Source: an optimization exercise on an open RTL-to-GDS flow (aim: small area and a short achievable clock period). Production flows keep margins and buffers that such runs may drop. The RTL was checked by simulation tests, not by an equivalence proof against the original design. The series may have gaps, and a smaller design here may also do less where the tests do not look.

===== design/flow/run.sh =====
#!/bin/bash
# synth_recipe.tcl (not shown) runs the flow's synth.tcl, then flattens the netlist and writes it again
# the make line also repeats each setting of config.mk as NAME=value (left out here)
make -C /OpenROAD-flow-scripts/flow DESIGN_CONFIG=/design/flow/config.mk WORK_HOME=/design/flow/orfs CLKGATE_MAP_FILE= SYNTH_SCRIPT=/design/flow/synth_recipe.tcl finish

===== design/flow/config.mk =====
export PLATFORM = sky130hd
export DESIGN_NAME = mul64
export DESIGN_NICKNAME = mul64
export VERILOG_FILES = /design/flow/design.v
export SDC_FILE = /design/flow/constraint.sdc
export NUM_CORES = 8
export LEC_CHECK = 0
export CAP_MARGIN = 40
export CORE_MARGIN = 2
export CORE_UTILIZATION = 40
export SLEW_MARGIN = 40

===== design/flow/constraint.sdc =====
create_clock -name core_clock -period 52.0 [get_ports {clk}]
set_input_delay 10.4000 -clock core_clock [delete_from_list [all_inputs] [get_ports {clk}]]
set_output_delay 10.4000 -clock core_clock [all_outputs]
set_load 0.01 [all_outputs]

===== design/flow/design.v =====
`timescale 1ns / 1ps
module fa(
input a,b,c,
output s,cout
);
wire w1,w2,w3;
xor(s,a,b,c);
and(w1,a,b);
xor(w2,a,b);
and(w3,w2,c);
or(cout,w3,w1);
endmodule
module fabit4(a,b,cin,sum,cout);
input[3:0] a,b;
input cin;
output [3:0] sum;
output cout;
wire p0,p1,p2,p3,g0,g1,g2,g3,c1,c2,c3,c4;
assign p0=(a[0]^b[0]),
p1=(a[1]^b[1]),
p2=(a[2]^b[2]),
p3=(a[3]^b[3]);
assign g0=(a[0]&b[0]),
g1=(a[1]&b[1]),
g2=(a[2]&b[2]),
g3=(a[3]&b[3]);
assign c0=cin,
c1=g0|(p0&cin),
c2=g1|(p1&g0)|(p1&p0&cin),
c3=g2|(p2&g1)|(p2&p1&g0)|(p2&p1&p0&cin),
c4=g3|(p3&g2)|(p3&p2&g1)|(p3&p2&p1&g0)|(p3&p2&p1&p0&cin);
assign sum[0]=p0^c0,
sum[1]=p1^c1,
sum[2]=p2^c2,
sum[3]=p3^c3;
assign cout=c4;
endmodule
module bit4(
input [3:0] inp1,
input [3:0] inp2,
output [7:0] outp
);
wire w1,w2,w3,w4,w5,w6,w7,w8,w9,w10,w11,w12,w13,w14,w15;
wire d1,d2,d3,d4,d5,d6,d7,d8,d9,d10,d11,d12,d13,d14,d15,d16,d17,d18;
and a1(outp[0],inp1[0],inp2[0]);
and a2(w15,inp1[1],inp2[0]);
and(w14,inp1[2],inp2[0]);
and(w13,inp1[3],inp2[0]);
and(w12,inp1[0],inp2[1]);
and(w11,inp1[1],inp2[1]);
and(w10,inp1[2],inp2[1]);
and(w9,inp1[3],inp2[1]);
and(w8,inp1[0],inp2[2]);
and(w7,inp1[1],inp2[2]);
and(w6,inp1[2],inp2[2]);
and(w5,inp1[3],inp2[2]);
and(w4,inp1[0],inp2[3]);
and(w3,inp1[1],inp2[3]);
and(w2,inp1[2],inp2[3]);
and(w1,inp1[3],inp2[3]);
fa fa1(w15,w12,0,outp[1],d1);
fa fa2(w14,w11,d1,d2,d3);
fa fa3(d2,w8,0,outp[2],d4);
fa fa4(d3,d4,0,d5,d6);
fa fa5(d5,w13,w10,d7,d8);
fa fa6(d7,w7,w4,outp[3],d9);
fa fa7(d6,d8,d9,d10,d11);
fa fa8(w9,w6,w3,d12,d13);
fa fa9(d10,d12,0,outp[4],d15);
fa fa10(d15,d13,d11,d16,d17);
fa fa11(d16,w5,w2,outp[5],d18);
fa fa12(d17,d18,w1,outp[6],outp[7]);
endmodule
module fabit8(
input [7:0] inp1,
input [7:0] inp2,
input cin,
output [7:0] outp,
output cout
);
wire w1;
fabit4 fa1(inp1[3:0],inp2[3:0],cin,outp[3:0],w1);
fabit4 fa2(inp1[7:4],inp2[7:4],w1,outp[7:4],cout);
endmodule
module fabit16(
input [15:0] inp1,
input [15:0] inp2,
input cin,
output [15:0] outp,
output cout
);
wire w1;
fabit8 fa1(inp1[7:0],inp2[7:0],cin,outp[7:0],w1);
fabit8 fa2(inp1[15:8],inp2[15:8],w1,outp[15:8],cout);
endmodule
module fabit32(a,b,cin,sum,cout);
input[31:0] a,b;
input cin;
output [31:0] sum;
output cout;
wire p[31:0];
wire g[31:0];
wire c[32:0];
assign p[0]=(a[0]^b[0]),
p[1]=(a[1]^b[1]),
p[2]=(a[2]^b[2]),
p[3]=(a[3]^b[3]),
p[4]=(a[4]^b[4]),
p[5]=(a[5]^b[5]),
p[6]=(a[6]^b[6]),
p[7]=(a[7]^b[7]),
p[8]=(a[8]^b[8]),
p[9]=(a[9]^b[9]),
p[10]=(a[10]^b[10]),
p[11]=(a[11]^b[11]),
p[12]=(a[12]^b[12]),
p[13]=(a[13]^b[13]),
p[14]=(a[14]^b[14]),
p[15]=(a[15]^b[15]),
p[16]=(a[16]^b[16]),
p[17]=(a[17]^b[17]),
p[18]=(a[18]^b[18]),
p[19]=(a[19]^b[19]),
p[20]=(a[20]^b[20]),
p[21]=(a[21]^b[21]),
p[22]=(a[22]^b[22]),
p[23]=(a[23]^b[23]),
p[24]=(a[24]^b[24]),
p[25]=(a[25]^b[25]),
p[26]=(a[26]^b[26]),
p[27]=(a[27]^b[27]),
p[28]=(a[28]^b[28]),
p[29]=(a[29]^b[29]),
p[30]=(a[30]^b[30]),
p[31]=(a[31]^b[31]);
assign g[0]=(a[0]&b[0]),
g[1]=(a[1]&b[1]),
g[2]=(a[2]&b[2]),
g[3]=(a[3]&b[3]),
g[4]=(a[4]&b[4]),
g[5]=(a[5]&b[5]),
g[6]=(a[6]&b[6]),
g[7]=(a[7]&b[7]),
g[8]=(a[8]&b[8]),
g[9]=(a[9]&b[9]),
g[10]=(a[10]&b[10]),
g[11]=(a[11]&b[11]),
g[12]=(a[12]&b[12]),
g[13]=(a[13]&b[13]),
g[14]=(a[14]&b[14]),
g[15]=(a[15]&b[15]),
g[16]=(a[16]&b[16]),
g[17]=(a[17]&b[17]),
g[18]=(a[18]&b[18]),
g[19]=(a[19]&b[19]),
g[20]=(a[20]&b[20]),
g[21]=(a[21]&b[21]),
g[22]=(a[22]&b[22]),
g[23]=(a[23]&b[23]),
g[24]=(a[24]&b[24]),
g[25]=(a[25]&b[25]),
g[26]=(a[26]&b[26]),
g[27]=(a[27]&b[27]),
g[28]=(a[28]&b[28]),
g[29]=(a[29]&b[29]),
g[30]=(a[30]&b[30]),
g[31]=(a[31]&b[31]);
assign c[0]=cin,
c[1]=(g[0]|(p[0]&c[0])),
c[2]=(g[1]|(p[1]&(g[0]|(p[0]&c[0])))),
c[3]=(g[2]|(p[2]&(g[1]|(p[1]&(g[0]|(p[0]&c[0])))))),
c[4]=(g[3]|(p[3]&(g[2]|(p[2]&(g[1]|(p[1]&(g[0]|(p[0]&c[0])))))))),
c[5]=(g[4]|(p[4]&(g[3]|(p[3]&(g[2]|(p[2]&(g[1]|(p[1]&(g[0]|(p[0]&c[0])))))))))),
c[6]=(g[5]|(p[5]&(g[4]|(p[4]&(g[3]|(p[3]&(g[2]|(p[2]&(g[1]|(p[1]&(g[0]|(p[0]&c[0])))))))))))),
c[7]=(g[6]|(p[6]&(g[5]|(p[5]&(g[4]|(p[4]&(g[3]|(p[3]&(g[2]|(p[2]&(g[1]|(p[1]&(g[0]|(p[0]&c[0])))))))))))))),
c[8]=(g[7]|(p[7]&(g[6]|(p[6]&(g[5]|(p[5]&(g[4]|(p[4]&(g[3]|(p[3]&(g[2]|(p[2]&(g[1]|(p[1]&(g[0]|(p[0]&c[0])))))))))))))))),
c[9]=(g[8]|(p[8]&(g[7]|(p[7]&(g[6]|(p[6]&(g[5]|(p[5]&(g[4]|(p[4]&(g[3]|(p[3]&(g[2]|(p[2]&(g[1]|(p[1]&(g[0]|(p[0]&c[0])))))))))))))))))),
c[10]=(g[9]|(p[9]&(g[8]|(p[8]&(g[7]|(p[7]&(g[6]|(p[6]&(g[5]|(p[5]&(g[4]|(p[4]&(g[3]|(p[3]&(g[2]|(p[2]&(g[1]|(p[1]&(g[0]|(p[0]&c[0])))))))))))))))))))),
c[11]=(g[10]|(p[10]&(g[9]|(p[9]&(g[8]|(p[8]&(g[7]|(p[7]&(g[6]|(p[6]&(g[5]|(p[5]&(g[4]|(p[4]&(g[3]|(p[3]&(g[2]|(p[2]&(g[1]|(p[1]&(g[0]|(p[0]&c[0])))))))))))))))))))))),
c[12]=(g[11]|(p[11]&(g[10]|(p[10]&(g[9]|(p[9]&(g[8]|(p[8]&(g[7]|(p[7]&(g[6]|(p[6]&(g[5]|(p[5]&(g[4]|(p[4]&(g[3]|(p[3]&(g[2]|(p[2]&(g[1]|(p[1]&(g[0]|(p[0]&c[0])))))))))))))))))))))))),
c[13]=(g[12]|(p[12]&(g[11]|(p[11]&(g[10]|(p[10]&(g[9]|(p[9]&(g[8]|(p[8]&(g[7]|(p[7]&(g[6]|(p[6]&(g[5]|(p[5]&(g[4]|(p[4]&(g[3]|(p[3]&(g[2]|(p[2]&(g[1]|(p[1]&(g[0]|(p[0]&c[0])))))))))))))))))))))))))),
c[14]=(g[13]|(p[13]&(g[12]|(p[12]&(g[11]|(p[11]&(g[10]|(p[10]&(g[9]|(p[9]&(g[8]|(p[8]&(g[7]|(p[7]&(g[6]|(p[6]&(g[5]|(p[5]&(g[4]|(p[4]&(g[3]|(p[3]&(g[2]|(p[2]&(g[1]|(p[1]&(g[0]|(p[0]&c[0])))))))))))))))))))))))))))),
c[15]=(g[14]|(p[14]&(g[13]|(p[13]&(g[12]|(p[12]&(g[11]|(p[11]&(g[10]|(p[10]&(g[9]|(p[9]&(g[8]|(p[8]&(g[7]|(p[7]&(g[6]|(p[6]&(g[5]|(p[5]&(g[4]|(p[4]&(g[3]|(p[3]&(g[2]|(p[2]&(g[1]|(p[1]&(g[0]|(p[0]&c[0])))))))))))))))))))))))))))))),
c[16]=(g[15]|(p[15]&(g[14]|(p[14]&(g[13]|(p[13]&(g[12]|(p[12]&(g[11]|(p[11]&(g[10]|(p[10]&(g[9]|(p[9]&(g[8]|(p[8]&(g[7]|(p[7]&(g[6]|(p[6]&(g[5]|(p[5]&(g[4]|(p[4]&(g[3]|(p[3]&(g[2]|(p[2]&(g[1]|(p[1]&(g[0]|(p[0]&c[0])))))))))))))))))))))))))))))))),
c[17]=(g[16]|(p[16]&(g[15]|(p[15]&(g[14]|(p[14]&(g[13]|(p[13]&(g[12]|(p[12]&(g[11]|(p[11]&(g[10]|(p[10]&(g[9]|(p[9]&(g[8]|(p[8]&(g[7]|(p[7]&(g[6]|(p[6]&(g[5]|(p[5]&(g[4]|(p[4]&(g[3]|(p[3]&(g[2]|(p[2]&(g[1]|(p[1]&(g[0]|(p[0]&c[0])))))))))))))))))))))))))))))))))),
c[18]=(g[17]|(p[17]&(g[16]|(p[16]&(g[15]|(p[15]&(g[14]|(p[14]&(g[13]|(p[13]&(g[12]|(p[12]&(g[11]|(p[11]&(g[10]|(p[10]&(g[9]|(p[9]&(g[8]|(p[8]&(g[7]|(p[7]&(g[6]|(p[6]&(g[5]|(p[5]&(g[4]|(p[4]&(g[3]|(p[3]&(g[2]|(p[2]&(g[1]|(p[1]&(g[0]|(p[0]&c[0])))))))))))))))))))))))))))))))))))),
c[19]=(g[18]|(p[18]&(g[17]|(p[17]&(g[16]|(p[16]&(g[15]|(p[15]&(g[14]|(p[14]&(g[13]|(p[13]&(g[12]|(p[12]&(g[11]|(p[11]&(g[10]|(p[10]&(g[9]|(p[9]&(g[8]|(p[8]&(g[7]|(p[7]&(g[6]|(p[6]&(g[5]|(p[5]&(g[4]|(p[4]&(g[3]|(p[3]&(g[2]|(p[2]&(g[1]|(p[1]&(g[0]|(p[0]&c[0])))))))))))))))))))))))))))))))))))))),
c[20]=(g[19]|(p[19]&(g[18]|(p[18]&(g[17]|(p[17]&(g[16]|(p[16]&(g[15]|(p[15]&(g[14]|(p[14]&(g[13]|(p[13]&(g[12]|(p[12]&(g[11]|(p[11]&(g[10]|(p[10]&(g[9]|(p[9]&(g[8]|(p[8]&(g[7]|(p[7]&(g[6]|(p[6]&(g[5]|(p[5]&(g[4]|(p[4]&(g[3]|(p[3]&(g[2]|(p[2]&(g[1]|(p[1]&(g[0]|(p[0]&c[0])))))))))))))))))))))))))))))))))))))))),
c[21]=(g[20]|(p[20]&(g[19]|(p[19]&(g[18]|(p[18]&(g[17]|(p[17]&(g[16]|(p[16]&(g[15]|(p[15]&(g[14]|(p[14]&(g[13]|(p[13]&(g[12]|(p[12]&(g[11]|(p[11]&(g[10]|(p[10]&(g[9]|(p[9]&(g[8]|(p[8]&(g[7]|(p[7]&(g[6]|(p[6]&(g[5]|(p[5]&(g[4]|(p[4]&(g[3]|(p[3]&(g[2]|(p[2]&(g[1]|(p[1]&(g[0]|(p[0]&c[0])))))))))))))))))))))))))))))))))))))))))),
c[22]=(g[21]|(p[21]&(g[20]|(p[20]&(g[19]|(p[19]&(g[18]|(p[18]&(g[17]|(p[17]&(g[16]|(p[16]&(g[15]|(p[15]&(g[14]|(p[14]&(g[13]|(p[13]&(g[12]|(p[12]&(g[11]|(p[11]&(g[10]|(p[10]&(g[9]|(p[9]&(g[8]|(p[8]&(g[7]|(p[7]&(g[6]|(p[6]&(g[5]|(p[5]&(g[4]|(p[4]&(g[3]|(p[3]&(g[2]|(p[2]&(g[1]|(p[1]&(g[0]|(p[0]&c[0])))))))))))))))))))))))))))))))))))))))))))),
c[23]=(g[22]|(p[22]&(g[21]|(p[21]&(g[20]|(p[20]&(g[19]|(p[19]&(g[18]|(p[18]&(g[17]|(p[17]&(g[16]|(p[16]&(g[15]|(p[15]&(g[14]|(p[14]&(g[13]|(p[13]&(g[12]|(p[12]&(g[11]|(p[11]&(g[10]|(p[10]&(g[9]|(p[9]&(g[8]|(p[8]&(g[7]|(p[7]&(g[6]|(p[6]&(g[5]|(p[5]&(g[4]|(p[4]&(g[3]|(p[3]&(g[2]|(p[2]&(g[1]|(p[1]&(g[0]|(p[0]&c[0])))))))))))))))))))))))))))))))))))))))))))))),
c[24]=(g[23]|(p[23]&(g[22]|(p[22]&(g[21]|(p[21]&(g[20]|(p[20]&(g[19]|(p[19]&(g[18]|(p[18]&(g[17]|(p[17]&(g[16]|(p[16]&(g[15]|(p[15]&(g[14]|(p[14]&(g[13]|(p[13]&(g[12]|(p[12]&(g[11]|(p[11]&(g[10]|(p[10]&(g[9]|(p[9]&(g[8]|(p[8]&(g[7]|(p[7]&(g[6]|(p[6]&(g[5]|(p[5]&(g[4]|(p[4]&(g[3]|(p[3]&(g[2]|(p[2]&(g[1]|(p[1]&(g[0]|(p[0]&c[0])))))))))))))))))))))))))))))))))))))))))))))))),
c[25]=(g[24]|(p[24]&(g[23]|(p[23]&(g[22]|(p[22]&(g[21]|(p[21]&(g[20]|(p[20]&(g[19]|(p[19]&(g[18]|(p[18]&(g[17]|(p[17]&(g[16]|(p[16]&(g[15]|(p[15]&(g[14]|(p[14]&(g[13]|(p[13]&(g[12]|(p[12]&(g[11]|(p[11]&(g[10]|(p[10]&(g[9]|(p[9]&(g[8]|(p[8]&(g[7]|(p[7]&(g[6]|(p[6]&(g[5]|(p[5]&(g[4]|(p[4]&(g[3]|(p[3]&(g[2]|(p[2]&(g[1]|(p[1]&(g[0]|(p[0]&c[0])))))))))))))))))))))))))))))))))))))))))))))))))),
c[26]=(g[25]|(p[25]&(g[24]|(p[24]&(g[23]|(p[23]&(g[22]|(p[22]&(g[21]|(p[21]&(g[20]|(p[20]&(g[19]|(p[19]&(g[18]|(p[18]&(g[17]|(p[17]&(g[16]|(p[16]&(g[15]|(p[15]&(g[14]|(p[14]&(g[13]|(p[13]&(g[12]|(p[12]&(g[11]|(p[11]&(g[10]|(p[10]&(g[9]|(p[9]&(g[8]|(p[8]&(g[7]|(p[7]&(g[6]|(p[6]&(g[5]|(p[5]&(g[4]|(p[4]&(g[3]|(p[3]&(g[2]|(p[2]&(g[1]|(p[1]&(g[0]|(p[0]&c[0])))))))))))))))))))))))))))))))))))))))))))))))))))),
c[27]=(g[26]|(p[26]&(g[25]|(p[25]&(g[24]|(p[24]&(g[23]|(p[23]&(g[22]|(p[22]&(g[21]|(p[21]&(g[20]|(p[20]&(g[19]|(p[19]&(g[18]|(p[18]&(g[17]|(p[17]&(g[16]|(p[16]&(g[15]|(p[15]&(g[14]|(p[14]&(g[13]|(p[13]&(g[12]|(p[12]&(g[11]|(p[11]&(g[10]|(p[10]&(g[9]|(p[9]&(g[8]|(p[8]&(g[7]|(p[7]&(g[6]|(p[6]&(g[5]|(p[5]&(g[4]|(p[4]&(g[3]|(p[3]&(g[2]|(p[2]&(g[1]|(p[1]&(g[0]|(p[0]&c[0])))))))))))))))))))))))))))))))))))))))))))))))))))))),
c[28]=(g[27]|(p[27]&(g[26]|(p[26]&(g[25]|(p[25]&(g[24]|(p[24]&(g[23]|(p[23]&(g[22]|(p[22]&(g[21]|(p[21]&(g[20]|(p[20]&(g[19]|(p[19]&(g[18]|(p[18]&(g[17]|(p[17]&(g[16]|(p[16]&(g[15]|(p[15]&(g[14]|(p[14]&(g[13]|(p[13]&(g[12]|(p[12]&(g[11]|(p[11]&(g[10]|(p[10]&(g[9]|(p[9]&(g[8]|(p[8]&(g[7]|(p[7]&(g[6]|(p[6]&(g[5]|(p[5]&(g[4]|(p[4]&(g[3]|(p[3]&(g[2]|(p[2]&(g[1]|(p[1]&(g[0]|(p[0]&c[0])))))))))))))))))))))))))))))))))))))))))))))))))))))))),
c[29]=(g[28]|(p[28]&(g[27]|(p[27]&(g[26]|(p[26]&(g[25]|(p[25]&(g[24]|(p[24]&(g[23]|(p[23]&(g[22]|(p[22]&(g[21]|(p[21]&(g[20]|(p[20]&(g[19]|(p[19]&(g[18]|(p[18]&(g[17]|(p[17]&(g[16]|(p[16]&(g[15]|(p[15]&(g[14]|(p[14]&(g[13]|(p[13]&(g[12]|(p[12]&(g[11]|(p[11]&(g[10]|(p[10]&(g[9]|(p[9]&(g[8]|(p[8]&(g[7]|(p[7]&(g[6]|(p[6]&(g[5]|(p[5]&(g[4]|(p[4]&(g[3]|(p[3]&(g[2]|(p[2]&(g[1]|(p[1]&(g[0]|(p[0]&c[0])))))))))))))))))))))))))))))))))))))))))))))))))))))))))),
c[30]=(g[29]|(p[29]&(g[28]|(p[28]&(g[27]|(p[27]&(g[26]|(p[26]&(g[25]|(p[25]&(g[24]|(p[24]&(g[23]|(p[23]&(g[22]|(p[22]&(g[21]|(p[21]&(g[20]|(p[20]&(g[19]|(p[19]&(g[18]|(p[18]&(g[17]|(p[17]&(g[16]|(p[16]&(g[15]|(p[15]&(g[14]|(p[14]&(g[13]|(p[13]&(g[12]|(p[12]&(g[11]|(p[11]&(g[10]|(p[10]&(g[9]|(p[9]&(g[8]|(p[8]&(g[7]|(p[7]&(g[6]|(p[6]&(g[5]|(p[5]&(g[4]|(p[4]&(g[3]|(p[3]&(g[2]|(p[2]&(g[1]|(p[1]&(g[0]|(p[0]&c[0])))))))))))))))))))))))))))))))))))))))))))))))))))))))))))),
c[31]=(g[30]|(p[30]&(g[29]|(p[29]&(g[28]|(p[28]&(g[27]|(p[27]&(g[26]|(p[26]&(g[25]|(p[25]&(g[24]|(p[24]&(g[23]|(p[23]&(g[22]|(p[22]&(g[21]|(p[21]&(g[20]|(p[20]&(g[19]|(p[19]&(g[18]|(p[18]&(g[17]|(p[17]&(g[16]|(p[16]&(g[15]|(p[15]&(g[14]|(p[14]&(g[13]|(p[13]&(g[12]|(p[12]&(g[11]|(p[11]&(g[10]|(p[10]&(g[9]|(p[9]&(g[8]|(p[8]&(g[7]|(p[7]&(g[6]|(p[6]&(g[5]|(p[5]&(g[4]|(p[4]&(g[3]|(p[3]&(g[2]|(p[2]&(g[1]|(p[1]&(g[0]|(p[0]&c[0])))))))))))))))))))))))))))))))))))))))))))))))))))))))))))))),
c[32]=(g[31]|(p[31]&(g[30]|(p[30]&(g[29]|(p[29]&(g[28]|(p[28]&(g[27]|(p[27]&(g[26]|(p[26]&(g[25]|(p[25]&(g[24]|(p[24]&(g[23]|(p[23]&(g[22]|(p[22]&(g[21]|(p[21]&(g[20]|(p[20]&(g[19]|(p[19]&(g[18]|(p[18]&(g[17]|(p[17]&(g[16]|(p[16]&(g[15]|(p[15]&(g[14]|(p[14]&(g[13]|(p[13]&(g[12]|(p[12]&(g[11]|(p[11]&(g[10]|(p[10]&(g[9]|(p[9]&(g[8]|(p[8]&(g[7]|(p[7]&(g[6]|(p[6]&(g[5]|(p[5]&(g[4]|(p[4]&(g[3]|(p[3]&(g[2]|(p[2]&(g[1]|(p[1]&(g[0]|(p[0]&c[0]))))))))))))))))))))))))))))))))))))))))))))))))))))))))))))))));
assign cout = c[32];
assign sum[0]=(p[0]^c[0]),
sum[1]=(p[1]^c[1]),
sum[2]=(p[2]^c[2]),
sum[3]=(p[3]^c[3]),
sum[4]=(p[4]^c[4]),
sum[5]=(p[5]^c[5]),
sum[6]=(p[6]^c[6]),
sum[7]=(p[7]^c[7]),
sum[8]=(p[8]^c[8]),
sum[9]=(p[9]^c[9]),
sum[10]=(p[10]^c[10]),
sum[11]=(p[11]^c[11]),
sum[12]=(p[12]^c[12]),
sum[13]=(p[13]^c[13]),
sum[14]=(p[14]^c[14]),
sum[15]=(p[15]^c[15]),
sum[16]=(p[16]^c[16]),
sum[17]=(p[17]^c[17]),
sum[18]=(p[18]^c[18]),
sum[19]=(p[19]^c[19]),
sum[20]=(p[20]^c[20]),
sum[21]=(p[21]^c[21]),
sum[22]=(p[22]^c[22]),
sum[23]=(p[23]^c[23]),
sum[24]=(p[24]^c[24]),
sum[25]=(p[25]^c[25]),
sum[26]=(p[26]^c[26]),
sum[27]=(p[27]^c[27]),
sum[28]=(p[28]^c[28]),
sum[29]=(p[29]^c[29]),
sum[30]=(p[30]^c[30]),
sum[31]=(p[31]^c[31]);
endmodule
module fabit64(
input [63:0] inp1,
input [63:0] inp2,
input cin,
output [63:0] outp,
output cout
);
wire w1;
fabit32 fa1(inp1[31:0],inp2[31:0],cin,outp[31:0],w1);
fabit32 fa2(inp1[63:32],inp2[63:32],w1,outp[63:32],cout);
endmodule
module fabit128(
input [127:0] inp1,
input [127:0] inp2,
input cin,
output [127:0] outp,
output cout
);
wire w1;
fabit64 fa1(inp1[63:0],inp2[63:0],cin,outp[63:0],w1);
fabit64 fa2(inp1[127:64],inp2[127:64],w1,outp[127:64],cout);
endmodule
module bit8(
input [7:0] inp1,
input [7:0] inp2,
output [15:0] outp
);
wire [7:0] w1;
wire [7:0] w2;
wire [7:0] w3;
wire [7:0] w4;
wire [7:0] w5;
wire [7:0] w6;
wire [7:0] w7;
wire w8,w9,w10,w11,w12;
bit4 mul1(inp1[3:0],inp2[3:0],w1);
bit4 mul2(inp1[3:0],inp2[7:4],w2);
bit4 mul3(inp1[7:4],inp2[3:0],w3);
bit4 mul4(inp1[7:4],inp2[7:4],w4);
assign outp[3:0] = w1[3:0];
fabit8 fa1(w3[7:0],w2[7:0],0,w5[7:0],w8);
fabit8 fa2(w5[7:0],{w4[3:0],w1[7:4]},0,outp[11:4],w9);
fa fa3(w8,w9,0,w10,w11);
wire [3:0] w13 = {2'b0,w11,w10};
fabit4 fa4(w4[7:4],w13,0,outp[15:12],w12);
endmodule
module bit16(
input [15:0] inp1,
input [15:0] inp2,
output [31:0] outp
);
wire [15:0] w1;
wire [15:0] w2;
wire [15:0] w3;
wire [15:0] w4;
wire [15:0] w5;
wire [15:0] w6;
wire [15:0] w7;
wire w8,w9,w10,w11,w12;
bit8 mul1(inp1[7:0],inp2[7:0],w1);
bit8 mul2(inp1[7:0],inp2[15:8],w2);
bit8 mul3(inp1[15:8],inp2[7:0],w3);
bit8 mul4(inp1[15:8],inp2[15:8],w4);
assign outp[7:0] = w1[7:0];
fabit16 fa1(w3[15:0],w2[15:0],0,w5[15:0],w8);
fabit16 fa2(w5[15:0],{w4[7:0],w1[15:8]},0,outp[23:8],w9);
fa fa3(w8,w9,0,w10,w11);
wire [7:0] w13 = {6'b0,w11,w10};
fabit16 fa4(w4[15:8],w13,0,outp[31:24],w12);
endmodule
module bit32(
input [31:0] inp1,
input [31:0] inp2,
output [63:0] outp
);
wire [31:0] w1;
wire [31:0] w2;
wire [31:0] w3;
wire [31:0] w4;
wire [31:0] w5;
wire [31:0] w6;
wire [31:0] w7;
wire w8,w9,w10,w11,w12;
bit16 mul1(inp1[15:0],inp2[15:0],w1);
bit16 mul2(inp1[15:0],inp2[31:16],w2);
bit16 mul3(inp1[31:16],inp2[15:0],w3);
bit16 mul4(inp1[31:16],inp2[31:16],w4);
assign outp[15:0] = w1[15:0];
fabit32 fa1(w3[31:0],w2[31:0],0,w5[31:0],w8);
fabit32 fa2(w5[31:0],{w4[15:0],w1[31:16]},0,outp[47:16],w9);
fa fa3(w8,w9,0,w10,w11);
wire [15:0] w13 = {14'b0,w11,w10};
fabit32 fa4(w4[31:16],w13,0,outp[63:48],w12);
endmodule
module bit64(
input [63:0] inp1,
input [63:0] inp2,
output [127:0] outp
);
wire [63:0] w1;
wire [63:0] w2;
wire [63:0] w3;
wire [63:0] w4;
wire [63:0] w5;
wire [63:0] w6;
wire [63:0] w7;
wire w8,w9,w10,w11,w12;
bit32 mul1(inp1[31:0],inp2[31:0],w1);
bit32 mul2(inp1[31:0],inp2[63:32],w2);
bit32 mul3(inp1[63:32],inp2[31:0],w3);
bit32 mul4(inp1[63:32],inp2[63:32],w4);
assign outp[31:0] = w1[31:0];
fabit64 fa1(w3[63:0],w2[63:0],0,w5[63:0],w8);
fabit64 fa2(w5[63:0],{w4[31:0],w1[63:32]},0,outp[95:32],w9);
fa fa3(w8,w9,0,w10,w11);
wire [31:0] w13 = {30'b0,w11,w10};
fabit64 fa4(w4[63:32],w13,0,outp[127:96],w12);
endmodule
module bit128(
input [127:0] inp1,
input [127:0] inp2,
output [255:0] outp
);
wire [127:0] w1;
wire [127:0] w2;
wire [127:0] w3;
wire [127:0] w4;
wire [127:0] w5;
wire [127:0] w6;
wire [127:0] w7;
wire w8,w9,w10,w11,w12;
bit64 mul1(inp1[63:0],inp2[63:0],w1);
bit64 mul2(inp1[63:0],inp2[127:64],w2);
bit64 mul3(inp1[127:64],inp2[63:0],w3);
bit64 mul4(inp1[127:64],inp2[127:64],w4);
assign outp[63:0] = w1[63:0];
fabit128 fa1(w3[127:0],w2[127:0],0,w5[127:0],w8);
fabit128 fa2(w5[127:0],{w4[63:0],w1[127:64]},0,outp[191:64],w9);
fa fa3(w8,w9,0,w10,w11);
wire [63:0] w13 = {62'b0,w11,w10};
fabit128 fa4(w4[127:64],w13,0,outp[255:192],w12);
endmodule
module mul64(clk, a, b, p);
input clk;
input [63:0] a;
input [63:0] b;
output reg [127:0] p;
reg [63:0] a_q;
reg [63:0] b_q;
wire [127:0] prod;
bit64 u_mul(.inp1(a_q), .inp2(b_q), .outp(prod));
always @(posedge clk) begin
    a_q <= a;
    b_q <= b;
    p <= prod;
end
endmodule

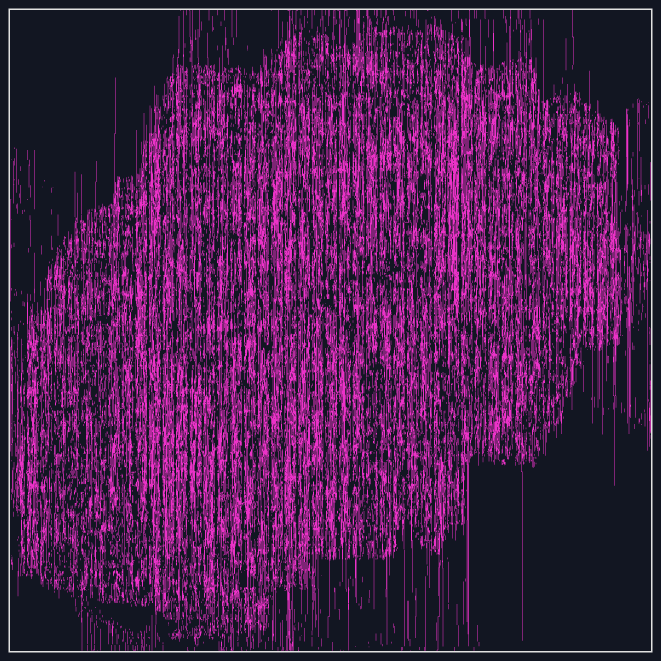
Figure 1: run 1, the metal 2 layer.
Scale: 1 px per um.
longest straight run: 241 um
main direction: vertical
share of all routed wire: 47%
nets with wire on the layer: 20,007
wire length on this layer: 228 mm

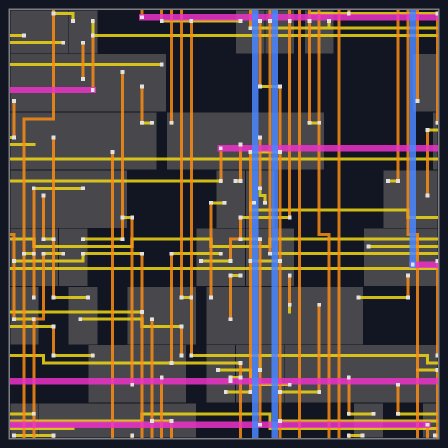
Figure 2: run 1, a small window of the routed layout.
Region (311, 439) to (331, 459) um. Cells in gray, sequential cells in the stronger gray; small squares are vias.
[orange] met2
[magenta] met3
[blue] met4
[yellow] met1
most frequent: fa_1 (7), and2_1 (6), inv_1 (6)
sequential cells in the window: 0
cells with their middle in the window: 27

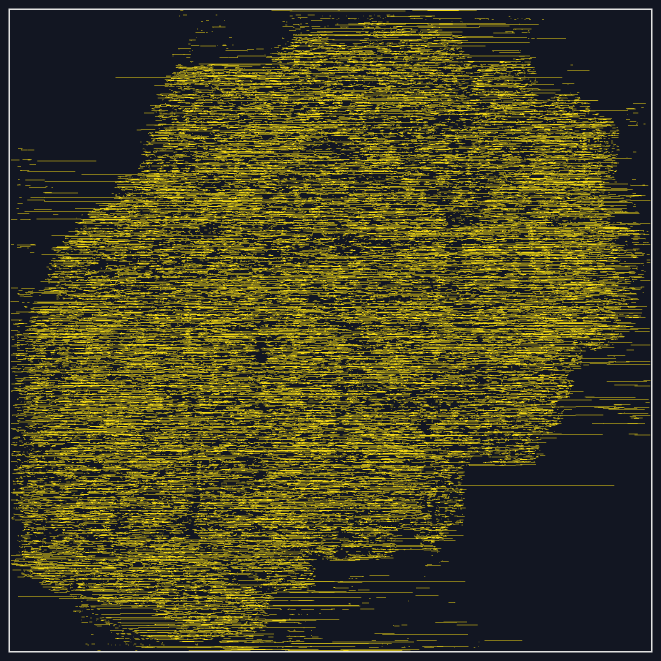
Figure 3: run 1, met1 routing.
Scale: 1 px per um.
nets with wire on the layer: 22,086
main direction: horizontal
wire length on this layer: 209 mm
share of all routed wire: 43%

## run 1: logic make-up (layout without fill, tap and decap cells)
kind of cell    Yosys count  after routing
other cells               0             45
xor+xnor               1148           1148
flops                   256            256
compound gates         1701           1701
fa+ha+maj              5811           5811
buf+inv                4498           4201
simple gates           4839           4839
mux                      25             25
## run 1: cell usage after synthesis (5+ instances only)
cell type  instances
o41ai_4            6
a211o_1            9
a2111oi_0          5
o211ai_1          10
nor3_1            41
nor4_4             5
a21oi_1          532
and3_1            21
nand3_1           28
xor2_1           645
nor2_1           223
or2_2             20
a31oi_1           53
a41oi_1            5
o21a_1            23
a211oi_2          10
inv_1           3602
nor2b_1           28
a31o_2            12
o21bai_1         125
o21ai_0          255
a211oi_1          55
nand4_1           16
o211a_1            5
nor4_1             7
mux2_2             6
nand2b_1          59
nand2_1         2070
xnor2_1          503
and4_1             5
clkbuf_1         896
or3_1              5
o21ai_1            9
dfxtp_1          256
o31ai_1            9
a41o_1             8
a21o_1           523
mux2i_1           18
a22oi_1            7
ha_1            2917
fa_1            2891
and2_1          2291
## run 1: worst max-delay path by stage
stage	depth (start not counted)	endpoint	slack (ns)	from
floorplan	157	p[127]	6.50	b_q[0]
global placement	155	p[127]	3.86	b_q[1]
detailed placement	155	p[127]	3.63	b_q[1]
CTS	155	p[127]	3.72	b_q[1]
global route	155	p[127]	2.35	b_q[1]
finish	155	p[127]	3.97	b_q[1]
## run 1: worst register-to-register path, delay by kind of cell, from the launching register on
family | cells | cell delay, ns
buf+inv | 10 | 1.22
xor+xnor | 5 | 0.76
fa+ha+maj | 131 | 44.24
simple gates | 4 | 0.55
flops | 1 | 0.48
compound gates | 5 | 0.69
## run 1: layout make-up
cell class              count  area share
repair buffers            514      0.0266
multi-input cells       13500       0.815
inverters                3602      0.0785
flip-flops and latches    256      0.0309
diodes                     45    0.000654
clock buffers              55     0.00718
well taps                5405      0.0393
clock inverters            30     0.00212
## run 1: routing by layer
metal / global-route usage / routed length [um] / vias to the layer above
met5: 0 / 86 / -
met3: 0.0231 / 24000 / 508
met1: 0.317 / 209000 / 60400
met4: 0.0886 / 21400 / 12
li1: - / - / 55100
met2: 0.408 / 228000 / 2627
## run 1: state kept, by name, summed over array words and instances, names as in the netlist
register / flops
a_q: 64
b_q: 64
p: 128
==> results.cfg, run 1 <==
[placement]
routabilityCongestion = 0.905
post-place-ws_ns = 3.63
placement.io_buffers = 256
placed_area_sq_um = 171000
place_inst = 23300
dpl.hpwl_mm = 389

[routing]
num_vias = 119000
drc_errors = 0
wire_per_inst_um = 20.6
first_pass_iters = 6
ant_nets = 0
wirelength_mm = 482
drtIter0Drc = 6215
vias_per_cell = 5.07

[grt]
grt_pass1_vias = 124000
grt_use_total = 0.240
grt_pass1_wl_mm = 748
grt_max_degree = 65
antenna_found_initial = 61

[critical_path]
reg2regPathDepth = 155
required_ns = 52.67
worstReg2RegStart = b_q[1]
end_kind = flip-flop
path_buf_inv = 10
critPathKind = reg -> reg
slowest_delay_ns = 0.65
crit_family = adder cells
cp.arrival_ns = 48.70
worst-path-max-fanout = 55
r2r-end = p[127]
ff2ff_setup_slack_ns = 3.97
worstSetupStartpointType = flip-flop
crit_path_top_delay_cell = buf_4

[die]
pin_count = 257
initial_core_util = 0.402
die_area_sq_um = 411000
die_h_um = 641
fp.coreArea_sq_um = 403000
num_rows = 233

[job]
maxCapViolations = 0

[yosys]
synth_compound_area_frac = 0.0679
synthArstFlopShare = 0
yosys.area_share.simple = 0.151
yosysSeqAreaShare = 0.0316
synth_top_area_cell = fa_1
synth_mux_area_frac = 0.00166
syn-cell-area_sq_um = 162000
synth_edf_count = 0
synth_adder_area_share = 0.582
yosysUniqueCellTypes = 74
synth-main-ff-cell = dfxtp_1
synth_top_family_by_area = adder cells
synth.avg_cell_area_sq_um = 8.88
synth_top_area_frac = 0.357
synth_xor_area_frac = 0.0619
synthTopCellsByArea = fa_1 36%, ha_1 22%, and2_1 8.8%
synthCells = 18300
yosysWarnings = 32
ys_ff_latch = 256

[finish]
area_growth_pct = 6.11
seqCellArea_sq_um = 5320
multiInputGateArea_sq_um = 140000
final_area_sq_um = 172000
finish.utilization = 0.427
layout_commonest_cell = inv_1
layout_common_cells = 3,602 x inv_1, 2,917 x ha_1, 2,891 x fa_1
fillers = 40300
drive_gt1_frac = 0.0300
finalNetCount = 23900

[clocking]
cts_root_buf = clkbuf_16
htree_levels = 2
cts_buffers = 46
cts.sinks = 256
clock_path_buffers = 3
clkLatencyLatePin_ns = 0.78
postCtsSetupBuffers = 0
cts_resized = 0
cts_hold_buffers = 0
cts_tree = built
clkTransAtPathRegs_ns = 0.07

[timing]
layout_setup_ws_ns = 3.97
min_period_ns = 48.03
rsz0062_at_grt = false
fin_skew_ns = 0.0695
slew_headroom = 0.393
finalHoldViolCount = 0
finalCritPeriodShare = 0.924
timing.setup.tns_ns = 0
setup_viol = 0
report.final.slew_viol_count = 0

[status]
outcome = timing/DRC/antenna clean

[min_path]
hp-start = a_q[0]
hold_depth = 2
whs_endpoint = p[1]
Figure 4. The whole layout, all layers (run 1).
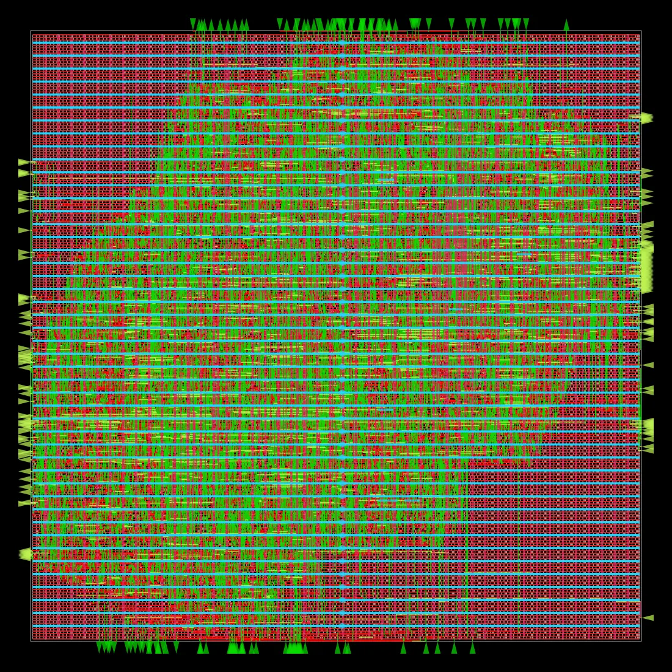

## Run 2: large edit since run 1, in outline
design/flow/design.v: 391 -> 14401 lines; modules unchanged: 1
  fa: edited, 11 -> 4 lines
  ha: new, 4 lines
  bc_pn: new, 4 lines
  bc_np: new, 4 lines
  gc_pn: new, 3 lines
  gc_np: new, 3 lines
  xo2: new, 3 lines
  xn2: new, 3 lines
  iv: new, 3 lines
  bpp: new, 4 lines
  aoi222: new, 3 lines
  aoi22: new, 3 lines
  nd2: new, 3 lines
  oai21: new, 3 lines
  benc: new, 7 lines
  bencn: new, 10 lines
  bit64: edited, 24 -> 14322 lines
  removed: fabit4, bit4, fabit8, fabit16, fabit32, fabit64, fabit128, bit8, bit16, bit32, bit128
==> module xo2 as of run 2 <==
module xo2(input a, input b, output y);
  assign y = a ^ b;
endmodule
==> module fa as of run 2 <==
module fa(input a, input b, input c, output s, output co);
  assign s = a ^ b ^ c;
  assign co = (a & b) | (c & (a ^ b));
endmodule
==> module bc_np as of run 2 <==
module bc_np(input gh, input ph, input gl, input pl, output g, output p);
  assign g = ~(gh & (ph | gl));
  assign p = ~(ph | pl);
endmodule
==> module benc as of run 2 <==
module benc(input [3:0] b, output s1, output s2, output s3, output s4, output neg);
  assign s1 = ~(b[3] ^ b[2]) & (b[1] ^ b[0]);
  assign s2 = (~b[3] & ~b[2] & b[1] & b[0]) | (b[3] & b[2] & ~b[1] & ~b[0]) | (~b[3] & b[2] & ~b[1] & ~b[0]) | (b[3] & ~b[2] & b[1] & b[0]);
  assign s3 = (b[3] ^ b[2]) & (b[1] ^ b[0]);
  assign s4 = (~b[3] & b[2] & b[1] & b[0]) | (b[3] & ~b[2] & ~b[1] & ~b[0]);
  assign neg = b[3] & ~(b[2] & b[1] & b[0]);
endmodule
==> module ha as of run 2 <==
module ha(input a, input b, output s, output co);
  assign s = a ^ b;
  assign co = a & b;
endmodule
==> module bencn as of run 2 <==
module bencn(input [3:0] b, output s1, output s2, output s3, output s4n, output neg);
  wire x10 = b[1] ^ b[0];
  wire x32 = b[3] ^ b[2];
  wire x21 = b[2] ^ b[1];
  assign s1 = x10 & ~x32;
  assign s3 = x10 & x32;
  assign s2 = x21 & ~x10;
  assign s4n = ~(x32 & ~x21 & ~x10);
  assign neg = b[3] & ~(b[2] & b[1] & b[0]);
endmodule
==> module xn2 as of run 2 <==
module xn2(input a, input b, output y);
  assign y = ~(a ^ b);
endmodule
==> module gc_pn as of run 2 <==
module gc_pn(input gh, input ph, input gl, output g);
  assign g = ~(gh | (ph & gl));
endmodule
==> module aoi22 as of run 2 <==
module aoi22(input a1, input a2, input b1, input b2, output y);
  assign y = ~((a1 & a2) | (b1 & b2));
endmodule
==> module oai21 as of run 2 <==
module oai21(input a1, input a2, input b1, output y);
  assign y = ~((a1 | a2) & b1);
endmodule
==> module bpp as of run 2 <==
module bpp(input s1, input s2, input s3, input s4, input neg,
           input x0, input x1, input x2, input x3, output pp);
  assign pp = ((s1 & x0) | (s2 & x1) | (s3 & x3) | (s4 & x2)) ^ neg;
endmodule
==> module nd2 as of run 2 <==
module nd2(input a, input b, output y);
  assign y = ~(a & b);
endmodule
==> module bc_pn as of run 2 <==
module bc_pn(input gh, input ph, input gl, input pl, output g, output p);
  assign g = ~(gh | (ph & gl));
  assign p = ~(ph & pl);
endmodule
==> module iv as of run 2 <==
module iv(input a, output y);
  assign y = ~a;
endmodule
==> module gc_np as of run 2 <==
module gc_np(input gh, input ph, input gl, output g);
  assign g = ~(gh & (ph | gl));
endmodule
==> module aoi222 as of run 2 <==
module aoi222(input a1, input a2, input b1, input b2, input c1, input c2, output y);
  assign y = ~((a1 & a2) | (b1 & b2) | (c1 & c2));
endmodule
==> design/flow/flow/run.sh (new file) <==
#!/bin/bash
# Layout flow: the standard ORFS flow (standard.sh), with ORFS's own repair
# knobs set: timing repair aims for a setup slack margin, port buffers use a
# plain buffer cell, and gate cloning is off. ORFS writes each tool's log under
# orfs/logs; this script's own output goes to standard.log.
set -uo pipefail
export SETUP_SLACK_MARGIN=40.5
export BUFFER_PORTS_ARGS="-buffer_cell sky130_fd_sc_hd__buf_4"
export SKIP_GATE_CLONING=1
bash standard.sh > standard.log 2>&1
==> design/flow/standard.sh (new file) <==
#!/bin/bash
# synth_recipe.tcl (not shown) runs the flow's synth.tcl, then flattens the netlist and writes it again
# the make line also repeats each setting of config.mk as NAME=value (left out here)
make -C /OpenROAD-flow-scripts/flow DESIGN_CONFIG=/design/flow/config.mk WORK_HOME=/design/flow/orfs CLKGATE_MAP_FILE= SYNTH_SCRIPT=/design/flow/synth_recipe.tcl "${@:-finish}"
--- a/design/flow/config.mk
+++ b/design/flow/config.mk
@@ -8,4 +8,6 @@
 export CAP_MARGIN = 40
 export CORE_MARGIN = 2
-export CORE_UTILIZATION = 40
+export CORE_UTILIZATION = 25
+export PLACE_DENSITY = 0.3
 export SLEW_MARGIN = 40
+export SYNTH_HIERARCHICAL = 1
removed: design/flow/run.sh
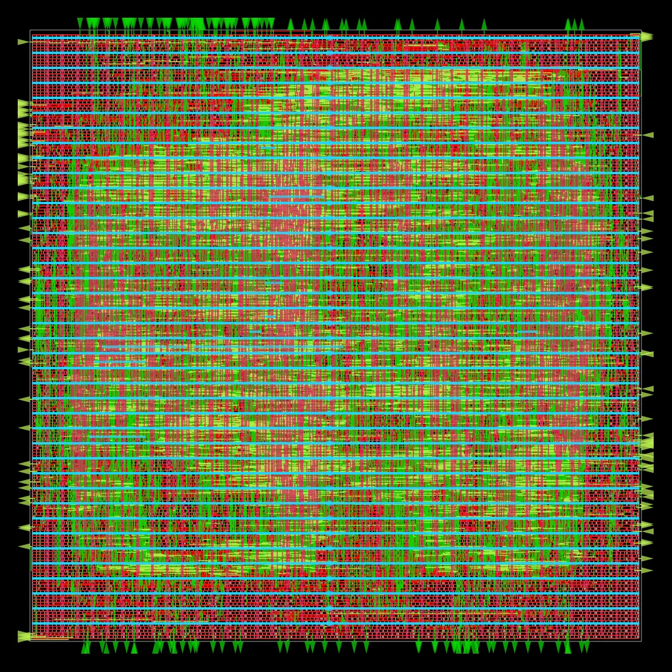
Figure 5: run 2, the whole layout, all layers.
Die Area: 307,000 sq um
die width: 554 um

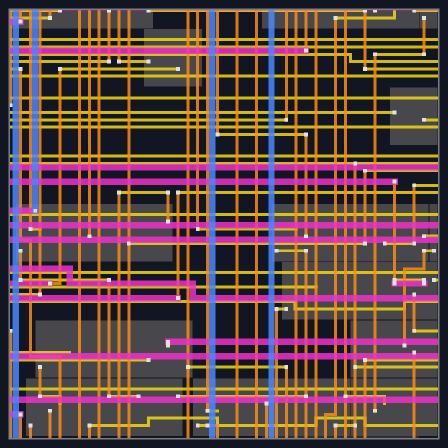
Figure 6: run 2, a small window of the routed layout.
Region (267, 378) to (287, 398) um. Cells in gray, sequential cells in the stronger gray; small squares are vias.
[magenta] met3
[blue] met4
[orange] met2
[yellow] met1
sequential cells in the window: 0
most frequent: fa_1 (8), buf_4 (2)
cells with their middle in the window: 10

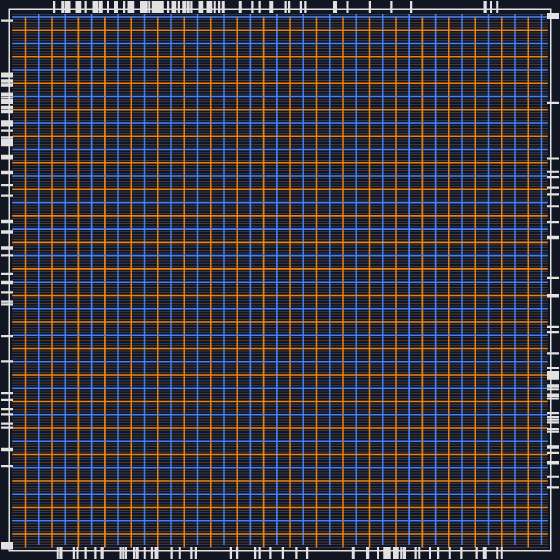
Figure 7: run 2, PDN straps and rails.
Pins as bars on the die edge.
[orange] VSS
[blue] VDD
rows: 201
met5 straps: 40
met4 straps: 40
signal pins: 257

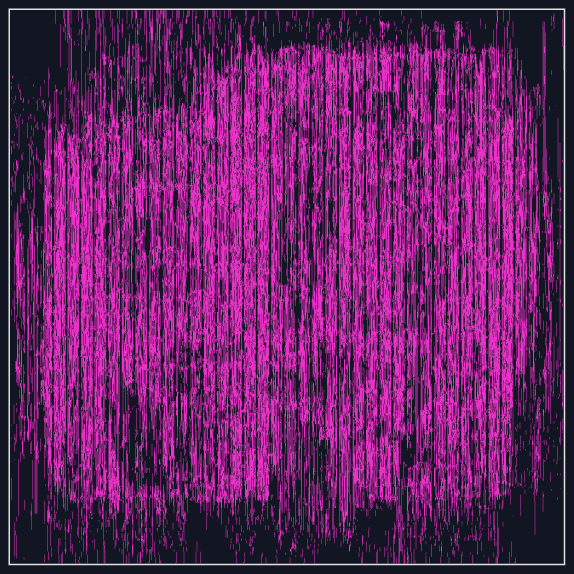
Figure 8: run 2, the metal 2 layer.
Scale: 1 px per um.
main direction: vertical
share of all routed wire: 43%
DR vias: 84,700
DRT Wirelength: 611 mm
GR Util met2: 0.574

==> results.cfg, run 2 <==
[finish]
layout_common_cells = 1,405 x o21ai_1, 1,345 x xor2_1, 1,344 x a222oi_1
fillers = 31700
seqCellArea_sq_um = 5380
drive_gt1_frac = 0.181
largest_register_ffs = 128
finish.utilization = 0.295
top_regs = p: 128 flops, a_q: 64 flops, b_q: 64 flops
multiInputGateArea_sq_um = 69600
finalNetCount = 9560

[yosys]
syn-cell-area_sq_um = 75600
ys_ff_latch = 256
yosysSeqAreaShare = 0.0678
synth_top_area_frac = 0.328
yosysUniqueCellTypes = 26
synth_top_area_cell = fa_1
yosysMostFrequentCell = o21ai_1
yosysWarnings = 7
yosys-top-cells-count = 1,418 x o21ai_1, 1,367 x xor2_1, 1,344 x a222oi_1, 1,239 x fa_1, 352 x ha_1
synthArstFlopShare = 0
synth_edf_count = 0

[timing]
min_period_ns = 11.64
rsz0062_at_grt = true
report.final.slew_viol_count = 0
slew_headroom = 0.247
finalCritPeriodShare = 0.224
fin_skew_ns = 0.0614

[critical_path]
critPathKind = reg -> out
slowest_delay_ns = 0.39
worstSetupStartpointType = flip-flop
required_ns = 41.60
cp.arrival_ns = 1.24
path_buf_inv = 1
worst-path-max-fanout = 1
crit_path_top_delay_cell = dfxtp_4
crit_family = flip-flops

[grt]
grt_pass1_vias = 85300
grt_use_total = 0.384
grt_pass1_wl_mm = 807
antenna_found_initial = 43
grt_max_degree = 67

[status]
outcome = timing/DRC/antenna clean

[clocking]
cts_root_buf = clkbuf_16
htree_levels = 2
cts_tree = built
clkLatencyLatePin_ns = 0.73
cts.sinks = 256
cts_hold_buffers = 0
clkTransAtPathRegs_ns = 0.07

[routing]
vias_per_cell = 7.14
first_pass_iters = 17
ant_nets = 0
drtIter0Drc = 20100
drc_errors = 0
wire_per_inst_um = 51.5

[placement]
dpl.hpwl_mm = 402
place_inst = 11700
placement.io_buffers = 256
routabilityCongestion = 0.957

[die]
initial_core_util = 0.252
num_rows = 201
pin_count = 257
[run 2: kinds of logic after synthesis]
logic type	Yosys count	synth area share
buf+inv	397	0.0268
compound gates	3128	0.312
xor+xnor	1619	0.188
flops	256	0.0678
simple gates	260	0.0195
other cells	1	0.0000496
fa+ha+maj	1591	0.386
[run 2: per-module statistics from Yosys (local to each module, per instance), a selection]
module / flops+latches / copies in the design
aoi222: 0 / 1302
bencn: 0 / 21
gc_np: 0 / 116
gc_pn: 0 / 240
iv: 0 / 112
oai21: 0 / 1302
xo2: 0 / 1366
[run 2: final timing paths]
| check | startpoint | to | slack [ns] | cells after the start |
|---|---|---|---|---|
| worst max-delay path | p[91] | p[91] | 40.36 | 1 |
| worst min-delay path | b_q[63] | p[127] | 1.02 | 4 |
| worst min register to register | b_q[63] | p[127] | 1.02 | 4 |
| worst max register to register | a_q[12] | p[59] | 40.73 | 36 |
[run 2: metal layers]
layer	global-route usage	wire (um)	up-vias	part of all wire
met5	0.00422	400	-	0.00066
met4	0.271	51200	23	0.084
met3	0.126	71900	2301	0.12
met2	0.574	261000	7781	0.43
met1	0.462	226000	44200	0.37
li1	-	-	30400	-
[run 2: through the flow]
stage / hold slack [ns] / worst slack, ns / cell area (sq um)
final: 1.02 / 40.36 / 88500
after global routing: 1.08 / 40.35 / 88500
after floorplan: 0.964 / 40.51 / 75700
after CTS: 1.04 / 40.32 / 88200
after global placement: 1.07 / 37.65 / 85600
after detailed placement: 1.03 / 38.42 / 86000
[run 2: what timing repair did]
action | 4_1_cts | 5_1_grt
pin swaps | 4 | 2
resized for setup | 256 | 37
setup buffers | 7 | 3
setup endpoints to repair | 201 | 169
[run 2: final cells by class]
type                    count  share of cell area
repair buffers            709              0.0708
well taps                3958              0.0559
inverters                 233             0.00991
clock inverters            12             0.00252
flip-flops and latches    256              0.0607
diodes                     31            0.000876
clock buffers              59              0.0136
multi-input cells        6600               0.786
Figure 9. Met1 routing (run 2).
Scale: 1 px per um.
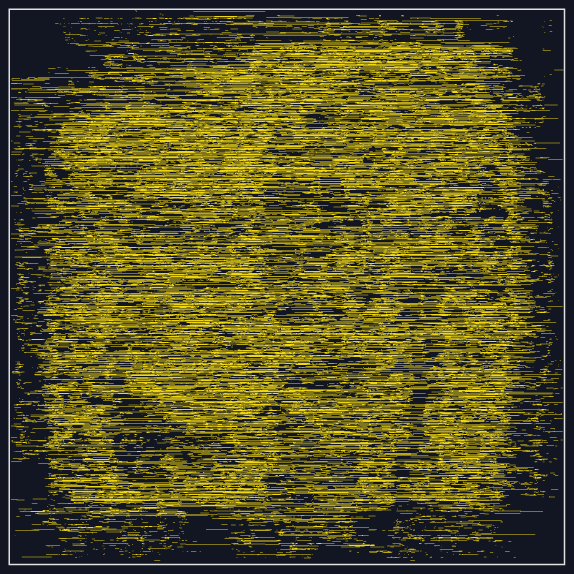

==> inputs of run 3 (changes only) <==
==> design/flow/flow/run.sh (replaced) <==
#!/bin/bash
# Layout flow: the standard ORFS flow (standard.sh), with ORFS's own repair
# knobs set: timing repair aims for a setup slack margin of 40.5 ns, port buffers
# start as the smallest buffer (timing repair upsizes them where needed), and
# gate cloning is off. ORFS writes each tool's log under orfs/logs; this
# script's own output goes to standard.log.
set -uo pipefail
export SETUP_SLACK_MARGIN=40.5
export BUFFER_PORTS_ARGS="-buffer_cell sky130_fd_sc_hd__buf_1"
export SKIP_GATE_CLONING=1
bash standard.sh > standard.log 2>&1
==> design/flow/config.mk (replaced) <==
export PLATFORM = sky130hd
export DESIGN_NAME = mul64
export DESIGN_NICKNAME = mul64
export VERILOG_FILES = /design/flow/design.v
export SDC_FILE = /design/flow/constraint.sdc
export NUM_CORES = 8
export LEC_CHECK = 0
export CAP_MARGIN = 10
export CORE_MARGIN = 2
export CORE_UTILIZATION = 30
export PLACE_DENSITY = 0.35
export SLEW_MARGIN = 10
export SYNTH_HIERARCHICAL = 1
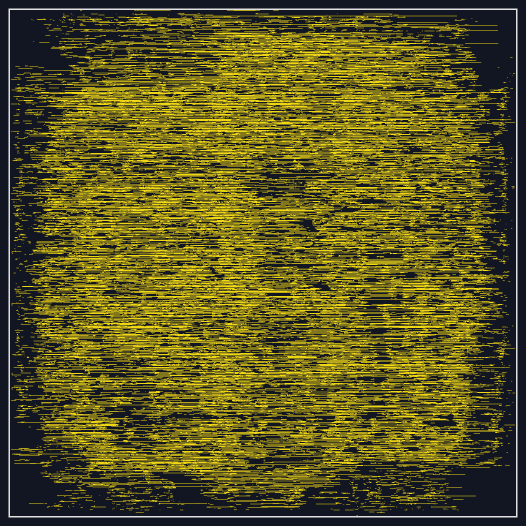
Figure 10: run 3, met1 routing.
Scale: 1 px per um.
longest straight run: 254 um
main direction: horizontal

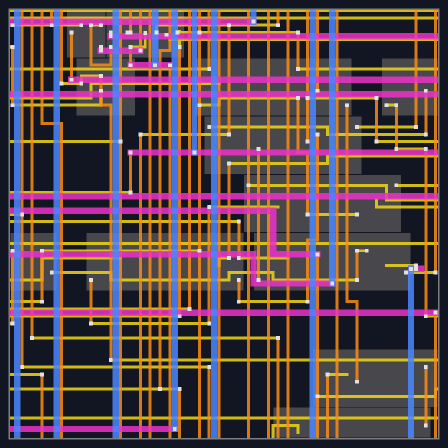
Figure 11: run 3, a small window of the routed layout.
Region (243, 344) to (263, 364) um. Cells in gray, sequential cells in the stronger gray; small squares are vias.
[blue] met4
[yellow] met1
[magenta] met3
[orange] met2
most frequent: fa_1 (7)
sequential cells in the window: 0
cells with their middle in the window: 10

==> results.cfg, run 3 <==
[yosys]
synth-main-ff-cell = dfxtp_1
synthArstFlopShare = 0
yosysWarnings = 7
yosysSeqAreaShare = 0.0678
synth_edf_count = 0
synth_top_area_cell = fa_1
synth_top_area_frac = 0.328
yosysMostFrequentCell = o21ai_1
synthCells = 7252
ys_ff_latch = 256
synthTopCellsByArea = fa_1 33%, a222oi_1 18%, xor2_1 16%
syn-cell-area_sq_um = 75600
yosysUniqueCellTypes = 26
synth.avg_cell_area_sq_um = 10.4
yosys-top-cells-count = 1,418 x o21ai_1, 1,367 x xor2_1, 1,344 x a222oi_1, 1,239 x fa_1, 352 x ha_1

[routing]
drc_errors = 0
met2WireLength_mm = 238
drtIter0Drc = 21600
wire_per_inst_um = 51.2
num_vias = 85300
wl_met3_mm = 76.6
ant_nets = 0
wirelength_mm = 578
vias_per_cell = 7.56
first_pass_iters = 20
routed.top_layer = met5
met1_length_mm = 203

[finish]
area_growth_pct = 14.6
layout_commonest_cell = o21ai_1
top_regs = p: 128 flops, a_q: 64 flops, b_q: 64 flops
largest_register = p
drive_gt1_frac = 0.159
largest_register_ffs = 128
layout_common_cells = 1,402 x o21ai_1, 1,344 x a222oi_1, 1,344 x xor2_1
fillers = 25900
finalNetCount = 9578
final_cells = 11300

[timing]
worst_pin_slew_ns = 1.55
finalCritPeriodShare = 0.223
setup_viol = 0
report.final.slew_viol_count = 29
fin_skew_ns = 0.0830
rsz0062_at_grt = true
finalHoldViolCount = 0
slew_headroom = -0.0358
timing.fmax_mhz = 86.2
timing.setup.tns_ns = 0
min_period_ns = 11.61

[grt]
grt_pass1_wl_mm = 770
grt_use_total = 0.434
grt_pass1_vias = 86000
grt_max_degree = 67
grt-ovfl-total = 0
antenna_found_initial = 50

[status]
outcome = finished with violations
so_faults = max-capacitance violations, max-slew violations

[critical_path]
worstSetupStartpointType = flip-flop
required_ns = 41.60
path_cells = buf_6
end_kind = output pin
slowest_delay_ns = 0.39
critPathKind = reg -> out
crit_start = p[88]
crit_path_top_delay_cell = dfxtp_4
worst-path-max-fanout = 1
path_buf_inv = 1
cp.arrival_ns = 1.21
crit_family = flip-flops
worstReg2RegStart = a_q[61]

[clocking]
cts_buffers = 40
htree_levels = 2
cts.sinks = 256
clkLatencyLatePin_ns = 0.73
cts_root_buf = clkbuf_16
clock_path_buffers = 3
cts_tree = built
clkTransAtPathRegs_ns = 0.05

[placement]
dpl.hpwl_mm = 382
placement.io_buffers = 256
place_inst = 11200
routabilityCongestion = 0.998

[die]
die_w_um = 506
num_rows = 184
die_h_um = 506
fp.coreArea_sq_um = 251000
initial_core_util = 0.301
die_area_sq_um = 256000
pin_count = 257

[job]
maxCapViolations = 1

[min_path]
hold_class = reg -> reg
hp-start = a_q[63]
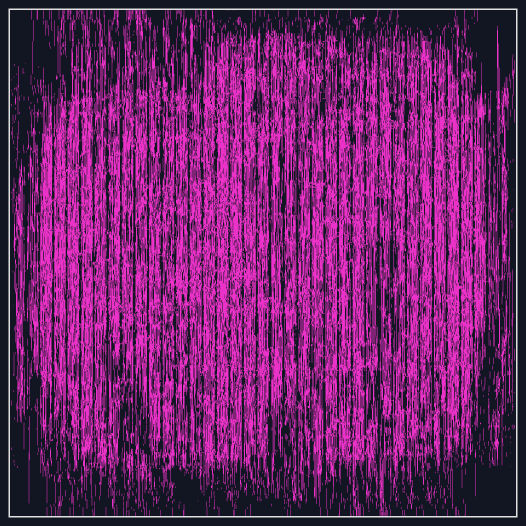
Figure 12: run 3, the metal 2 layer.
Scale: 1 px per um.
nets with wire on the layer: 8,169
longest straight run: 253 um
share of all routed wire: 41%

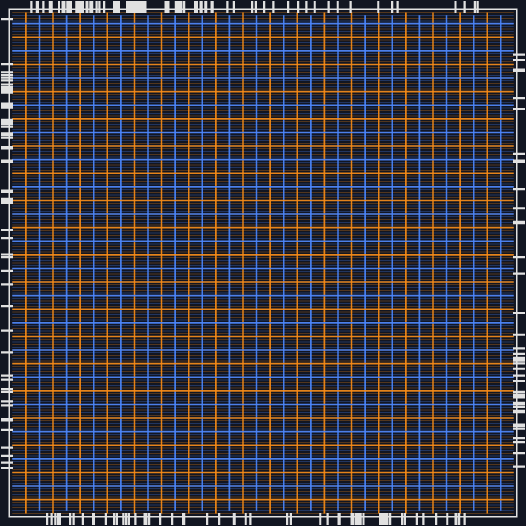
Figure 13: run 3, PDN straps and rails.
Scale: 1 px per um. Pins as bars on the die edge.
[blue] VDD
[orange] VSS
signal pins: 257
met5 straps: 36

[run 3: layout make-up]
type,instances,area [sq um],share of cell area
Antenna cell,47,118,0.00136
Clock buffer,53,1140,0.0132
Clock inverter,18,239,0.00276
Inverter,233,875,0.0101
Multi-Input combinational cell,6600,69500,0.802
Sequential cell,256,5290,0.0611
Tap cell,3348,4190,0.0483
Timing Repair Buffer,727,5300,0.0611
[run 3: repair_timing]
item                       CTS  global route
setup buffers                6             4
hold buffers                 0             0
setup endpoints to repair  197           173
cloned                       0             0
resized for setup          212            93
pin swaps                    6             4
[run 3: per-module statistics from Yosys, one instance, submodules excluded]
module,cells,copies in the design,flip-flops and latches
gc_np,1,116,0
ha,1,289,0
mul64,256,1,256
bit64,736,1,0
aoi222,1,1302,0
gc_pn,1,240,0
xn2,1,126,0
bencn,8,21,0
iv,1,112,0
fa,1,1239,0
oai21,1,1302,0
xo2,1,1366,0
[run 3: cell families after synthesis]
family / count (synthesis) / share of synthesized area
AO/OA/AOI/OAI: 3128 / 0.312
XOR/XNOR: 1619 / 0.188
adder cells (fa/ha/maj): 1591 / 0.386
buffers and inverters: 397 / 0.0268
AND/OR/NAND/NOR: 260 / 0.0195
flip-flops: 256 / 0.0678
other: 1 / 0.0000496
[run 3: final timing paths]
| kind | slack [ns] | endpoint | cells after the start |
|---|---|---|---|
| worst max-delay path | 40.39 | p[88] | 1 |
| worst min-delay path | 0.98 | p[127] | 4 |
| worst max register to register | 40.63 | p[127] | 33 |
| worst min register to register | 0.98 | p[127] | 4 |
[run 3: routing by layer]
metal,up-vias,GRT usage
li1,30500,-
met1,43300,0.504
met2,8571,0.627
met3,2890,0.174
met4,32,0.350
met5,-,0.00815
[run 3: through the flow]
stage	area [sq um]	hold WS (ns)	worst slack (ns)	utilization
floorplan	75700	0.964	40.51	-
global placement	84200	0.974	38.47	0.335
detailed placement	84200	0.962	38.42	0.335
CTS	86100	0.980	40.37	0.343
global route	86600	1.01	40.39	0.345
finish	86700	0.979	40.39	0.345
Figure 14. The whole layout, all layers (run 3).
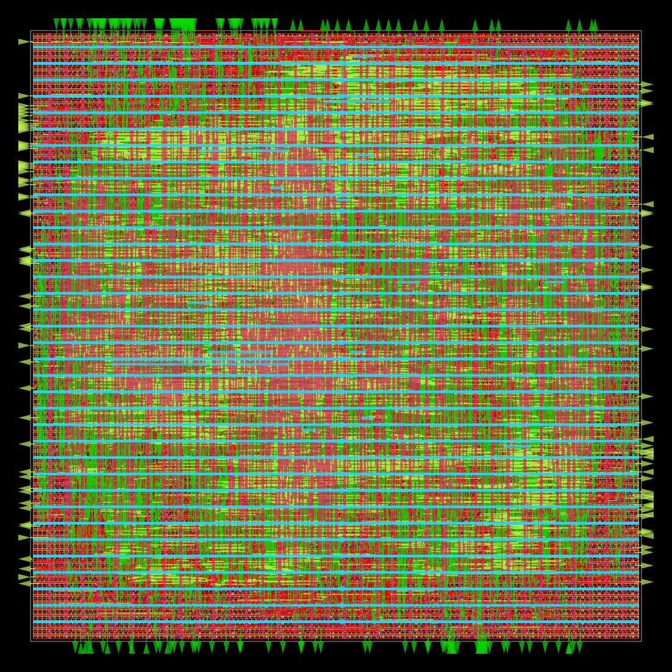

==> inputs of run 4 (changes only) <==
==> design/flow/flow/run.sh (replaced) <==
#!/bin/bash
# Layout flow: the standard ORFS flow (standard.sh) with ORFS's own knobs:
# - before floorplanning, flow/downsize.tcl puts every combinational cell at
#   its smallest drive strength (timing repair sizes up what needs it);
# - timing repair aims for a setup slack margin of 40.5 ns;
# - port buffers start as the smallest buffer (repair upsizes them as needed);
# - gate cloning is off.
# ORFS writes each tool's log under orfs/logs; this script's output goes to
# standard.log.
set -uo pipefail
export PRE_FLOORPLAN_TCL="$PWD/flow/downsize.tcl"
export SETUP_SLACK_MARGIN=40.5
export BUFFER_PORTS_ARGS="-buffer_cell sky130_fd_sc_hd__buf_1"
export SKIP_GATE_CLONING=1
bash standard.sh > standard.log 2>&1
==> design/flow/flow/downsize.tcl (new file) <==
# Before floorplanning: put every combinational cell at the smallest drive
# strength of its footprint (same function and pins); timing repair later
# sizes up the cells that need it. Registers keep the cell synthesis gave them.
set db [ord::get_db]
set smallest [dict create]
foreach lib [$db getLibs] {
  foreach m [$lib getMasters] {
    set n [$m getName]
    if {[regexp {^(sky130_fd_sc_hd__[a-z0-9]+)_(\d+)$} $n -> base drv]} {
      set a [expr {[$m getWidth] * [$m getHeight]}]
      if {![dict exists $smallest $base] || $a < [lindex [dict get $smallest $base] 1]} {
        dict set smallest $base [list $m $a]
      }
    }
  }
}
set nswap 0
foreach inst [[ord::get_db_block] getInsts] {
  set m [$inst getMaster]
  set n [$m getName]
  if {![regexp {^(sky130_fd_sc_hd__[a-z0-9]+)_(\d+)$} $n -> base drv]} continue
  if {[string match "sky130_fd_sc_hd__df*" $n] || [string match "*clk*" $n] || [string match "*conb*" $n]} continue
  if {![dict exists $smallest $base]} continue
  set sm [lindex [dict get $smallest $base] 0]
  if {$sm ne $m && [$sm getWidth] < [$m getWidth]} {
    if {[$inst swapMaster $sm]} { incr nswap }
  }
}
puts "downsize: swapped $nswap instances to their smallest size"
--- a/design/flow/config.mk
+++ b/design/flow/config.mk
@@ -6,8 +6,8 @@
 export NUM_CORES = 8
 export LEC_CHECK = 0
-export CAP_MARGIN = 10
+export CAP_MARGIN = 40
 export CORE_MARGIN = 2
 export CORE_UTILIZATION = 30
 export PLACE_DENSITY = 0.35
-export SLEW_MARGIN = 10
+export SLEW_MARGIN = 40
 export SYNTH_HIERARCHICAL = 1
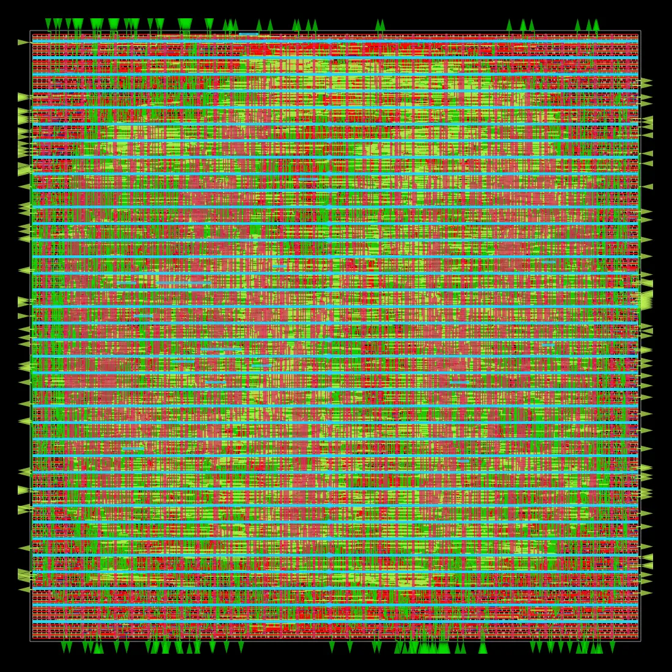
Figure 15: run 4, the whole layout, all layers.
DRT Wirelength: 601 mm
I/O pin total: 257
post-route design area: 86,200 sq um

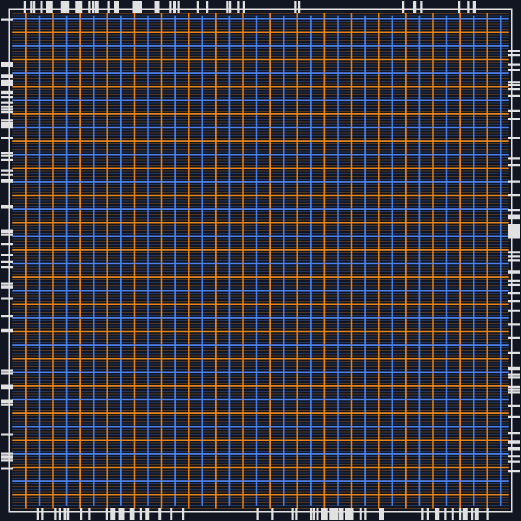
Figure 16: run 4, PDN straps and rails.
Scale: 1 px per um. Pins as bars on the die edge.
[orange] VSS
[blue] VDD
signal pins: 257
rows: 182
met1 rails: 183
met4 straps: 36

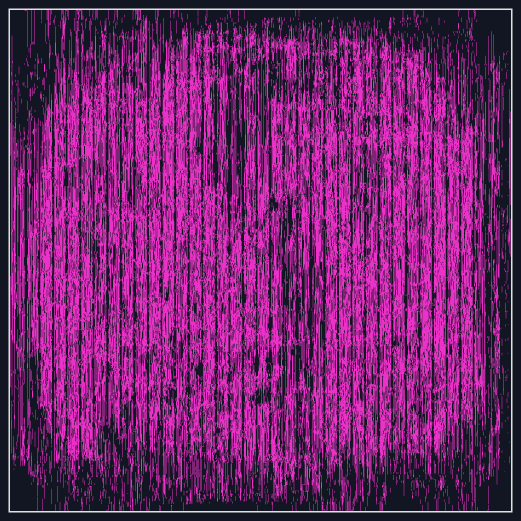
Figure 17: run 4, the metal 2 layer.
Scale: 1 px per um.
longest straight run: 275 um
share of all routed wire: 41%
nets with wire on the layer: 8,081
wire length on this layer: 243 mm
main direction: vertical
GR Util met2: 0.653
DR vias: 87,600

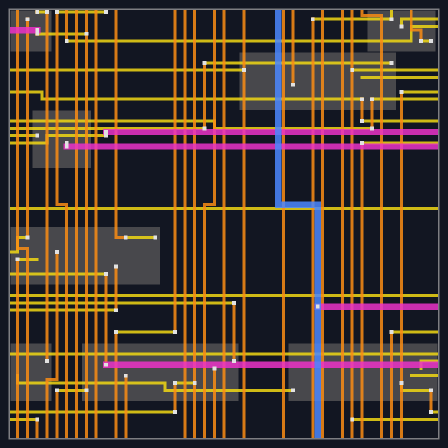
Figure 18: run 4, a small window of the routed layout.
Region (240, 341) to (260, 361) um. Cells in gray, sequential cells in the stronger gray; small squares are vias.
[blue] met4
[magenta] met3
[orange] met2
[yellow] met1
cells with their middle in the window: 6
sequential cells in the window: 0
most frequent: fa_1 (4), xor2_1 (1), buf_4 (1)

==> results.cfg, run 4 <==
[status]
outcome = timing/DRC/antenna clean

[job]
maxCapViolations = 0

[timing]
timing.setup.tns_ns = 0
finalHoldViolCount = 0
finalCritPeriodShare = 0.223
slew_headroom = 0.295
timing.fmax_mhz = 86.3
layout_setup_ws_ns = 40.41
fin_skew_ns = 0.0324
report.final.slew_viol_count = 0
rsz0062_at_grt = true
worst_pin_slew_ns = 1.06
setup_viol = 0
min_period_ns = 11.59

[grt]
grt_max_degree = 69
grt-ovfl-total = 0
grt_pass1_wl_mm = 791
antenna_found_initial = 58
grt_use_total = 0.461
grt_pass1_vias = 86000

[critical_path]
ff2ff_setup_slack_ns = 40.50
path_buf_inv = 1
reg2regPathDepth = 34
cp.arrival_ns = 1.19
required_ns = 41.60
worstSetupStartpointType = flip-flop
worst-path-max-fanout = 1
slowest_delay_ns = 0.39
path_depth = 1
end_kind = output pin
path_cells = buf_6
critPathKind = reg -> out
crit_family = flip-flops
crit_path_top_delay_cell = dfxtp_4

[finish]
largest_register_ffs = 128
largest_register = p
finish.utilization = 0.351
layout_common_cells = 1,404 x o21ai_1, 1,344 x a222oi_1, 1,343 x xor2_1
finalNetCount = 9573
drive_gt1_frac = 0.132
top_regs = p: 128 flops, a_q: 64 flops, b_q: 64 flops
layout_commonest_cell = o21ai_1

[die]
fp.coreArea_sq_um = 246000
num_rows = 182
initial_core_util = 0.302
die_h_um = 501
die_area_sq_um = 251000
die_w_um = 501

[yosys]
synthCells = 7252
yosysWarnings = 7

[placement]
post-place-ws_ns = 38.06
placement.io_buffers = 256
dpl.hpwl_mm = 384
routabilityCongestion = 0.998

[clocking]
cts_buffers = 38
cts_root_buf = clkbuf_16
cts_tree = built
clock_path_buffers = 3
cts.sinks = 256
clkTransAtPathRegs_ns = 0.07
clkLatencyLatePin_ns = 0.70
htree_levels = 2

[routing]
vias_per_cell = 7.85
wire_per_inst_um = 53.8
first_pass_iters = 17
ant_nets = 0
drtIter0Drc = 22900
drc_errors = 0

[min_path]
hold_class = reg -> reg
hold_depth = 4
-- run 4: cell type report --
class | count | area, sq um
antenna | 64 | 160
clock buffer | 47 | 1070
clock inverter | 23 | 278
fill | 25100 | 159000
inverter | 233 | 886
multi-input combinational | 6600 | 68800
sequential | 256 | 5320
tap | 3220 | 4030
timing repair buffer | 724 | 5640
-- run 4: worst paths after layout --
kind | from | to
max | p[93] | p[93]
min | b_q[2] | p[1]
max reg2reg | a_q[30] | p[91]
min reg2reg | b_q[2] | p[1]
-- run 4: per-stage QoR --
stage	cell area [sq um]	hold WS (ns)	std cells
3_3_place_gp	83100	1.30	11000
2_1_floorplan	74100	0.941	7253
6_report	86200	1.34	11200
4_1_cts	85400	1.29	11100
3_5_place_dp	83400	1.27	11000
5_1_grt	86100	1.33	11100
-- run 4: routing by layer --
metal	track usage	vias to the layer above	share of wire
li1	-	30500	-
met2	0.653	9516	0.41
met5	0	-	0.00040
met4	0.350	31	0.097
met1	0.544	44500	0.35
met3	0.205	3096	0.14
-- run 4: repair_timing --
action	CTS	global route
resized for setup	245	134
hold endpoints to repair	0	0
pin swaps	3	10
hold buffers	0	0
setup endpoints to repair	203	170
setup buffers	3	5
Figure 19. Met1 routing (run 4).
Scale: 1 px per um.
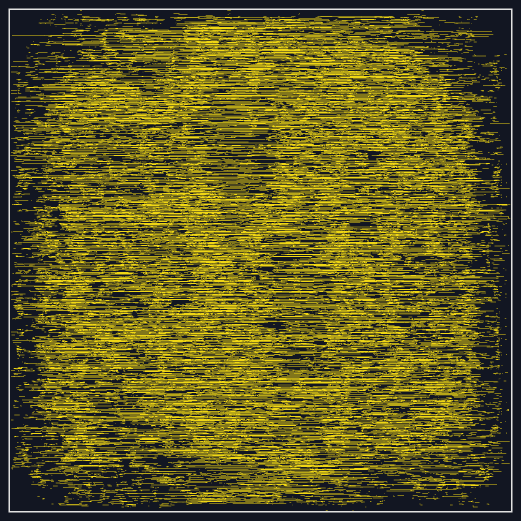

==> run 5: too many edits to list; what changed since run 4 <==
design/flow/design.v: 14401 -> 14298 lines; modules unchanged: 17
  han: new, 4 lines
  pgn: new, 4 lines
  bencm: new, 10 lines
  nbenc: new, 5 lines
  bit64: edited, 14322 -> 14196 lines
==> module han as of run 5 <==
module han(input a, input b, output s, output co);
  assign s = ~(a ^ b);
  assign co = a | b;
endmodule
==> module bencm as of run 5 <==
module bencm(input [3:0] b, output s1, output s2, output s3n, output s4, output neg);
  wire x10 = b[1] ^ b[0];
  wire x32 = b[3] ^ b[2];
  wire x21 = b[2] ^ b[1];
  assign s1 = x10 & ~x32;
  assign s3n = ~(x10 & x32);
  assign s2 = x21 & ~x10;
  assign s4 = x32 & ~x21 & ~x10;
  assign neg = b[3] & ~(b[2] & b[1] & b[0]);
endmodule
==> module nbenc as of run 5 <==
module nbenc(input h, input l, output s1, output s2, output s3);
  assign s1 = l & ~h;
  assign s2 = h & ~l;
  assign s3 = h & l;
endmodule
==> module pgn as of run 5 <==
module pgn(input a, input b, output p, output g);
  assign p = a ^ b;
  assign g = ~(a | b);
endmodule
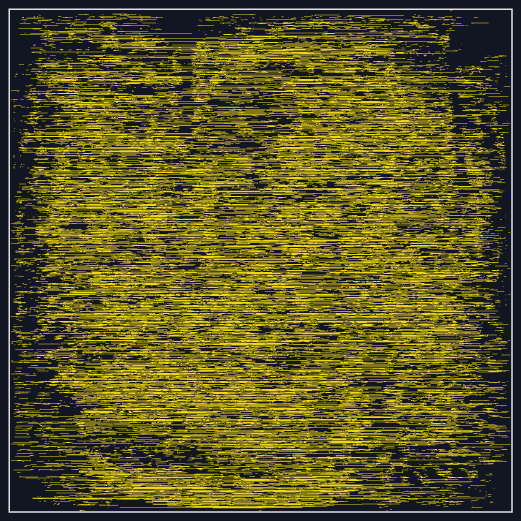
Figure 20: run 5, met1 routing.
Scale: 1 px per um.
wire length on this layer: 201 mm
nets with wire on the layer: 8,946
longest straight run: 183 um
share of all routed wire: 36%

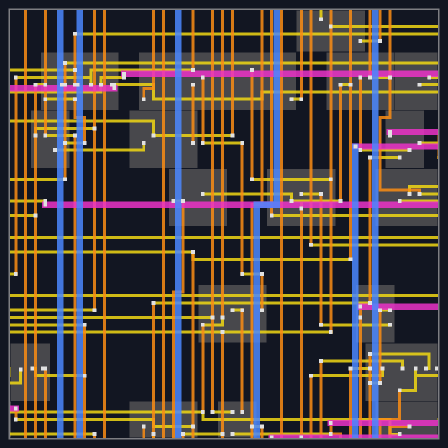
Figure 21: run 5, a small window of the routed layout.
Region (241, 341) to (261, 361) um. Cells in gray, sequential cells in the stronger gray; small squares are vias.
[magenta] met3
[yellow] met1
[blue] met4
[orange] met2
most frequent: xor2_1 (9), o21ai_1 (4), a222oi_1 (3)
sequential cells in the window: 0
cells with their middle in the window: 18

==> results.cfg, run 5 <==
[critical_path]
critPathKind = reg -> out
crit_family = flip-flops
worstSetupStartpointType = flip-flop
required_ns = 41.60
path_buf_inv = 1
end_kind = output pin
crit_path_top_delay_cell = dfxtp_2
cp.arrival_ns = 1.13
worst-path-max-fanout = 1
slowest_delay_ns = 0.36
path_cells = buf_6

[clocking]
clkLatencyLatePin_ns = 0.67
cts_root_buf = clkbuf_16
cts_tree = built
cts_buffers = 36
clkTransAtPathRegs_ns = 0.06
cts_hold_buffers = 0
cts.sinks = 256
htree_levels = 2
clock_path_buffers = 3

[routing]
num_vias = 83600
ant_nets = 0
drtIter0Drc = 20200
vias_per_cell = 7.52
drc_errors = 0
wire_per_inst_um = 50.4
first_pass_iters = 15
wirelength_mm = 560

[timing]
finalCritPeriodShare = 0.222
timing.setup.tns_ns = 0
setup_viol = 0
report.final.slew_viol_count = 0
finalHoldViolCount = 0
slew_headroom = 0.346
min_period_ns = 11.53
fin_skew_ns = 0.0333
timing.fmax_mhz = 86.7
worst_pin_slew_ns = 0.981
rsz0062_at_grt = true

[yosys]
synthCells = 7278
yosysWarnings = 7

[finish]
layout_common_cells = 1,412 x o21ai_1, 1,387 x xor2_1, 1,302 x a222oi_1
top_regs = p: 128 flops, a_q: 64 flops, b_q: 64 flops
largest_register = p
layout_commonest_cell = o21ai_1
drive_gt1_frac = 0.122
finalNetCount = 9574
largest_register_ffs = 128
fillers = 25300

[grt]
met2_usage = 0.636
grt-ovfl-total = 0
grt_max_degree = 69
grt_use_total = 0.430
busiest_layer = met2
grt_pass1_vias = 85000
use_met1 = 0.511
grt_util_met3 = 0.146
antenna_found_initial = 39
grt_pass1_wl_mm = 748

[placement]
dpl.hpwl_mm = 341
placement.io_buffers = 256
routabilityCongestion = 0.957
placed_area_sq_um = 83400

[min_path]
hold_class = reg -> reg

[die]
pin_count = 257
fp.coreArea_sq_um = 246000
initial_core_util = 0.302

[job]
maxCapViolations = 0

[status]
outcome = timing/DRC/antenna clean
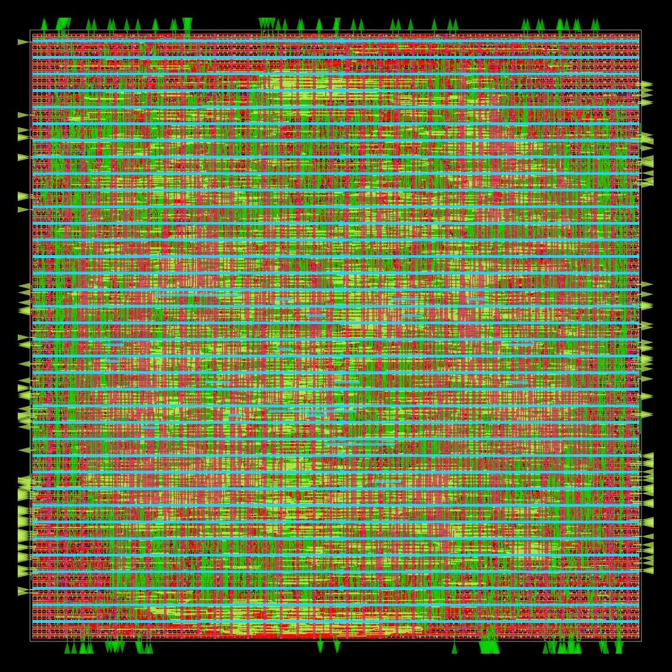
Figure 22: run 5, the whole layout, all layers.
row cnt: 182
post-route design area: 86,300 sq um
die width: 501 um
Die Area: 251,000 sq um

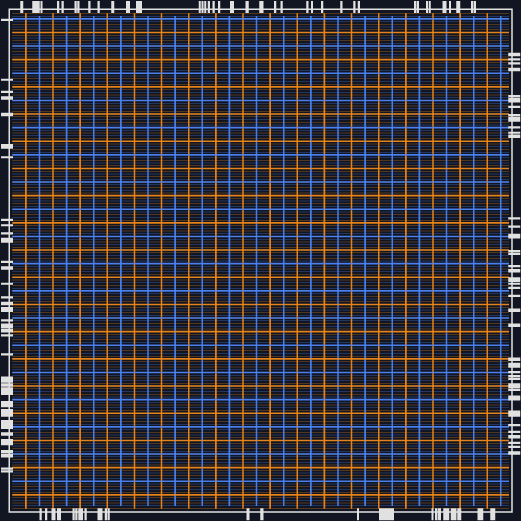
Figure 23: run 5, PDN straps and rails.
Scale: 1 px per um. Pins as bars on the die edge.
[orange] VSS
[blue] VDD
rows: 182
met5 straps: 36

==> run 5: area by class of cell <==
type	count	area [sq um]	share of cell area
flip-flops and latches	256	5300	0.0614
repair buffers	702	5970	0.0692
clock inverters	18	186	0.00216
well taps	3220	4030	0.0467
multi-input cells	6707	69200	0.802
diodes	16	40.0	0.000464
clock buffers	47	1000	0.0116
inverters	151	571	0.00661
==> run 5: what timing repair did <==
action	CTS	global route
setup buffers	14	7
resized for setup	310	75
setup endpoints to repair	201	169
pin swaps	1	6
==> run 5: path summary, 6_finish.rpt <==
check | start | end | slack, ns | cells past startpoint
max | p[94] | p[94] | 40.47 | 1
max reg2reg | a_q[4] | p[79] | 40.53 | 37
min | a_q[63] | p[127] | 0.84 | 3
min reg2reg | a_q[63] | p[127] | 0.84 | 3
==> run 5: routing by layer <==
| metal | vias to the layer above | routed length, um |
|---|---|---|
| met5 | - | 426 |
| met4 | 38 | 51200 |
| met3 | 2304 | 71600 |
| met2 | 7921 | 236000 |
| met1 | 42900 | 201000 |
| li1 | 30500 | - |
==> run 5: per-stage QoR <==
step,instances,utilization,worst slack (ns),hold slack [ns]
3_3_place_gp,11000,0.338,37.30,0.828
5_1_grt,11100,0.351,40.44,0.893
4_1_cts,11100,0.348,40.41,0.857
6_report,11100,0.351,40.47,0.843
2_1_floorplan,7280,-,40.59,0.987
3_5_place_dp,11000,0.339,37.49,0.849
Figure 24. The metal 2 layer (run 5).
Scale: 1 px per um.
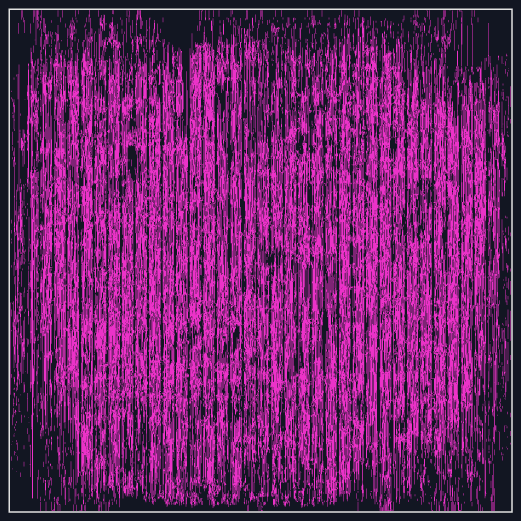

==> inputs of run 6 (changes only) <==
--- a/design/flow/config.mk
+++ b/design/flow/config.mk
@@ -8,6 +8,6 @@
 export CAP_MARGIN = 40
 export CORE_MARGIN = 2
-export CORE_UTILIZATION = 30
-export PLACE_DENSITY = 0.35
+export CORE_UTILIZATION = 35
+export PLACE_DENSITY = 0.42
 export SLEW_MARGIN = 40
 export SYNTH_HIERARCHICAL = 1
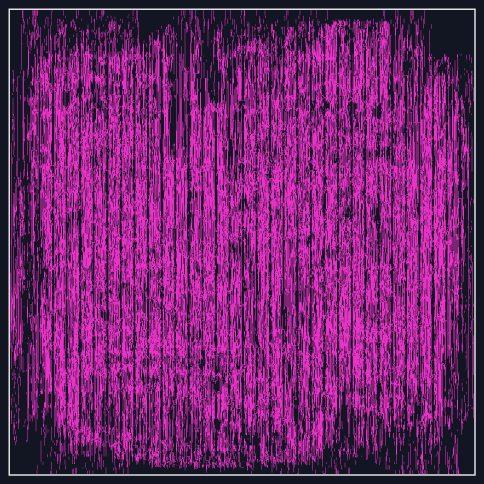
Figure 25: run 6, the metal 2 layer.
Scale: 1 px per um.
wire length on this layer: 213 mm
nets with wire on the layer: 7,947
main direction: vertical
longest straight run: 219 um

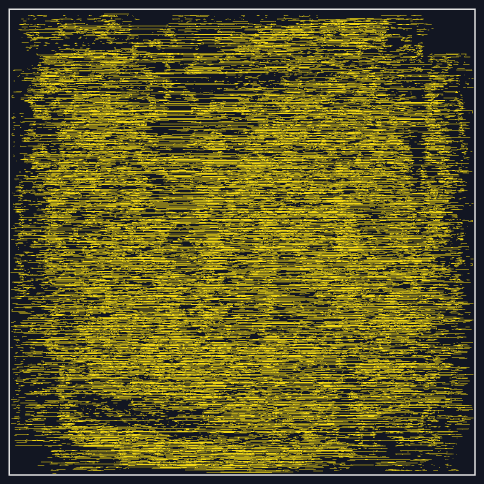
Figure 26: run 6, met1 routing.
Scale: 1 px per um.
longest straight run: 247 um
wire length on this layer: 177 mm
share of all routed wire: 34%
main direction: horizontal
met1 GRT Util: 0.541
DRT Wirelength: 521 mm
DR vias: 84,900

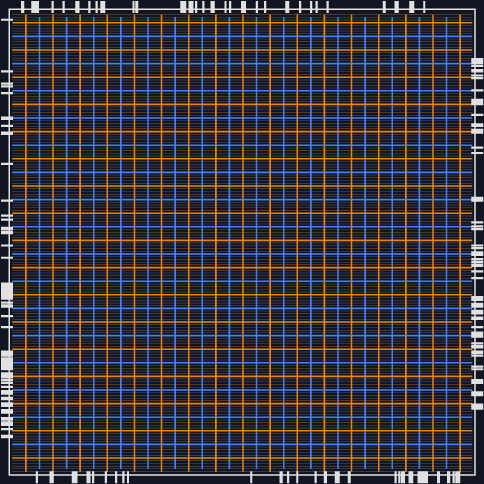
Figure 27: run 6, PDN straps and rails.
Scale: 1 px per um. Pins as bars on the die edge.
[blue] VDD
[orange] VSS
rows: 168
met5 straps: 33
met4 straps: 33
met1 rails: 169
signal pins: 257
core area: 210,000 sq um
die width: 464 um

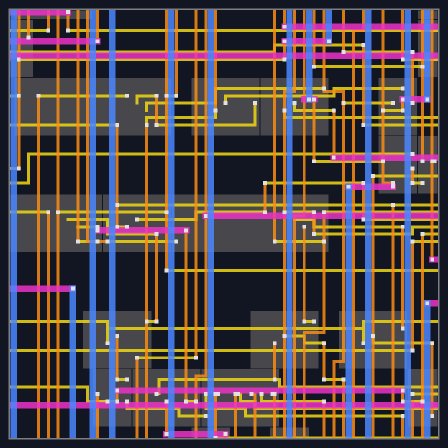
Figure 28: run 6, a small window of the routed layout.
Region (222, 315) to (242, 335) um. Cells in gray, sequential cells in the stronger gray; small squares are vias.
[blue] met4
[magenta] met3
[yellow] met1
[orange] met2
cells with their middle in the window: 15
most frequent: xor2_1 (7), o21ai_1 (4), fa_1 (3)
sequential cells in the window: 0

==> results.cfg, run 6 <==
[status]
outcome = timing/DRC/antenna clean

[placement]
post-place-ws_ns = 38.42
placement.io_buffers = 256
dpl.hpwl_mm = 320
routabilityCongestion = 1.02
placed_area_sq_um = 82600

[timing]
finalCritPeriodShare = 0.221
worst_pin_slew_ns = 1.00
holdWs_ns = 0.810
min_period_ns = 11.50
setup_viol = 0
fin_skew_ns = 0.0370
finalHoldViolCount = 0
slew_headroom = 0.331
timing.fmax_mhz = 86.9
report.final.slew_viol_count = 0
rsz0062_at_grt = true
layout_setup_ws_ns = 40.50
timing.setup.tns_ns = 0

[routing]
ant_nets = 0
first_pass_iters = 22
vias_per_cell = 7.94
drtIter0Drc = 22200
wire_per_inst_um = 48.7
drc_errors = 0

[clocking]
clkTransAtPathRegs_ns = 0.06
htree_levels = 2
clock_path_buffers = 3
cts_root_buf = clkbuf_16
cts_tree = built
cts.sinks = 256
clkLatencyLatePin_ns = 0.66
cts_hold_buffers = 0
cts_buffers = 34

[critical_path]
required_ns = 41.60
path_cells = buf_6
critPathKind = reg -> out
worstSetupStartpointType = flip-flop
worst-path-max-fanout = 1
crit_family = flip-flops
worstReg2RegStart = a_q[50]
crit_start = p[121]
path_buf_inv = 1
crit_end = p[121]
path_depth = 1
reg2regPathDepth = 36
r2r-end = p[127]
crit_path_top_delay_cell = dfxtp_4
cp.arrival_ns = 1.10
ff2ff_setup_slack_ns = 40.61
end_kind = output pin
slowest_delay_ns = 0.35

[grt]
grt-ovfl-total = 0
grt_use_total = 0.463
grt_pass1_wl_mm = 705
grt_pass1_vias = 84900
grt_max_degree = 68
antenna_found_initial = 37

[finish]
layout_common_cells = 1,414 x o21ai_1, 1,384 x xor2_1, 1,302 x a222oi_1
multiInputGateArea_sq_um = 69100
largest_register_ffs = 128
layout_commonest_cell = o21ai_1
seqCellArea_sq_um = 5330
largest_register = p
top_regs = p: 128 flops, a_q: 64 flops, b_q: 64 flops
final_area_sq_um = 85300
fillers = 20900
drive_gt1_frac = 0.121
finalNetCount = 9552

[job]
maxCapViolations = 0

[yosys]
synthCells = 7278
yosysWarnings = 7

[die]
initial_core_util = 0.353
die_area_sq_um = 216000
num_rows = 168
pin_count = 257

[min_path]
hold_class = reg -> reg
## run 6: what timing repair did
| item | in CTS | in global routing |
|---|---|---|
| pin swaps | 3 | 5 |
| endpoints found under the setup margin | 201 | 116 |
| setup buffers | 3 | 8 |
| gates resized for setup | 274 | 117 |
## run 6: worst min-delay path: cells and delay by family, from the launching register on
kind                      cells  cell delay [ns]
and+or+nand+nor               1             0.12
DFF                           1             0.43
xor gates and xnor gates      2             0.20
## run 6: through the flow
step,util,cells
floorplan,-,7280
global placement,0.392,10600
detailed placement,0.393,10600
CTS,0.402,10700
global route,0.405,10700
finish,0.406,10700
## run 6: how the worst min path moves through the flow
stage,to,cells after the start,slack [ns],startpoint
after floorplan,p[127],6,0.99,b_q[63]
after global placement,p[127],3,0.78,a_q[63]
after detailed placement,p[127],3,0.77,a_q[63]
after CTS,p[127],3,0.82,a_q[63]
after global routing,p[127],3,0.84,a_q[63]
final,p[127],3,0.81,a_q[63]
## run 6: final cells by class
type / instances / share of cell area
inverters: 151 / 0.00669
repair buffers: 682 / 0.0639
flip-flops and latches: 256 / 0.0625
multi-input cells: 6707 / 0.811
well taps: 2805 / 0.0412
clock inverters: 11 / 0.00200
diodes: 39 / 0.00114
clock buffers: 50 / 0.0119
## run 6: routing by layer
layer	part of all wire	GRT usage
met3	0.15	0.191
met5	0.00043	0.00512
met4	0.10	0.373
met1	0.34	0.541
met2	0.41	0.665

## re-timing with driven ports
The results above use ideal ports. As a check the final layouts listed here were re-extracted and re-timed, cells and wires unchanged.
Step 1: set_driving_cell puts a clkbuf_16 on clk and a buf_2 on each other input, an assumption about the parent block.
Step 2 also shifts input and output timing later by t, the mid clock arrival at the registers, as if the neighbouring blocks saw the same clock.
a / b / c = ideal ports / drivers / drivers and shift; a / b = the first two.
run | shift t [ns] | slack for setup (ns) | hold slack, ns
run 1 | 0.865 | 3.971 / 3.971 / 3.971 | 0.638 / 0.638 / 0.638
run 2 | 0.812 | 40.362 / 40.253 / 40.728 | 1.020 / 1.020 / 1.020
run 3 | 0.801 | 40.395 / 40.285 / 40.632 | 0.979 / 0.979 / 0.979
run 4 | 0.790 | 40.410 / 40.301 / 40.500 | 1.336 / 1.336 / 1.336
run 5 | 0.748 | 40.468 / 40.372 / 40.525 | 0.843 / 0.843 / 0.843
run 6 | 0.732 | 40.498 / 40.405 / 40.608 | 0.810 / 0.810 / 0.810
